This design comes from an exercise in tuning for small area and a short achievable clock period on the open sky130 flow, not from production work. At most, simulation tests tie the RTL to the original design; equivalence was not proved. Not every run is shown, and edits may drop behaviour that the tests do not exercise. For runs 2 and 3, only the layout was checked, not whether the RTL still works.

==> design.v <==
module fpu_adder
(
	input clk, rst,
	input [31:0] a,
	input [31:0] b,
	input sub,			 
	output [31:0] s
);
	wire exchange = ({1'b0, b[30:0]} > {1'b0, a[30:0]});
	wire [31:0] fp_large = exchange? b : a;
	wire [31:0] fp_small = exchange? a : b;
	wire fp_large_hidden_bit = |fp_large[30:23];
	wire fp_small_hidden_bit = |fp_small[30:23];
	wire [23:0] large_frac24 = {fp_large_hidden_bit,fp_large[22:0]};
	wire [23:0] small_frac24 = {fp_small_hidden_bit,fp_small[22:0]};
	wire [7:0] temp_exp = fp_large[30:23];
	wire sign = exchange? sub^b[31] : a[31];
	wire op_sub = sub^fp_large[31]^fp_small[31];
	wire fp_large_expo_is_ff = &fp_large[30:23];
	wire fp_small_expo_is_ff = &fp_small[30:23];
	wire fp_large_frac_is_00 = ~|fp_large[22:0];
	wire fp_small_frac_is_00 = ~|fp_small[22:0];
	wire fp_large_is_inf = fp_large_expo_is_ff & fp_large_frac_is_00;
	wire fp_small_is_inf = fp_small_expo_is_ff & fp_small_frac_is_00;
	wire fp_large_is_nan = fp_large_expo_is_ff & ~fp_large_frac_is_00;
	wire fp_small_is_nan = fp_small_expo_is_ff & ~fp_small_frac_is_00;
	wire s_is_inf = fp_large_is_inf | fp_small_is_inf;
	wire s_is_nan = fp_large_is_nan | fp_small_is_nan | ((sub^fp_small[31]^fp_large[31]) & fp_large_is_inf & fp_small_is_inf);
	wire [22:0] nan_frac = ({1'b0, a[22:0]} > {1'b0, b[22:0]}) ? {1'b1, a[21:0]} : {1'b1, b[21:0]};
	wire [22:0] inf_nan_frac = s_is_nan ? nan_frac : 23'h0;
	wire [7:0] exp_diff = fp_large[30:23] - fp_small[30:23];
	wire small_den_only = (fp_large[30:23] != 0) & (fp_small[30:23] == 0);
	wire [7:0] shift_amount = small_den_only ? exp_diff - 8'h1 : exp_diff;
	wire [49:0] small_frac50 = (shift_amount >= 26) ? {26'h0, small_frac24} : {small_frac24, 26'h0} >> shift_amount;
	wire [26:0] small_frac27 = {small_frac50[49:24], |small_frac50[23:0]};
	wire [27:0] aligned_large_frac = {1'b0, large_frac24, 3'b000};
	wire [27:0] aligned_small_frac = {1'b0, small_frac27};
	wire [27:0] cal_frac = op_sub ? aligned_large_frac - aligned_small_frac : aligned_large_frac + aligned_small_frac;
	wire [26:0] f4, f3, f2, f1, f0;
	wire [4:0] zeros;
	assign zeros[4] = ~|cal_frac[26:11];
	assign f4 = zeros[4] ? {cal_frac[10:0], 16'b0} : cal_frac[26:0];
	assign zeros[3] = ~|f4[26:19];
	assign f3 = zeros[3] ? {f4[18:0], 8'b0} : f4;
	assign zeros[2] = ~|f3[26:23];
	assign f2 = zeros[2] ? {f3[22:0], 4'b0} : f3;
	assign zeros[1] = ~|f2[26:25];
	assign f1 = zeros[1] ? {f2[24:0], 2'b0} : f2;
	assign zeros[0] = ~f1[26];
	assign f0 = zeros[0] ? {f1[25:0], 1'b0} : f1;
	reg [7:0] exp0;
	reg [26:0] frac0;
	always @(*) begin
		if (cal_frac[27]) begin  
			frac0 = cal_frac[27:1];  
			exp0 = temp_exp + 8'h1;
		end else begin
			if ((temp_exp > zeros) && (f0[26])) begin  
				exp0 = temp_exp - zeros;
				frac0 = f0;                
			end else begin                 
				exp0 = 0;
				if (temp_exp != 0)         
				frac0 = cal_frac[26:0] << (temp_exp - 8'h1);
				else frac0 = cal_frac[26:0]; 
			end
		end
	end
	wire frac_plus_1 = frac0[2] & (frac0[1] | frac0[0]) | frac0[2] & frac0[1] & frac0[0] & frac0[3] | (frac0[2] | frac0[1] | frac0[0]) & sign;
	wire [24:0] frac_round = {1'b0, frac0[26:3]} + frac_plus_1;
	wire [7:0] exponent = frac_round[24]? exp0 + 8'h1 : exp0;
	wire overflow = &exp0 | &exponent;
	reg [31:0] res;
	always @(posedge clk) begin
		if (rst) begin
			res <= 0;
		end else begin
			res <= final_result(overflow, sign, s_is_nan, s_is_inf, exponent, frac_round[22:0], inf_nan_frac);
		end
	end
	assign s = res;
	function [31:0] final_result;
		input overflow;
		input sign;
		input is_nan;
		input is_inf;
		input [7:0] exponent;
		input [22:0] fraction, inf_nan_frac;
		casex({overflow, sign, is_nan, is_inf})
			4'b1_x_0_x : final_result = {sign, 8'hff, 23'h000000};  
			4'b0_x_0_0 : final_result = {sign, exponent, fraction};  
			4'bx_x_1_x : final_result = {1'b1, 8'hff, inf_nan_frac};  
			4'bx_x_0_1 : final_result = {sign, 8'hff, inf_nan_frac};  
			default : final_result = {sign, 8'h00, 23'h000000};  
		endcase
	endfunction
endmodule
module pipelined_fpu_mul_eff
(
	input clk, rst,
	input [31:0] a, b,
	output [31:0] s
);
	wire a_expo_is_00 = ~|a[30:23];
	wire a_expo_is_ff = &a[30:23];
	wire a_frac_is_00 = ~|a[22:0];
	wire a_is_inf = a_expo_is_ff & a_frac_is_00;
	wire a_is_nan = a_expo_is_ff & ~a_frac_is_00;
	wire a_is_0 = a_expo_is_00 & a_frac_is_00;
	wire b_expo_is_00 = ~|b[30:23];
	wire b_expo_is_ff = &b[30:23];
	wire b_frac_is_00 = ~|b[22:0];
	wire b_is_inf = b_expo_is_ff & b_frac_is_00;
	wire b_is_nan = b_expo_is_ff & ~b_frac_is_00;
	wire b_is_0 = b_expo_is_00 & b_frac_is_00;
	wire [22:0] nan_frac = (a[21:0] > b[21:0]) ? {1'b1, a[21:0]} : {1'b1, b[21:0]};
	wire is_nan = a_is_nan | b_is_nan | (a_is_inf & b_is_0) | (b_is_inf & a_is_0);
	wire [23:0] a_frac24 = {~a_expo_is_00, a[22:0]};
	wire [23:0] b_frac24 = {~b_expo_is_00, b[22:0]};
	wire [35:0] pp1 = a_frac24 * b_frac24[11:0];
	reg sign_str, s_is_nan_str, s_is_inf_str;
	reg [9:0] exp10_str;
	reg [22:0] inf_nan_frac_str;
	reg [23:0] a_frac24_str;
	reg [11:0] b_frac24_msb_str;
	reg [35:0] pp1_str;
	always @(posedge clk) begin
		if (rst) begin
			sign_str <= 0;
			s_is_nan_str <= 0;
			s_is_inf_str <= 0;
			exp10_str <= 0;
			inf_nan_frac_str <= 0;
			a_frac24_str <= 0;
			b_frac24_msb_str <= 0;
			pp1_str <= 0;
		end else begin
			sign_str <= a[31] ^ b[31];
			s_is_nan_str <= is_nan;
			s_is_inf_str <= a_is_inf | b_is_inf;
			exp10_str <= {2'h0, a[30:23]} + {2'h0, b[30:23]} - 10'h7f + a_expo_is_00 + b_expo_is_00;
			inf_nan_frac_str <= is_nan ? nan_frac : 23'h0;
			a_frac24_str <= a_frac24;
			b_frac24_msb_str <= b_frac24[23:12];
			pp1_str <= pp1;
		end
	end
	wire [35:0] pp2 = a_frac24_str * b_frac24_msb_str;
	wire [87:0] full_z = pp1_str + {pp2, 12'h000};
	reg sign, s_is_nan, s_is_inf;
	reg [9:0] exp10;
	reg [22:0] inf_nan_frac;
	reg [47:8] z_sum, z_carry;
	reg [7:0] z_7_0;
	always @(posedge clk) begin
		if (rst) begin
			sign <= 0;
			s_is_nan <= 0;
			s_is_inf <= 0;
			exp10 <= 0;
			inf_nan_frac <= 0;
			z_carry <= 0;
			z_sum <= 0;
			z_7_0 <= 0;
		end else begin
			sign <= sign_str;
			s_is_nan <= s_is_nan_str;
			s_is_inf <= s_is_inf_str;
			exp10 <= exp10_str;
			inf_nan_frac <= inf_nan_frac_str;
			z_carry <= full_z[87:48];
			z_sum <= full_z[47:8];
			z_7_0 <= full_z[7:0];
		end
	end
	wire [47:8] z_47_8 = {1'b0, z_sum} + z_carry;
	wire [47:0] z = {z_47_8, z_7_0};
	wire [46:0] z5, z4, z3, z2, z1, z0;
	wire [5:0] zeros;
	assign zeros[5] = ~|z[46:15];
	assign z5 = zeros[5] ? {z[14:0], 32'b0} : z[46:0];
	assign zeros[4] = ~|z5[46:31];
	assign z4 = zeros[4] ? {z5[30:0], 16'b0} : z5;
	assign zeros[3] = ~|z4[46:39];
	assign z3 = zeros[3] ? {z4[38:0], 8'b0} : z4;
	assign zeros[2] = ~|z3[46:43];
	assign z2 = zeros[2] ? {z3[42:0], 4'b0} : z3;
	assign zeros[1] = ~|z2[46:45];
	assign z1 = zeros[1] ? {z2[44:0], 2'b0} : z2;
	assign zeros[0] = ~z1[46];
	assign z0 = zeros[0] ? {z1[45:0], 1'b0} : z1;
	reg [46:0] frac0;
	reg [9:0] exp0;
	always @(*) begin
		if (z[47]) begin
			exp0 = exp10 + 10'h1;
			frac0 = z[47:1];
		end else begin
			if (!exp10[9] && (exp10[8:0] > zeros) && z0[46]) begin
				exp0 = exp10 - zeros;
				frac0 = z0;
			end else begin
				exp0 = 0;
				if (!exp10[9] && (exp10 != 0))
					frac0 = z[46:0] << (exp10 - 10'h1);
				else
					frac0 = z[46:0] >> (10'h1 - exp10);
			end
		end
	end
	wire [26:0] frac = {frac0[46:21], |frac0[20:0]};
	wire frac_plus_1 = frac0[2] & (frac0[1] | frac0[0]) | frac0[2] & ~frac0[1] & ~frac0[0] & frac0[3];
	wire [24:0] frac_round = {1'b0, frac[26:3]} + frac_plus_1;
	wire [9:0] exp1 = frac_round[24] ? exp0 + 10'h1 : exp0;
	wire overflow = (exp0 >= 10'h0ff) | (exp1 >= 10'h0ff);
	reg [31:0] prod;
	always @(posedge clk) begin
		if (rst) begin
			prod <= 0;
		end else begin
			prod <= final_result(overflow, sign, s_is_inf, s_is_nan, exp1[7:0], frac_round[22:0], inf_nan_frac);
		end
	end 
	assign s = prod;
	function [31:0] final_result;
		input overflow;
		input sign, s_is_inf, s_is_nan;
		input [7:0] exponent;
		input [22:0] fraction, inf_nan_frac;
		casex({overflow, sign, s_is_nan, s_is_inf})
			4'b1_x_0_x : final_result = {sign, 8'hff, 23'h000000};
			4'b0_x_0_0 : final_result = {sign, exponent, fraction};
			4'bx_x_1_x : final_result = {1'b1, 8'hff, inf_nan_frac};
			4'bx_x_0_1 : final_result = {sign, 8'hff, inf_nan_frac};
			default : final_result = {sign, 8'h00, 23'h000000};
		endcase
	endfunction
endmodule
module complex_multiplier
(
	input clk, rst,
	input in_valid,
	input [31:0] x_real, x_imag, y_real, y_imag,
	output out_valid,
	output [31:0] xy_real, xy_imag
);
	wire [31:0] rr, ri, ir, ii;
	reg [3:0] valid_pipe;
	always @(posedge clk) begin
		if (rst)
			valid_pipe <= 4'b0;
		else
			valid_pipe <= {valid_pipe[2:0], in_valid};
	end
	assign out_valid = valid_pipe[3];
	pipelined_fpu_mul_eff mrr(
		.clk(clk),
		.rst(rst),
		.a(x_real),
		.b(y_real),
		.s(rr)
	);
	pipelined_fpu_mul_eff mri(
		.clk(clk),
		.rst(rst),
		.a(x_real),
		.b(y_imag),
		.s(ri)
	);
	pipelined_fpu_mul_eff mir(
		.clk(clk),
		.rst(rst),
		.a(x_imag),
		.b(y_real),
		.s(ir)
	);
	pipelined_fpu_mul_eff mii(
		.clk(clk),
		.rst(rst),
		.a(x_imag),
		.b(y_imag),
		.s(ii)
	);
	fpu_adder realpart(
		.clk(clk),
		.rst(rst),
		.a(rr),
		.b(ii),
		.sub(1'b1),
		.s(xy_real)
	);
	fpu_adder imagpart(
		.clk(clk),
		.rst(rst),
		.a(ri),
		.b(ir),
		.sub(1'b0),
		.s(xy_imag)
	);
endmodule
==> run.sh <==
#!/bin/bash
# synth_recipe.tcl (not shown) runs the flow's synth.tcl, then flattens the netlist and writes it again
# the make line also repeats each setting of config.mk as NAME=value (left out here)
make -C /OpenROAD-flow-scripts/flow DESIGN_CONFIG=/design/flow/config.mk WORK_HOME=/design/flow/orfs CLKGATE_MAP_FILE= SYNTH_SCRIPT=/design/flow/synth_recipe.tcl finish
==> config.mk <==
export PLATFORM = sky130hd
export DESIGN_NAME = complex_multiplier
export DESIGN_NICKNAME = complex_multiplier
export VERILOG_FILES = /design/flow/design.v
export SDC_FILE = /design/flow/constraint.sdc
export NUM_CORES = 8
export LEC_CHECK = 0
export CAP_MARGIN = 20
export CORE_MARGIN = 2
export CORE_UTILIZATION = 40
export SLEW_MARGIN = 20
==> constraint.sdc <==
create_clock -name core_clock -period 21.0 [get_ports {clk}]
set_input_delay 4.2000 -clock core_clock [delete_from_list [all_inputs] [get_ports {clk}]]
set_output_delay 4.2000 -clock core_clock [all_outputs]
set_load 0.01 [all_outputs]
**Run 1: power grid**

The bar under the picture is 200 um long. Pins as bars on the die edge.
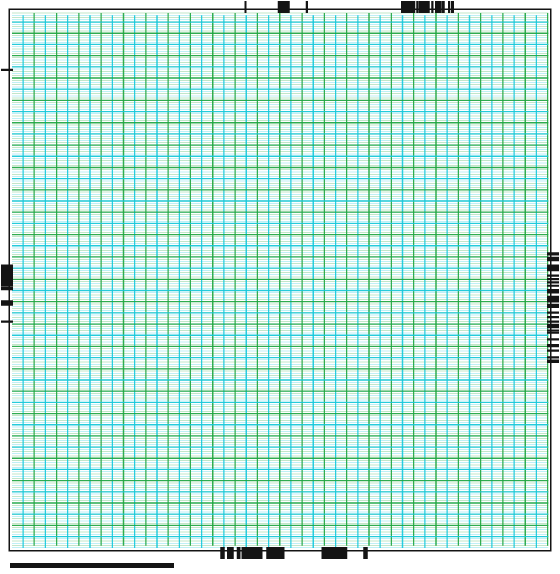
VSS: shown in cyan. VDD: shown in green.
The core has 239 rows. 196 signal pins sit on the boundary. 47 straps on met5. 240 met1 rails follow the rows.
core area: 424,000 um^2
die height: 656.6 um
Die Wd: 656.6 um

**Run 1: cells colored by class**

The bar under the picture is 200 um long.
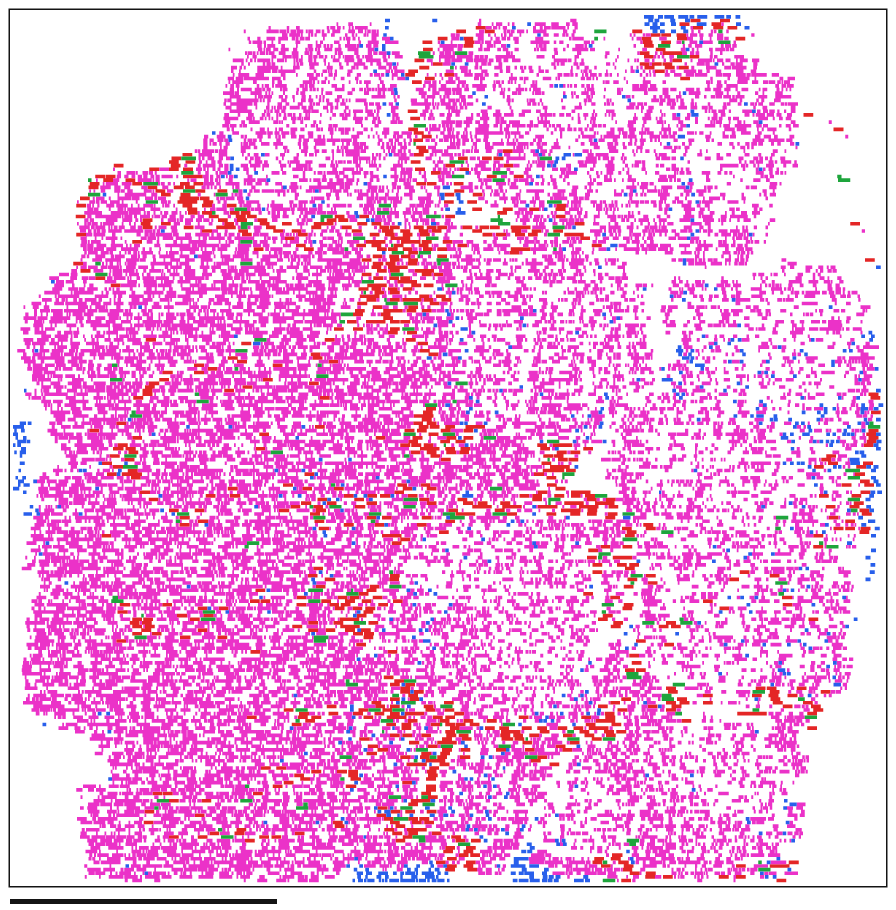
sequential cells: shown in red, cells 896, share of their area 10%. remaining buffers and delay cells: shown in blue, cells 887, share of their area 3.9%. combinational and other logic: shown in magenta, cells 19,965, share of their area 83%. clock drivers and dummy loads: shown in green, cells 212, share of their area 2.4%.
Seq/total area: 9.812%
final instance area: 183,500 um^2
Placement Rows: 239
Final Util: 43.26%

**Run 1: clock wires, drivers and flops**

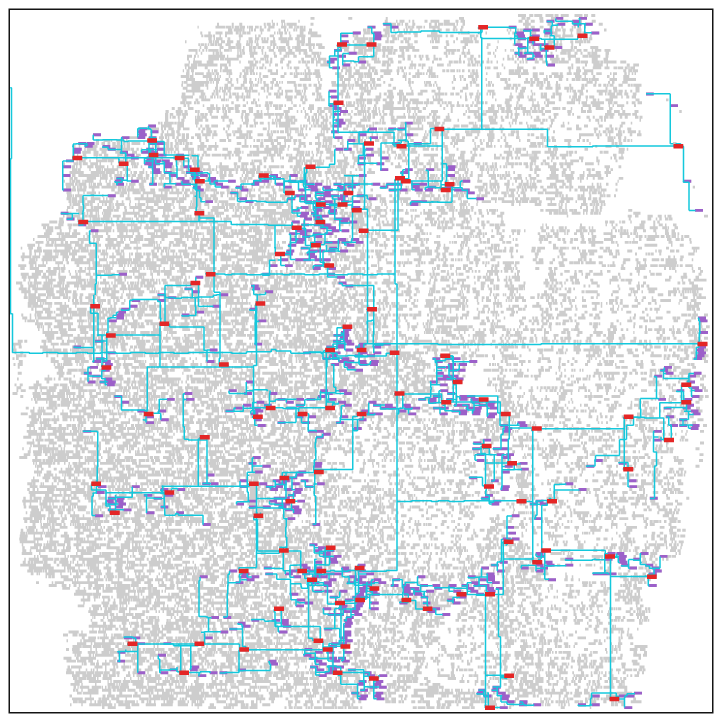
clock drivers: shown in red, count 115. flip-flops: shown in purple, count 896. clock wires: shown in cyan, length 16,900 um.
There are 116 routed clock nets.
Clock Latency Late Sink: 0.96 ns

**Run 1: wiring by layer**

The bar under the picture is 200 um long.
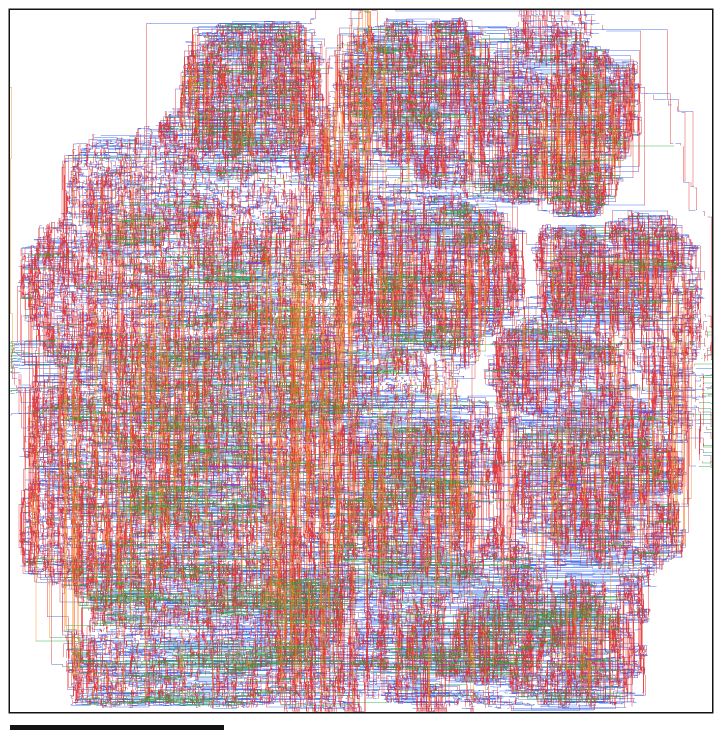
metal 4: shown in orange, wire length 55.1 mm. metal 3: shown in green, wire length 73.1 mm. metal 2: shown in red, wire length 322 mm. metal 1: shown in blue, wire length 311 mm. metal 5: shown in purple, wire length 213 um.
WL per Instance: 27.46 um
Total Routing Usage GR: 34.35%
DR vias: 166,720

==> out/qor.yml, run 1 <==
hold_buffers: 0
grt_max_degree: 157
drive_gt1_share_pct: 7.067
cts_tree: "yes"
worst-path-stages: 57
gp_congestion: 1.019
cts_resized: 0
critPathKind: "flip-flop to flip-flop"
synth_edf_count: 0
skew_ns: 0.09900
tightest_slew_ns: 1.283
outcome: "timing/DRC/antenna clean"
min_from: "mrr.inf_nan_frac_str[6]"
cp.buffers_inverters: 6
nNetsFinal: 24950
fillers: 43549
endpoint: "realpart.res[22]"
initial_utilization_pct: 40.17
area_growth_pct: 7.694
maxSlewViolCount: 0
drv_cap: 0
rsz0062_at_grt: "no"
cts_max_level: 3
crit_family: "simple AND/OR/NAND/NOR gates"
synthFlopType: "dfxtp_1"
whs_path_depth: 1
min_period_ns: 18.75
grt_antenna_before_repair: 60
r2r_cells: 57
clock-sinks: 896
drtIter0Drc: 18599
endpoint_kind: "flip-flop"
cp-startpoint: "mii.prod[10]"
root_buffer: "clkbuf_16"
finalSetupTns_ns: 0
fin_crit_sh_pct: 89.27
crit_path_start_kind: "flip-flop"
place_ws_ns: 2.798
reg2reg_setup_slack_ns: 2.25
die_area_um2: 431100
synth_area_um2: 170300
yosysWarnings: 3
ys_ff_latch: 896
hp-class: "flip-flop to flip-flop"
regArea_um2: 18000
grt_pass1_wl_mm: 1112
clockBufferDepth: 4
path_max_fanout: 43
multi_input_area_um2: 137700
avgViaCountPerCell: 6.014
hold_viol_final: 0
max_slew_margin_pct: 13.54
cpMaxStageDelayCell: "ha_2"
ios: 196
arrival_ns: 19.55
io_buffers: 195
synth-async-reset-ratio_pct: 0
critPathMaxStageDelay_ns: 0.78
fmax_mhz: 53.35
## run 1: layout make-up
cell class	count	share of cell area, %
antenna	98	0.1337
timing repair buffer	887	3.742
inverter	2487	5.089
clock buffer	137	1.708
sequential	896	9.812
clock inverter	75	0.5784
multi-input combinational	17478	75.07
tap	5663	3.862
## run 1: cells in the mapped netlist (223+ instances only)
master    number  area [um^2]
a211oi_1     284         2132
a21oi_1     1381         6912
and2_1       682         4267
clkbuf_1    1261         4733
dfxtp_1      896        17940
fa_1        1780        35630
ha_1        1174        14690
inv_1       2458         9226
mux2i_1      662         6626
nand2_1     3016        11320
nand3_1      426         2132
nor2_1      1861         6985
nor2b_1      366         2290
nor3_1       532         2663
o21ai_0      993         4970
o21bai_1     223         1674
xnor2_1      661         5789
xor2_1       324         2838
## run 1: sequential cells by signal (all words and copies together), names as in the netlist, 24 cells and up
signal / count
mii.prod: 32
mrr.z_sum: 40
mrr.pp1_str: 36
mii.a_frac24_str: 24
mri.a_frac24_str: 24
mri.prod: 32
realpart.res: 32
mrr.prod: 32
mii.pp1_str: 36
mri.pp1_str: 36
mir.z_sum: 40
mir.prod: 32
imagpart.res: 32
mii.z_sum: 40
mir.pp1_str: 36
mri.z_sum: 40
## run 1: cell families after synthesis
group                      after synthesis  synth area share [%]
AOI/OAI and AO/OA                     4711                 17.82
xor gates and xnor gates               991                 5.140
adders and majority gates             2957                 29.56
buffers and inverters                 4024                 9.032
DFF                                    896                 10.53
muxes                                  918                 6.406
and+or+nand+nor                       7901                 21.51
## run 1: layer usage
layer,up-vias,GRT usage (%),part of all wire (%)
met5,-,0,0.028
met4,28,20.72,7.2
met3,1773,7.407,9.6
met2,8594,51.53,42
met1,81898,45.19,41
li1,74427,-,-
## run 1: metrics by stage
stage          utilization (%)  cells  hold slack (ns)
4_1_cts                  43.20  27621           0.3991
2_1_floorplan                -  22398           0.4014
3_5_place_dp             42.21  27409           0.4218
3_3_place_gp             42.19  27409           0.4161
5_1_grt                  43.24  27682           0.4242
6_report                 43.26  27721           0.4140
--- run 2: outline of the changes from run 1 ---
design.v: 300 -> 2132 lines; modules unchanged: 0
  fpu_adder: edited, 97 -> 77 lines
  pipelined_fpu_mul_eff: edited, 141 -> 85 lines
  mant_mul24: new, 1939 lines
  complex_multiplier: edited, 62 -> 31 lines
==> module complex_multiplier as of run 2 <==
module complex_multiplier
(
	input clk, rst,
	input in_valid,
	input [31:0] x_real, x_imag, y_real, y_imag,
	output out_valid,
	output [31:0] xy_real, xy_imag
);
	reg [4:0] valid_pipe;
	always @(posedge clk) begin
		if (rst)
			valid_pipe <= 5'b0;
		else
			valid_pipe <= {valid_pipe[3:0], in_valid};
	end
	assign out_valid = valid_pipe[4];
	reg [31:0] xr, xi, yr, yi;
	always @(posedge clk) begin
		xr <= x_real;
		xi <= x_imag;
		yr <= y_real;
		yi <= y_imag;
	end
	wire [31:0] rr, ri, ir, ii;
	pipelined_fpu_mul_eff mrr(.clk(clk), .a(xr), .b(yr), .s(rr));
	pipelined_fpu_mul_eff mri(.clk(clk), .a(xr), .b(yi), .s(ri));
	pipelined_fpu_mul_eff mir(.clk(clk), .a(xi), .b(yr), .s(ir));
	pipelined_fpu_mul_eff mii(.clk(clk), .a(xi), .b(yi), .s(ii));
	fpu_adder realpart(.clk(clk), .a(rr), .b(ii), .sub(1'b1), .s(xy_real));
	fpu_adder imagpart(.clk(clk), .a(ri), .b(ir), .sub(1'b0), .s(xy_imag));
endmodule
==> module pipelined_fpu_mul_eff as of run 2 <==
module pipelined_fpu_mul_eff
(
	input clk,
	input [31:0] a, b,
	output [31:0] s
);
	wire [7:0] ea = a[30:23];
	wire [7:0] eb = b[30:23];
	wire a_expo_is_00 = ~|ea;
	wire b_expo_is_00 = ~|eb;
	wire a_expo_is_ff = &ea;
	wire b_expo_is_ff = &eb;
	wire a_frac_is_00 = ~|a[22:0];
	wire b_frac_is_00 = ~|b[22:0];
	wire a_is_inf = a_expo_is_ff & a_frac_is_00;
	wire a_is_nan = a_expo_is_ff & ~a_frac_is_00;
	wire a_is_0 = a_expo_is_00 & a_frac_is_00;
	wire b_is_inf = b_expo_is_ff & b_frac_is_00;
	wire b_is_nan = b_expo_is_ff & ~b_frac_is_00;
	wire b_is_0 = b_expo_is_00 & b_frac_is_00;
	wire is_nan = a_is_nan | b_is_nan | (a_is_inf & b_is_0) | (b_is_inf & a_is_0);
	wire is_inf = a_is_inf | b_is_inf;
	wire [21:0] nan_frac = (a[21:0] > b[21:0]) ? a[21:0] : b[21:0];
	wire [23:0] a_frac24 = {~a_expo_is_00, a[22:0]};
	wire [23:0] b_frac24 = {~b_expo_is_00, b[22:0]};
	wire [47:0] z;
	mant_mul24 mm(.x(a_frac24), .y(b_frac24), .z(z));
	wire [9:0] E = {2'h0, ea} + {2'h0, eb} - 10'h7f + a_expo_is_00 + b_expo_is_00;
	wire [4:0] lza = lzc24(a_frac24);
	wire [4:0] lzb = lzc24(b_frac24);
	wire [5:0] L = lza + lzb;
	wire signed [10:0] Es = {E[9], E};
	wire signed [10:0] Ls = {5'h0, L};
	wire signed [10:0] Em1 = Es - 11'sd1;
	wire signed [10:0] s0 = (Em1 < Ls) ? Em1 : Ls;
	wire signed [10:0] r0 = 11'sd46 - s0;
	wire [6:0] r = (r0 > 11'sd127) ? 7'd127 : r0[6:0];
	wire signed [10:0] EmL = Es - Ls;
	wire [8:0] Eb = (EmL < 11'sd1) ? 9'd1 : EmL[8:0];
	wire L0 = (L == 6'd0);
	wire fA1 = L0 & (E == 10'h3ff);
	wire fA2 = L0 & E[9] & (E != 10'h3ff);
	reg [47:0] z_q;
	reg [6:0] r_q;
	reg [8:0] Eb_q;
	reg fA1_q, fA2_q, sign_q, nan_q, inf_q;
	always @(posedge clk) begin
		z_q <= {z[47:22], is_nan ? nan_frac : z[21:0]};
		r_q <= r;
		Eb_q <= Eb;
		fA1_q <= fA1;
		fA2_q <= fA2;
		sign_q <= a[31] ^ b[31];
		nan_q <= is_nan;
		inf_q <= is_inf;
	end
	wire [93:0] zz = {z_q, 46'h0} >> r_q;
	wire [47:0] y = zz[47:0];
	wire zA = fA1_q & z_q[47];
	wire [46:0] frac0 = zA ? z_q[47:1] : y[47] ? y[47:1] : y[46:0];
	wire frac_plus_1 = frac0[2] & (frac0[1] | frac0[0] | frac0[3]);
	wire [24:0] frac_round = {1'b0, frac0[46:23]} + frac_plus_1;
	wire [9:0] exp0 = zA ? 10'h0 : (y[47] | y[46]) ? {1'b0, Eb_q} + y[47] : 10'h0;
	wire [9:0] exp1 = frac_round[24] ? exp0 + 10'h1 : exp0;
	wire overflow = (exp0 >= 10'h0ff) | (exp1 >= 10'h0ff) | (fA2_q & z_q[47]);
	reg [31:0] prod;
	always @(posedge clk) begin
		if (nan_q)
			prod <= {1'b1, 8'hff, 1'b1, z_q[21:0]};
		else if (overflow | inf_q)
			prod <= {sign_q, 8'hff, 23'h0};
		else
			prod <= {sign_q, exp1[7:0], frac_round[22:0]};
	end
	assign s = prod;
	function [4:0] lzc24;
		input [23:0] v;
		integer i;
		begin
			lzc24 = 5'd24;
			for (i = 0; i < 24; i = i + 1)
				if (v[i]) lzc24 = 23 - i;
		end
	endfunction
endmodule
==> module fpu_adder as of run 2 <==
module fpu_adder
(
	input clk,
	input [31:0] a,
	input [31:0] b,
	input sub,			 
	output [31:0] s
);
	wire exchange = (b[30:0] > a[30:0]);
	wire [31:0] fp_large = exchange ? b : a;
	wire [31:0] fp_small = exchange ? a : b;
	wire [23:0] large_frac24 = {|fp_large[30:23], fp_large[22:0]};
	wire [23:0] small_frac24 = {|fp_small[30:23], fp_small[22:0]};
	wire [7:0] temp_exp = fp_large[30:23];
	wire sign = exchange ? sub ^ b[31] : a[31];
	wire op_sub = sub ^ a[31] ^ b[31];
	wire a_expo_is_ff = &a[30:23];
	wire b_expo_is_ff = &b[30:23];
	wire a_frac_is_00 = ~|a[22:0];
	wire b_frac_is_00 = ~|b[22:0];
	wire a_is_inf = a_expo_is_ff & a_frac_is_00;
	wire b_is_inf = b_expo_is_ff & b_frac_is_00;
	wire a_is_nan = a_expo_is_ff & ~a_frac_is_00;
	wire b_is_nan = b_expo_is_ff & ~b_frac_is_00;
	wire s_is_inf = a_is_inf | b_is_inf;
	wire s_is_nan = a_is_nan | b_is_nan | (op_sub & a_is_inf & b_is_inf);
	wire [21:0] nan_frac = (a[22:0] > b[22:0]) ? a[21:0] : b[21:0];
	wire [7:0] dab = a[30:23] - b[30:23];
	wire [7:0] dba = b[30:23] - a[30:23];
	wire [7:0] exp_diff = exchange ? dba : dab;
	wire small_den_only = (|fp_large[30:23]) & ~(|fp_small[30:23]);
	wire [7:0] shift_amount = exp_diff - small_den_only;
	wire [49:0] small_frac50 = (shift_amount >= 26) ? {26'h0, small_frac24} : {small_frac24, 26'h0} >> shift_amount;
	wire [26:0] small_frac27 = {small_frac50[49:24], |small_frac50[23:0]};
	wire [27:0] aligned_large_frac = {1'b0, large_frac24, 3'b000};
	wire [27:0] aligned_small_frac = {1'b0, small_frac27};
	wire [27:0] cal_frac = op_sub ? aligned_large_frac - aligned_small_frac : aligned_large_frac + aligned_small_frac;
	reg [27:0] cal_q;
	reg [7:0] te_q;
	reg sign_q, nan_q, inf_q;
	always @(posedge clk) begin
		cal_q <= {cal_frac[27:22], s_is_nan ? nan_frac : cal_frac[21:0]};
		te_q <= temp_exp;
		sign_q <= sign;
		nan_q <= s_is_nan;
		inf_q <= s_is_inf;
	end
	wire [4:0] zeros = lzc27(cal_q[26:0]);
	wire [7:0] lim = (te_q == 8'h0) ? 8'h0 : te_q - 8'h1;
	wire [4:0] sh = ({3'h0, zeros} < lim) ? zeros : lim[4:0];
	wire [26:0] f0 = cal_q[26:0] << sh;
	wire [26:0] frac0 = cal_q[27] ? cal_q[27:1] : f0;
	wire [7:0] exp0 = cal_q[27] ? te_q + 8'h1 : f0[26] ? te_q - sh : 8'h0;
	wire frac_plus_1 = frac0[2] & (frac0[1] | frac0[0]) | (frac0[2] | frac0[1] | frac0[0]) & sign_q;
	wire [24:0] frac_round = {1'b0, frac0[26:3]} + frac_plus_1;
	wire [7:0] exponent = frac_round[24] ? exp0 + 8'h1 : exp0;
	wire overflow = &exp0 | &exponent;
	reg [31:0] res;
	always @(posedge clk) begin
		if (nan_q)
			res <= {1'b1, 8'hff, 1'b1, cal_q[21:0]};
		else if (overflow | inf_q)
			res <= {sign_q, 8'hff, 23'h0};
		else
			res <= {sign_q, exponent, frac_round[22:0]};
	end
	assign s = res;
	function [4:0] lzc27;
		input [26:0] v;
		integer i;
		begin
			lzc27 = 5'd31;
			for (i = 0; i < 27; i = i + 1)
				if (v[i]) lzc27 = 26 - i;
		end
	endfunction
endmodule
--- a/config.mk
+++ b/config.mk
@@ -6,4 +6,5 @@
 export NUM_CORES = 8
 export LEC_CHECK = 0
+export ABC_AREA = 1
 export CAP_MARGIN = 20
 export CORE_MARGIN = 2
==> run 2 against run 1 <==
Compared with the run above:
- hold slack worse by 0.0097 ns
- die area down 27%
- still clean
- wire length decreased by 28%
- sequential share of layout area rose by 0.48 points
- register-to-register slack improved by 9.5 ns
==> out/qor.yml, run 2 <==
outcome: "timing/DRC/antenna clean"  # unchanged
signal_buffers: 508  # was 887
synth_most_common_cell: "nand2_1"  # unchanged
seq_cells: 679  # was 896
yosysSeqAreaShare_pct: 11.01  # was 10.53%
critPathMaxStageDelay_ns: 0.55  # was 0.78 ns
rows: 204  # was 239
hp-class: "flip-flop to flip-flop"  # unchanged
fin_crit_sh_pct: 44.17  # was 89.27%
seq_area_share_pct: 10.29  # was 9.812%
cpMaxStageDelayCell: "fa_1"  # was ha_2
drt_pass1_iterations: 6  # was 8
clock_area_share_pct: 2.622  # was 2.287%
fmax_mhz: 107.8  # was 53.35 MHz
io_buffers: 195  # unchanged
cts_max_level: 3  # unchanged
root_buffer: "clkbuf_16"  # unchanged
path_max_fanout: 32  # was 43
n_tap_cell: 4120  # was 5,663
crit_path_start_kind: "flip-flop"  # unchanged
synth_area_um2: 123500  # was 170,300 um^2
skew_ns: 0.1156  # was 0.09900 ns
buf_share_pct: 3.251  # was 3.742%
die_area_um2: 313200  # was 431,100 um^2
wl_met3_mm: 62.22  # was 73.14 mm
path_clk_slew_ns: 0.06  # about the same
drv_cap: 0  # unchanged
area_growth_pct: 7.146  # was 7.694%
postLayoutCellArea_um2: 132300  # was 183,500 um^2
finalSetupTns_ns: 0  # unchanged
clockBufferDepth: 4  # unchanged
layout.non_clock_inverters: 2791  # was 2,487
avgViaCountPerCell: 5.836  # was 6.014
highest_layer: "met5"  # unchanged
fillers: 32343  # was 43,549
gp_congestion: 1.045  # was 1.019
whs_path_depth: 2  # was 1
synth_area_leaders: "fa_1 (16%), dfxtp_1 (11%), xor2_1 (10%)"  # was fa_1 (21%), dfxtp_1 (11%), ha_1 (8.6%)
netlist.area_leader.share_pct: 16.47  # was 20.92%
wl_met1_mm: 223.3  # was 311.0 mm
grt_pass1_wl_mm: 800.5  # was 1112 mm
rsz0062_at_grt: "no"  # unchanged
yosysWarnings: 3  # unchanged
diodes: 31  # was 98
r2r_cells: 38  # was 57
hold_buffers: 0  # unchanged
clk_latency_ns: 0.88  # was 0.96 ns
initial_utilization_pct: 40.09  # was 40.17%
max_slew_margin_pct: 20.03  # was 13.54%
synth_edf_count: 0  # unchanged
regArea_um2: 13620  # was 18,000 um^2
endpoint_kind: "flip-flop"  # unchanged
drtIter0Drc: 14956  # was 18,599
maxSlewViolCount: 0  # unchanged
synth_area_leader_cell: "fa_1"  # unchanged
critPathKind: "flip-flop to flip-flop"  # unchanged
multi_input_area_um2: 95200  # was 137,700 um^2
synthFlopType: "dfxtp_1"  # unchanged
clock-sinks: 679  # was 896
min_period_ns: 9.276  # was 18.75 ns
grt_pass1_vias: 120000  # was 161,790
synth-async-reset-ratio_pct: 0  # unchanged
arrival_ns: 10.02  # was 19.55 ns
grt_antenna_before_repair: 49  # was 60
hold_viol_final: 0  # unchanged
dominant_cells: "multi-input gates"  # unchanged
tightest_slew_ns: 1.191  # was 1.283 ns
multi_input_area_share_pct: 71.94  # was 75.07%
wl_met2_mm: 224.9  # was 321.8 mm
multi_input_gates: 13411  # was 17,478
cts_tree: "yes"  # unchanged
clock_buffers: 121  # was 137
ys_ff_latch: 679  # was 896
ys_top_cells_by_count: "nand2_1 (3,153), inv_1 (2,664), xor2_1 (1,469)"  # was nand2_1 (3,016), inv_1 (2,458), nor2_1 (1,861)
place_ws_ns: 12.06  # was 2.798 ns
grt_max_degree: 102  # was 157
nNetsFinal: 19480  # was 24,950
cts_resized: 0  # unchanged
final_util_pct: 42.95  # was 43.26%
drive_gt1_share_pct: 5.208  # was 7.067%
ios: 196  # unchanged
==> run 2: changes by cell type in the layout (fill, tap and decap cells not counted), moves of 486 or more <==
cell     previous run  this run
o22ai_1           111      1239
nand3_1           426       912
a21oi_1          1376       767
fa_1             1780      1016
nor2_1           1853      1183
xnor2_1           632       145
and2_1            682        15
xor2_1            307      1464
==> run 2: per-stage QoR <==
| step | cells | hold slack, ns |
|---|---|---|
| floorplan | 17935 | 0.3883 |
| global placement | 21509 | 0.3908 |
| detailed placement | 21509 | 0.3928 |
| CTS | 21689 | 0.4078 |
| global route | 21711 | 0.4175 |
| finish | 21720 | 0.4043 |
==> run 2: worst max-delay path, delay by kind of cell, from the launching register on <==
kind | cells | cell delay [ns]
XOR/XNOR | 2 | 0.36
buffers and inverters | 9 | 1.36
adder cells (fa/ha/maj) | 6 | 2.93
flip-flops | 1 | 0.31
AND/OR/NAND/NOR | 9 | 1.26
AO/OA/AOI/OAI | 12 | 2.90
==> run 2: path summary, 6_finish.rpt <==
kind,from,endpoint,slack [ns]
worst max-delay path,yr[3],mir.z_q[46],11.72
worst min-delay path,valid_pipe[3],valid_pipe[4],0.40
worst max register to register,yr[3],mir.z_q[46],11.72
worst min register to register,valid_pipe[3],valid_pipe[4],0.40
==> run 2: layer usage <==
layer | global-route usage [%] | up-vias
li1 | - | 57975
met3 | 9.057 | 1550
met4 | 19.05 | 28
met1 | 44.44 | 59855
met5 | 0 | -
met2 | 49.28 | 7359
==> run 2: cell families after synthesis <==
family	Yosys count	share of synthesized area, %
AOI/OAI and AO/OA	3825	18.18
xor gates and xnor gates	1618	11.49
adders and majority gates	1860	25.02
buffers and inverters	3845	12.19
DFF	679	11.01
muxes	203	1.647
and+or+nand+nor	5905	20.47
**Run 2: wiring by layer**

The bar under the picture is 200 um long.
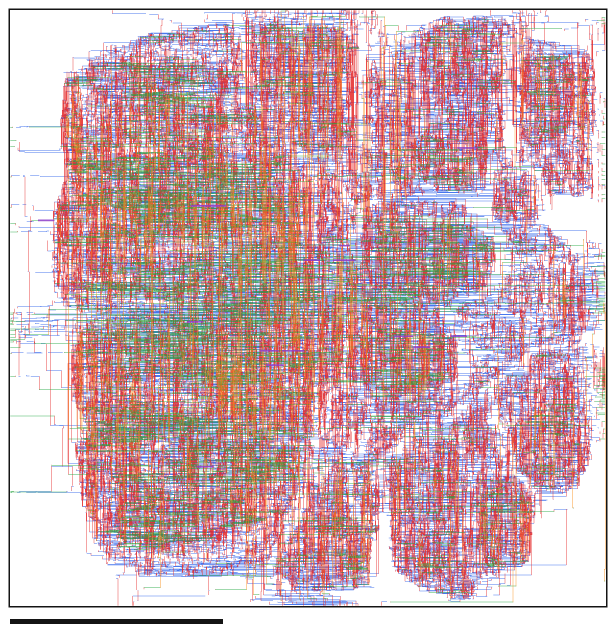
metal 3: shown in green, wire length 62.2 mm. metal 4: shown in orange, wire length 36.8 mm. metal 1: shown in blue, wire length 223 mm. metal 2: shown in red, wire length 225 mm. metal 5: shown in purple, wire length 227 um.
DR vias: 126,767
Total Routing Usage GR: 33.65%
WL per Instance: 25.21 um

**Run 2: power grid**

The bar under the picture is 200 um long. Pins as bars on the die edge.
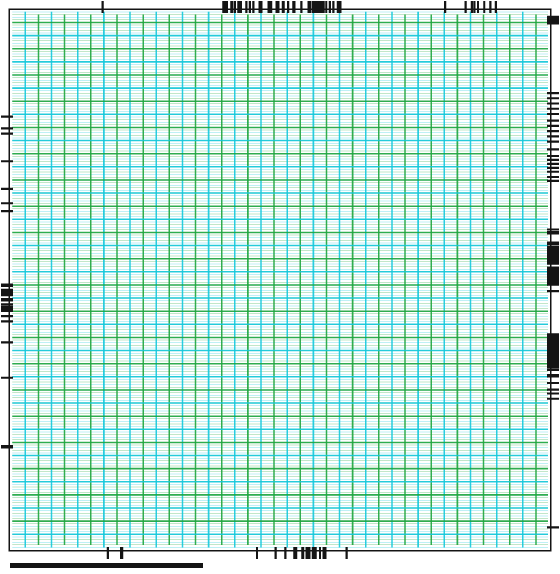
VDD: shown in green. VSS: shown in cyan.
196 signal pins sit on the boundary. 205 met1 rails follow the rows. The core has 204 rows.
die height: 559.7 um
Die Wd: 559.7 um
core area: 308,100 um^2

## Run 3: what changed since run 2
--- a/config.mk
+++ b/config.mk
@@ -6,5 +6,5 @@
 export NUM_CORES = 8
 export LEC_CHECK = 0
-export ABC_AREA = 1
+export ABC_AREA = 0
 export CAP_MARGIN = 20
 export CORE_MARGIN = 2
==> run 3 against run 2 <==
Compared with the run above:
- setup slack got worse by 2.0 ns
- wire length up 30%
- synthesized cell count is 17% higher
- register-to-register slack worse by 2.0 ns
- critical path type unchanged
- critical endpoint is now realpart.cal_q[26]
- highest routed layer unchanged
==> out/qor.yml, run 3 <==
outcome: "timing/DRC/antenna clean"  # unchanged
dpl.cell_count: 24471  # was 21,509
drtIter0Drc: 23962  # was 14,956
synthFlopType: "dfxtp_1"  # unchanged
synth_area_um2: 148200  # was 123,500 um^2
fillers: 38223  # was 32,343
synth-async-reset-ratio_pct: 0  # unchanged
cts_max_level: 3  # unchanged
synth_area_leaders: "fa_1 (14%), dfxtp_1 (9.2%), a21oi_1 (8.7%)"  # was fa_1 (16%), dfxtp_1 (11%), xor2_1 (10%)
overflow: 0  # unchanged
syn_avg_cell_area_um2: 7.038  # was 6.886 um^2
final_util_pct: 42.12  # was 42.95%
ys_ff_latch: 679  # unchanged
path_max_fanout: 51  # was 32
root_buffer: "clkbuf_16"  # unchanged
drt_wl_total_mm: 709.2  # was 547.5 mm
vias: 163721  # was 126,767
yosysSeqAreaShare_pct: 9.172  # was 11.01%
arrival_ns: 12.08  # was 10.02 ns
grt_max_degree: 167  # was 102
gp_congestion: 1.028  # was 1.045
ys_top_cells_by_count: "a21oi_1 (2,562), nand2_1 (1,996), o21ai_0 (1,937)"  # was nand2_1 (3,153), inv_1 (2,664), xor2_1 (1,469)
finalSetupViolCount: 0  # unchanged
synth_most_common_cell: "a21oi_1"  # was nand2_1
layout.cells.non_filler: 24683  # was 21,720
yosysWarnings: 3  # unchanged
synth_edf_count: 0  # unchanged
tightest_slew_ns: 1.261  # was 1.191 ns
grt_pass1_wl_mm: 1026  # was 800.5 mm
crit_top_cell: "a21oi_1"  # was inv_1
drv_cap: 0  # unchanged
cts_tree: "yes"  # unchanged
hold_viol_final: 0  # unchanged
fin_crit_sh_pct: 53.73  # was 44.17%
drt_pass1_iterations: 12  # was 6
hold_ws_ns: 0.4407  # was 0.4043 ns
synthCells: 21057  # was 17,935
endpoint: "realpart.cal_q[26]"  # was mir.z_q[46]
cp-startpoint: "mii.prod[21]"  # was yr[3]
grt_antenna_before_repair: 50  # was 49
rows: 223  # was 204
min_period_ns: 11.28  # was 9.276 ns
area_growth_pct: 4.823  # was 7.146%
cts_setup_buffers: 0  # unchanged
postLayoutCellArea_um2: 155300  # was 132,300 um^2
r2r_cells: 48  # was 38
clock-sinks: 679  # unchanged
dpl_cell_area_um2: 152000  # was 128,800 um^2
detail_route.wl_per_cell_um: 28.73  # was 25.21 um
finalSetupTns_ns: 0  # unchanged
route.detailed.drc: 0  # unchanged
r2r-start: "mii.prod[21]"  # was yr[3]
synthDistinctLibCells: 125  # was 100
clockBufferDepth: 4  # unchanged
io_buffers: 195  # unchanged
cp.required_ns: 21.79  # was 21.74 ns
grt_pass1_vias: 148954  # was 120,000
fmax_mhz: 88.63  # was 107.8 MHz
path_clk_slew_ns: 0.07  # was 0.06 ns
hpwl_mm: 500.7  # was 413.1 mm
critPathKind: "flip-flop to flip-flop"  # unchanged
netlist.area_leader.share_pct: 13.72  # was 16.47%
drive_gt1_share_pct: 6.679  # was 5.208%
cts_resized: 0  # unchanged
rsz0062_at_grt: "no"  # unchanged
fin_ws_ns: 9.717  # was 11.72 ns
synth_area_leader_cell: "fa_1"  # unchanged
cpMaxStageDelayCell: "nor4_2"  # was fa_1
die_area_um2: 375400  # was 313,200 um^2
endpoint_kind: "flip-flop"  # unchanged
hold_buffers: 0  # unchanged
avgViaCountPerCell: 6.633  # was 5.836
critPathMaxStageDelay_ns: 0.70  # was 0.55 ns
drtAntennaViolNets: 0  # unchanged
cts_inserted_buffers: 93  # was 99
hp-class: "flip-flop to flip-flop"  # unchanged
globalRouteTotalUtil_pct: 36.16  # was 33.65%
reg2reg_setup_slack_ns: 9.72  # was 11.72 ns
final_common_cell: "a21oi_1"  # was nand2_1
nNetsFinal: 21606  # was 19,480
ios: 196  # unchanged
max_slew_margin_pct: 15.35  # was 20.03%
final_cell_mix: "a21oi_1 (2,561), nand2_1 (1,985), o21ai_0 (1,936), inv_1 (1,639), nor2_1 (1,528)"  # was nand2_1 (3,151), inv_1 (2,624), xor2_1 (1,464), o22ai_1 (1,239), nor2_1 (1,183)
place_ws_ns: 9.798  # was 12.06 ns
r2r_end: "realpart.cal_q[26]"  # was mir.z_q[46]
syn-num-nets: 23047  # was 19,925
initial_utilization_pct: 40.18  # was 40.09%
crit_path_start_kind: "flip-flop"  # unchanged
maxSlewViolCount: 0  # unchanged
## run 3: layout make-up
class / instances / area [um^2] / share of cell area, %
multi-input combinational: 16451 / 119900 / 77.20
sequential: 679 / 13910 / 8.955
inverter: 1728 / 6497 / 4.183
tap: 4950 / 6193 / 3.987
timing repair buffer: 663 / 5515 / 3.550
clock buffer: 111 / 2497 / 1.608
clock inverter: 57 / 701.9 / 0.4518
antenna: 44 / 110.1 / 0.07088
## run 3: critical path: cells and delay by family (launching register included)
family	cells	cell delay [ns]
AO/OA/AOI/OAI	26	4.52
XOR/XNOR	1	0.15
adder cells (fa/ha/maj)	4	1.26
buffers and inverters	3	1.02
flip-flops	1	0.41
multiplexers	3	0.65
AND/OR/NAND/NOR	11	3.13
## run 3: worst min-delay path by stage
stage | end | startpoint | cells after the start | slack (ns)
after floorplan | mii.prod[31] | mii.sign_q | 1 | 0.39
after global placement | valid_pipe[2] | valid_pipe[1] | 1 | 0.42
after detailed placement | valid_pipe[1] | valid_pipe[0] | 1 | 0.43
after CTS | valid_pipe[1] | valid_pipe[0] | 1 | 0.44
after global routing | valid_pipe[4] | valid_pipe[3] | 1 | 0.46
final | valid_pipe[1] | valid_pipe[0] | 1 | 0.44
## run 3: per-layer routing
layer	up-vias	routed length [um]	track usage [%]
met2	11282	290300	52.61
met3	2699	93470	11.27
met1	77675	278000	47.33
met5	-	460	0.1679
li1	72023	-	-
met4	42	47020	19.72
## run 3: kinds of logic after synthesis
group / Yosys count / synth area share, %
xor gates and xnor gates: 660 / 3.924
buffers and inverters: 3927 / 10.23
AOI/OAI and AO/OA: 7754 / 32.34
adders and majority gates: 1914 / 21.21
and+or+nand+nor: 5318 / 15.98
muxes: 805 / 7.149
DFF: 679 / 9.172
**Run 3: power grid**

The bar under the picture is 200 um long. Pins as bars on the die edge.
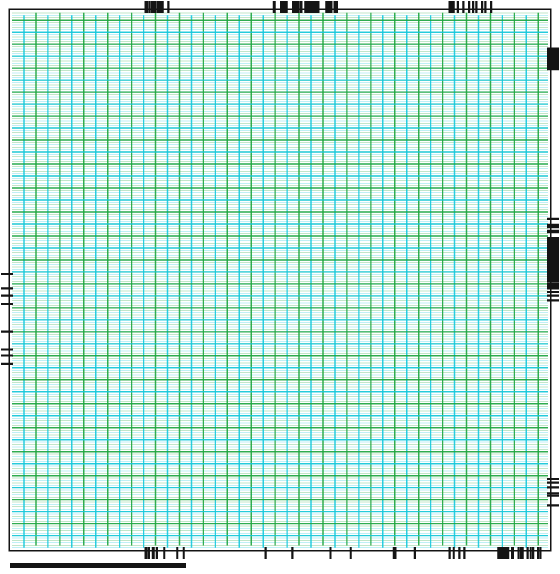
VDD: shown in green. VSS: shown in cyan.
The core has 223 rows. 224 met1 rails follow the rows. 44 straps on met5. 44 straps on met4.
die height: 612.7 um
Die Wd: 612.7 um
core area: 368,900 um^2

**Run 3: clock wires, drivers and flops**

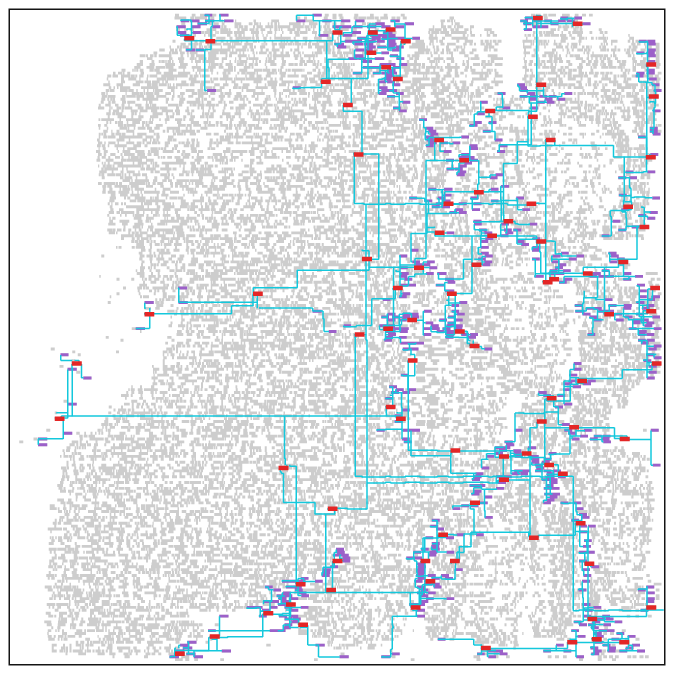
clock wires: shown in cyan, length 13,400 um. flip-flops: shown in purple, count 679. clock drivers: shown in red, count 93.
There are 94 routed clock nets.
worst clock skew: 0.08049 ns
Clock Latency Late Sink: 0.89 ns

==> run 4: too many edits to list; what changed since run 3 <==
design.v: 2132 -> 2677 lines; modules unchanged: 0
  fpu_adder: edited, 77 -> 99 lines
  pipelined_fpu_mul_eff: edited, 85 -> 134 lines
  mant_mul24: edited, 1939 -> 2388 lines
  complex_multiplier: edited, 31 -> 56 lines
==> module complex_multiplier as of run 4 <==
module complex_multiplier
(
	input clk, rst,
	input in_valid,
	input [31:0] x_real, x_imag, y_real, y_imag,
	output out_valid,
	output [31:0] xy_real, xy_imag
);
	reg [8:0] valid_pipe;
	always @(posedge clk) begin
		if (rst)
			valid_pipe <= 9'b0;
		else
			valid_pipe <= {valid_pipe[7:0], in_valid};
	end
	assign out_valid = valid_pipe[8];
	reg [31:0] xr, xi, yr, yi;
	reg [12:0] yr_one, yr_two, yi_one, yi_two;
	always @(posedge clk) begin
		xr <= x_real;
		xi <= x_imag;
		yr <= y_real;
		yi <= y_imag;
		yr_one <= booth_one(y_real);
		yr_two <= booth_two(y_real);
		yi_one <= booth_one(y_imag);
		yi_two <= booth_two(y_imag);
	end
	wire [31:0] rr, ri, ir, ii;
	pipelined_fpu_mul_eff mrr(.clk(clk), .a(xr), .b(yr), .b_one(yr_one), .b_two(yr_two), .s(rr));
	pipelined_fpu_mul_eff mri(.clk(clk), .a(xr), .b(yi), .b_one(yi_one), .b_two(yi_two), .s(ri));
	pipelined_fpu_mul_eff mir(.clk(clk), .a(xi), .b(yr), .b_one(yr_one), .b_two(yr_two), .s(ir));
	pipelined_fpu_mul_eff mii(.clk(clk), .a(xi), .b(yi), .b_one(yi_one), .b_two(yi_two), .s(ii));
	fpu_adder realpart(.clk(clk), .a_d(rr), .b_d(ii), .sub(1'b1), .s(xy_real));
	fpu_adder imagpart(.clk(clk), .a_d(ri), .b_d(ir), .sub(1'b0), .s(xy_imag));
	function [25:0] booth_digits;
		input [31:0] f;
		reg [26:0] m;
		integer i;
		begin
			m = {2'b00, |f[30:23], f[22:0], 1'b0};
			for (i = 0; i < 13; i = i + 1) begin
				booth_digits[i] = m[2*i+1] ^ m[2*i];
				booth_digits[13+i] = (m[2*i+2] & ~m[2*i+1] & ~m[2*i]) | (~m[2*i+2] & m[2*i+1] & m[2*i]);
			end
		end
	endfunction
	function [12:0] booth_one;
		input [31:0] f;
		booth_one = booth_digits(f) >> 0;
	endfunction
	function [12:0] booth_two;
		input [31:0] f;
		booth_two = booth_digits(f) >> 13;
	endfunction
endmodule
==> module pipelined_fpu_mul_eff as of run 4 <==
module pipelined_fpu_mul_eff
(
	input clk,
	input [31:0] a, b,
	input [12:0] b_one, b_two,
	output [31:0] s
);
	wire [7:0] ea = a[30:23];
	wire [7:0] eb = b[30:23];
	wire a_expo_is_00 = ~|ea;
	wire b_expo_is_00 = ~|eb;
	wire a_expo_is_ff = &ea;
	wire b_expo_is_ff = &eb;
	wire a_frac_is_00 = ~|a[22:0];
	wire b_frac_is_00 = ~|b[22:0];
	wire a_is_inf = a_expo_is_ff & a_frac_is_00;
	wire a_is_nan = a_expo_is_ff & ~a_frac_is_00;
	wire a_is_0 = a_expo_is_00 & a_frac_is_00;
	wire b_is_inf = b_expo_is_ff & b_frac_is_00;
	wire b_is_nan = b_expo_is_ff & ~b_frac_is_00;
	wire b_is_0 = b_expo_is_00 & b_frac_is_00;
	wire is_nan = a_is_nan | b_is_nan | (a_is_inf & b_is_0) | (b_is_inf & a_is_0);
	wire is_inf = a_is_inf | b_is_inf;
	wire [21:0] nan_frac = (a[21:0] > b[21:0]) ? a[21:0] : b[21:0];
	wire [23:0] a_frac24 = {~a_expo_is_00, a[22:0]};
	wire [23:0] b_frac24 = {~b_expo_is_00, b[22:0]};
	wire [12:0] b_neg = {1'b0, b_frac24[23], b_frac24[21], b_frac24[19], b_frac24[17], b_frac24[15],
		b_frac24[13], b_frac24[11], b_frac24[9], b_frac24[7], b_frac24[5], b_frac24[3], b_frac24[1]};
	wire [47:0] ra, rb;
	mant_mul24 mm(.x(a_frac24), .one(b_one), .two(b_two), .neg(b_neg), .ra(ra), .rb(rb));
	wire [8:0] S = {1'b0, ea[7:1], ea[0] | a_expo_is_00} + {1'b0, eb[7:1], eb[0] | b_expo_is_00};
	wire [5:0] lzs = lzc24(a_frac24) + lzc24(b_frac24);
	reg [47:0] ra_q, rb_q;
	reg [8:0] S_q;
	reg [5:0] lzs_q;
	reg sign_q, nan_q, inf_q;
	always @(posedge clk) begin
		ra_q <= {ra[47:22], is_nan ? nan_frac : ra[21:0]};
		rb_q <= {rb[47:22], is_nan ? 22'h0 : rb[21:0]};
		S_q <= S;
		lzs_q <= lzs;
		sign_q <= a[31] ^ b[31];
		nan_q <= is_nan;
		inf_q <= is_inf;
	end
	wire [47:0] z = ra_q + rb_q;
	wire [9:0] rA = 10'd535 - lzs_q;
	wire [9:0] rB = 10'd663 - S_q;
	wire [9:0] rM = (rA > rB) ? rA : rB;
	wire [6:0] r = ~rM[9] ? 7'd0 : (rM[8:7] != 2'b00) ? 7'd127 : rM[6:0];
	wire [9:0] EmL = {1'b0, S_q} + 10'd385 - lzs_q;
	wire [8:0] Eb = (EmL < 10'd513) ? 9'd1 : EmL[8:0];
	wire L0 = (lzs_q == 6'd0);
	wire fA1 = L0 & (S_q == 9'd126);
	wire fA2 = L0 & (S_q < 9'd126);
	reg [47:0] z_q;
	reg [6:0] r_q;
	reg [8:0] Eb_q;
	reg fA1_q, fA2_q, sign_q2, nan_q2, inf_q2;
	always @(posedge clk) begin
		z_q <= z;
		r_q <= r;
		Eb_q <= Eb;
		fA1_q <= fA1;
		fA2_q <= fA2;
		sign_q2 <= sign_q;
		nan_q2 <= nan_q;
		inf_q2 <= inf_q;
	end
	wire [70:0] zz = {z_q, 23'h0} >> r_q;
	wire [47:0] y = zz[47:0];
	wire zA = fA1_q & z_q[47];
	wire [46:0] frac0 = zA ? z_q[47:1] : y[47] ? y[47:1] : y[46:0];
	wire frac_plus_1 = frac0[2] & (frac0[1] | frac0[0] | frac0[3]);
	wire [9:0] exp0 = zA ? 10'h0 : (y[47] | y[46]) ? {1'b0, Eb_q} + y[47] : 10'h0;
	reg [23:0] fh_q;
	reg [9:0] e0_q;
	reg p1_q, sign_q3, nan_q3, inf_q3, ovfA_q3;
	always @(posedge clk) begin
		fh_q <= nan_q2 ? {2'b00, z_q[21:0]} : frac0[46:23];
		p1_q <= frac_plus_1 & ~nan_q2;
		e0_q <= exp0;
		sign_q3 <= sign_q2;
		nan_q3 <= nan_q2;
		inf_q3 <= inf_q2;
		ovfA_q3 <= fA2_q & z_q[47];
	end
	wire [24:0] frac_round = {1'b0, fh_q} + p1_q;
	wire [9:0] exp1 = frac_round[24] ? e0_q + 10'h1 : e0_q;
	wire overflow = (e0_q >= 10'h0ff) | (exp1 >= 10'h0ff) | ovfA_q3;
	reg [31:0] prod;
	always @(posedge clk) begin
		if (nan_q3)
			prod <= {1'b1, 8'hff, 1'b1, frac_round[21:0]};
		else if (overflow | inf_q3)
			prod <= {sign_q3, 8'hff, 23'h0};
		else
			prod <= {sign_q3, exp1[7:0], frac_round[22:0]};
	end
	assign s = prod;
	function [4:0] lzc24;
		input [23:0] v;
		reg [31:0] w;
		reg [15:0] z1;
		reg [15:0] c1;
		reg [7:0] z2;
		reg [15:0] c2;
		reg [3:0] z3;
		reg [11:0] c3;
		reg [1:0] z4;
		reg [7:0] c4;
		integer g;
		begin
			w = {v, 8'hff};
			for (g = 0; g < 16; g = g + 1) begin
				z1[g] = ~(w[2*g+1] | w[2*g]);
				c1[g] = ~w[2*g+1];
			end
			for (g = 0; g < 8; g = g + 1) begin
				z2[g] = z1[2*g+1] & z1[2*g];
				c2[2*g +: 2] = z1[2*g+1] ? {1'b1, c1[2*g]} : {1'b0, c1[2*g+1]};
			end
			for (g = 0; g < 4; g = g + 1) begin
				z3[g] = z2[2*g+1] & z2[2*g];
				c3[3*g +: 3] = z2[2*g+1] ? {1'b1, c2[2*(2*g) +: 2]} : {1'b0, c2[2*(2*g+1) +: 2]};
			end
			for (g = 0; g < 2; g = g + 1) begin
				z4[g] = z3[2*g+1] & z3[2*g];
				c4[4*g +: 4] = z3[2*g+1] ? {1'b1, c3[3*(2*g) +: 3]} : {1'b0, c3[3*(2*g+1) +: 3]};
			end
			lzc24 = z4[1] ? {1'b1, c4[3:0]} : {1'b0, c4[7:4]};
		end
	endfunction
endmodule
==> module fpu_adder as of run 4 <==
module fpu_adder
(
	input clk,
	input [31:0] a_d,		 
	input [31:0] b_d,
	input sub,			 
	output [31:0] s
);
	wire exchange_d = (b_d[30:0] > a_d[30:0]);
	wire [7:0] ea1 = {a_d[30:24], a_d[23] | ~|a_d[30:23]};
	wire [7:0] eb1 = {b_d[30:24], b_d[23] | ~|b_d[30:23]};
	wire [7:0] dab = ea1 - eb1;
	wire [7:0] dba = eb1 - ea1;
	wire [7:0] shift_amount_d = exchange_d ? dba : dab;
	wire nan_a_d = (a_d[22:0] > b_d[22:0]);
	reg [31:0] fp_large, fp_small;
	reg exchange, nan_small, big_shift;
	reg [4:0] sh5;
	always @(posedge clk) begin
		fp_large <= exchange_d ? b_d : a_d;
		fp_small <= exchange_d ? a_d : b_d;
		exchange <= exchange_d;
		nan_small <= ~(nan_a_d ^ exchange_d);
		big_shift <= (shift_amount_d >= 8'd26);
		sh5 <= shift_amount_d[4:0];
	end
	wire [23:0] large_frac24 = {|fp_large[30:23], fp_large[22:0]};
	wire [23:0] small_frac24 = {|fp_small[30:23], fp_small[22:0]};
	wire [7:0] temp_exp = fp_large[30:23];
	wire sign = fp_large[31] ^ (exchange & sub);
	wire op_sub = sub ^ fp_large[31] ^ fp_small[31];
	wire l_expo_is_ff = &fp_large[30:23];
	wire s_expo_is_ff = &fp_small[30:23];
	wire l_frac_is_00 = ~|fp_large[22:0];
	wire s_frac_is_00 = ~|fp_small[22:0];
	wire l_is_inf = l_expo_is_ff & l_frac_is_00;
	wire s_is_inf_ = s_expo_is_ff & s_frac_is_00;
	wire l_is_nan = l_expo_is_ff & ~l_frac_is_00;
	wire s_is_nan_ = s_expo_is_ff & ~s_frac_is_00;
	wire s_is_inf = l_is_inf | s_is_inf_;
	wire s_is_nan = l_is_nan | s_is_nan_ | (op_sub & l_is_inf & s_is_inf_);
	wire [21:0] nan_frac = nan_small ? fp_small[21:0] : fp_large[21:0];
	wire [25:0] small_hi = big_shift ? 26'h0 : {small_frac24, 2'b00} >> sh5;
	wire [23:0] below = big_shift ? 24'hffffff : ~(24'hffffff << (sh5 - 5'd2)) & {24{sh5 >= 5'd3}};
	wire sticky = |(small_frac24 & below);
	wire [27:0] aligned_large_frac = s_is_nan ? {2'b10, nan_frac, 4'h0} : {1'b0, large_frac24, 3'b000};
	wire [27:0] aligned_small_frac = s_is_nan ? 28'h0 : {1'b0, small_hi, sticky};
	wire [27:0] cal_frac = aligned_large_frac + (aligned_small_frac ^ {28{op_sub}}) + op_sub;
	reg [27:0] cal_q;
	reg [7:0] te_q;
	reg sign_q, nan_q, inf_q;
	always @(posedge clk) begin
		cal_q <= cal_frac;
		te_q <= temp_exp;
		sign_q <= sign;
		nan_q <= s_is_nan;
		inf_q <= s_is_inf;
	end
	wire [4:0] zeros = lzc27(cal_q[26:0]);
	wire [7:0] lim = (te_q == 8'h0) ? 8'h0 : te_q - 8'h1;
	wire [4:0] sh = ({3'h0, zeros} < lim) ? zeros : lim[4:0];
	wire [26:0] f0 = cal_q[26:0] << sh;
	wire [26:0] frac0 = cal_q[27] ? cal_q[27:1] : f0;
	wire [7:0] exp0 = cal_q[27] ? te_q + 8'h1 : f0[26] ? te_q - sh : 8'h0;
	wire frac_plus_1 = frac0[2] & (frac0[1] | frac0[0]) | (frac0[2] | frac0[1] | frac0[0]) & sign_q;
	reg [23:0] fh_q;
	reg [7:0] e0_q;
	reg p1_q, sign_q2, nan_q2, inf_q2;
	always @(posedge clk) begin
		fh_q <= frac0[26:3];
		p1_q <= frac_plus_1;
		e0_q <= exp0;
		sign_q2 <= sign_q;
		nan_q2 <= nan_q;
		inf_q2 <= inf_q;
	end
	wire [24:0] frac_round = {1'b0, fh_q} + p1_q;
	wire [7:0] exponent = frac_round[24] ? e0_q + 8'h1 : e0_q;
	wire overflow = &e0_q | &exponent;
	reg [31:0] res;
	always @(posedge clk) begin
		if (nan_q2)
			res <= {1'b1, 8'hff, 1'b1, frac_round[21:0]};
		else if (overflow | inf_q2)
			res <= {sign_q2, 8'hff, 23'h0};
		else
			res <= {sign_q2, exponent, frac_round[22:0]};
	end
	assign s = res;
	function [4:0] lzc27;
		input [26:0] v;
		integer i;
		begin
			lzc27 = 5'd31;
			for (i = 0; i < 27; i = i + 1)
				if (v[i]) lzc27 = 26 - i;
		end
	endfunction
endmodule
--- a/config.mk
+++ b/config.mk
@@ -6,7 +6,7 @@
 export NUM_CORES = 8
 export LEC_CHECK = 0
-export ABC_AREA = 0
+export ABC_AREA = 1
 export CAP_MARGIN = 20
 export CORE_MARGIN = 2
-export CORE_UTILIZATION = 40
+export CORE_UTILIZATION = 55
 export SLEW_MARGIN = 20
==> run 4 against run 3 <==
Compared with the run above:
- global-route usage rose by 3.8 points
- wire length down 30%
- via count shrank 26%
- count of clock-buffer cells in the layout grew 108
- sequential share of layout area up 13 points
- non-clock buffer count fell by 199
- synthesized area decreased by 11%
- clock skew shrank 0.021 ns
- still clean
==> out/qor.yml, run 4 <==
outcome: "timing/DRC/antenna clean"  # unchanged
cts_max_level: 4  # was 3
gp_congestion: 1.018  # was 1.028
cp_cell_sequence: "clkdlybuf4s50_1"
route.detailed.drc: 0  # unchanged
endpoint_kind: "output port"  # was flip-flop
synth_area_leader_cell: "dfxtp_1"  # was fa_1
hold_ws_ns: 0.3187  # was 0.4407 ns
maxSlewViolCount: 0  # unchanged
drive_gt1_share_pct: 4.975  # was 6.679%
path_clk_slew_ns: 0.06  # was 0.07 ns
synthCells: 17081  # was 21,057
drv_cap: 0  # unchanged
drtIter0Drc: 13719  # was 23,962
die_area_um2: 244500  # was 375,400 um^2
overflow: 0  # unchanged
cts_resized: 0  # unchanged
path_max_fanout: 1  # was 51
finalSetupTns_ns: 0  # unchanged
grt_max_degree: 94  # was 167
arrival_ns: 1.72  # was 12.08 ns
initial_utilization_pct: 55.16  # was 40.18%
final_common_cell: "nand2_1"  # was a21oi_1
clock-sinks: 1554  # was 679
synth_edf_count: 0  # unchanged
rows: 180  # was 223
yosysSeqAreaShare_pct: 23.51  # was 9.172%
drtAntennaViolNets: 0  # unchanged
fin_crit_sh_pct: 28.19  # was 53.73%
cts_setup_buffers: 0  # unchanged
grt_antenna_before_repair: 63  # was 50
area_growth_pct: 7.832  # was 4.823%
crit_family: "buffers and inverters"  # was compound AO/OA/AOI/OAI gates
cts_tree: "yes"  # unchanged
hp-class: "flip-flop to flip-flop"  # unchanged
synthFlopType: "dfxtp_1"  # unchanged
syn-num-nets: 19042  # was 23,047
rsz0062_at_grt: "no"  # unchanged
synth_area_um2: 132300  # was 148,200 um^2
grt_pass1_wl_mm: 735.8  # was 1026 mm
avgViaCountPerCell: 6.054  # was 6.633
nNetsFinal: 18683  # was 21,606
cp.required_ns: 16.80  # was 21.79 ns
die_w_um: 494.5  # was 612.7 um
ios: 196  # unchanged
critPathKind: "flip-flop to output port"  # was flip-flop to flip-flop
drt_pass1_iterations: 9  # was 12
final_util_pct: 59.48  # was 42.12%
grt_pass1_vias: 114989  # was 148,954
hpwl_mm: 359.5  # was 500.7 mm
netlist.area_leader.share_pct: 23.51  # was 13.72%
synth-async-reset-ratio_pct: 0  # unchanged
max_slew_margin_pct: 15.81  # was 15.35%
crit_path_start_kind: "flip-flop"  # unchanged
root_buffer: "clkbuf_16"  # unchanged
die_h_um: 494.5  # was 612.7 um
met3_usage_pct: 12.15  # was 11.27%
hold_buffers: 0  # unchanged
fmax_mhz: 168.9  # was 88.63 MHz
hold_viol_final: 0  # unchanged
cp.buffers_inverters: 1  # was 3
synth_most_common_cell: "nand2_1"  # was a21oi_1
busiest_layer: "met2"  # unchanged
clockBufferDepth: 3  # was 4
final_cell_mix: "nand2_1 (2,729), inv_1 (2,024), dfxtp_1 (1,540), xor2_1 (1,520), o21ai_0 (1,379)"  # was a21oi_1 (2,561), nand2_1 (1,985), o21ai_0 (1,936), inv_1 (1,639), nor2_1 (1,528)
yosysWarnings: 3  # unchanged
cpMaxStageDelayCell: "clkdlybuf4s50_1"  # was nor4_2
ys_top_cells_by_count: "nand2_1 (2,736), inv_1 (2,079), dfxtp_1 (1,554)"  # was a21oi_1 (2,562), nand2_1 (1,996), o21ai_0 (1,937)
ys_ff_latch: 1554  # was 679
synthDistinctLibCells: 81  # was 125
io_buffers: 195  # unchanged
syn_avg_cell_area_um2: 7.746  # was 7.038 um^2
synth_area_leaders: "dfxtp_1 (24%), fa_1 (15%), xor2_1 (10%)"  # was fa_1 (14%), dfxtp_1 (9.2%), a21oi_1 (8.7%)
tightest_slew_ns: 1.261  # about the same
finalSetupViolCount: 0  # unchanged
core_um2: 239900  # was 368,900 um^2
min_period_ns: 5.920  # was 11.28 ns
met1_usage_pct: 51.86  # was 47.33%
critPathMaxStageDelay_ns: 0.54  # was 0.70 ns
grt_use_met2_pct: 58.16  # was 52.61%
[run 4: changes by cell type in the layout (fill, tap and decap cells not counted), moves of 385 or more]
cell     previous run  this run
nand2_1          1985      2729
nor2_1           1528      1079
dfxtp_1           583      1540
o21ai_0          1936      1379
a21oi_1          2561       648
xor2_1            232      1520
o22ai_1           411      1200
mux2i_1           487        79
inv_1            1639      2024
a22oi_1           531        10
[run 4: metal layers]
metal | vias to the layer above | part of all wire, %
li1 | 55652 | -
met1 | 57171 | 40
met2 | 7152 | 41
met3 | 1653 | 12
met4 | 26 | 6.9
met5 | - | 0.038
[run 4: worst register-to-register path, delay by kind of cell, from the launching register on]
kind	cells	cell delay [ns]
AO/OA/AOI/OAI	8	1.43
XOR/XNOR	1	0.13
adder cells (fa/ha/maj)	4	1.05
buffers and inverters	3	0.72
flip-flops	1	0.93
AND/OR/NAND/NOR	11	1.22
[run 4: final timing paths]
path | endpoint | depth (start not counted) | slack [ns] | startpoint
worst max-delay path | xy_real[28] | 1 | 15.08 | realpart.res[28]
worst min-delay path | mii.inf_q3 | 0 | 0.32 | mii.inf_q2
worst max register to register | imagpart.cal_q[22] | 27 | 15.40 | imagpart.sh5[1]
worst min register to register | mii.inf_q3 | 0 | 0.32 | mii.inf_q2
[run 4: cells by family after synthesis]
kind of cell	after synthesis	synth area share, %
buf+inv	3166	9.069
fa+ha+maj	1830	23.06
mux	101	0.7849
xor+xnor	1714	11.36
compound gates	3880	17.10
flops	1554	23.51
simple gates	4836	15.12
[run 4: final cells by class]
type	count	area (um^2)
antenna	46	115.1
tap	3185	3985
fill	22616	97180
inverter	2167	8137
timing repair buffer	464	3971
clock inverter	100	1236
sequential	1554	31130
clock buffer	219	4816
multi-input combinational	12361	89280
[run 4: metrics by stage]
step | worst slack [ns] | instances | cell area, um^2
final | 15.08 | 20096 | 142700
after global routing | 14.85 | 20067 | 142600
after CTS | 15.01 | 20049 | 142500
after detailed placement | 14.98 | 19730 | 136500
after global placement | 14.95 | 19730 | 136500
after floorplan | 16.19 | 17081 | 132300
**Run 4: clock routing**

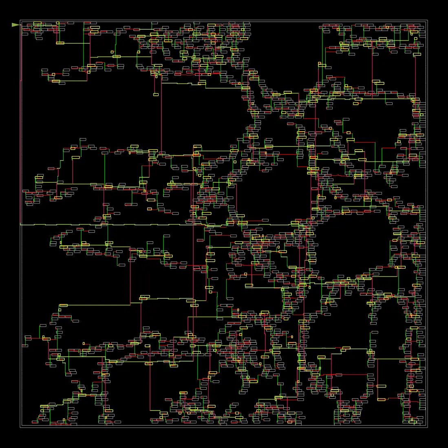
Clock Latency Late Sink: 0.88 ns
FFs & Latches: 1,554
worst clock skew: 0.05999 ns
Num CTS Buffers: 174

**Run 4: wiring by layer**

The bar under the picture is 100 um long.
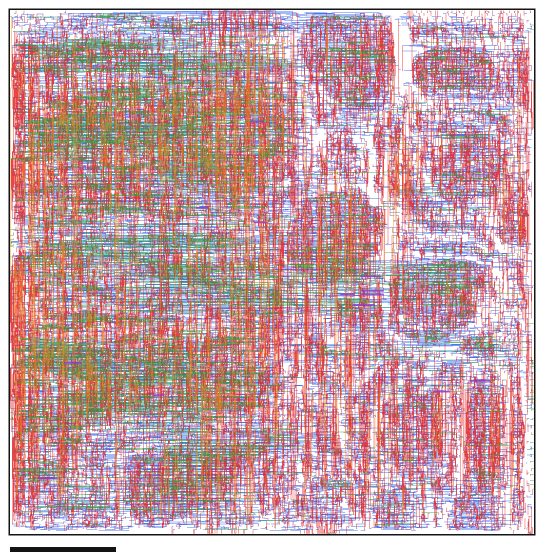
metal 1: shown in blue, wire length 198 mm. metal 3: shown in green, wire length 59.1 mm. metal 5: shown in purple, wire length 190 um. metal 4: shown in orange, wire length 34.7 mm. metal 2: shown in red, wire length 207 mm.
DR vias: 121,654
WL final: 499.1 mm
WL per Instance: 24.84 um
Total Routing Usage GR: 39.93%

[afterwards: timing with drivers on the ports]
The results above use ideal ports. As a check the final layouts listed here were re-extracted and re-timed, cells and wires unchanged.
Step 1 assumes that a clkbuf_16 drives the clock port and a buf_2 every other input.
Step 2 times the ports against the registers' clock, not the clock port: input delays grow and output delays shrink by t, the midpoint of the rising clock arrivals with the driver on.
Three values: ideal ports, drivers, drivers and shift; two values: the first two.
| run | t (ns) | setup slack, ns | latest minus earliest clock arrival (ns) |
|---|---|---|---|
| run 1 | 1.027 | 2.254 / 2.254 / 2.254 | 0.099 / 0.099 |
| run 2 | 0.928 | 11.724 / 11.724 / 11.724 | 0.117 / 0.116 |
| run 3 | 0.972 | 9.717 / 9.717 / 9.717 | 0.082 / 0.082 |
| run 4 | 0.959 | 15.080 / 14.973 / 14.949 | 0.070 / 0.069 |
After both steps every run listed still meets setup and hold. The setup slack of run 4, which loses most, moves by -0.107 ns with the drivers and by -0.131 ns with both steps.
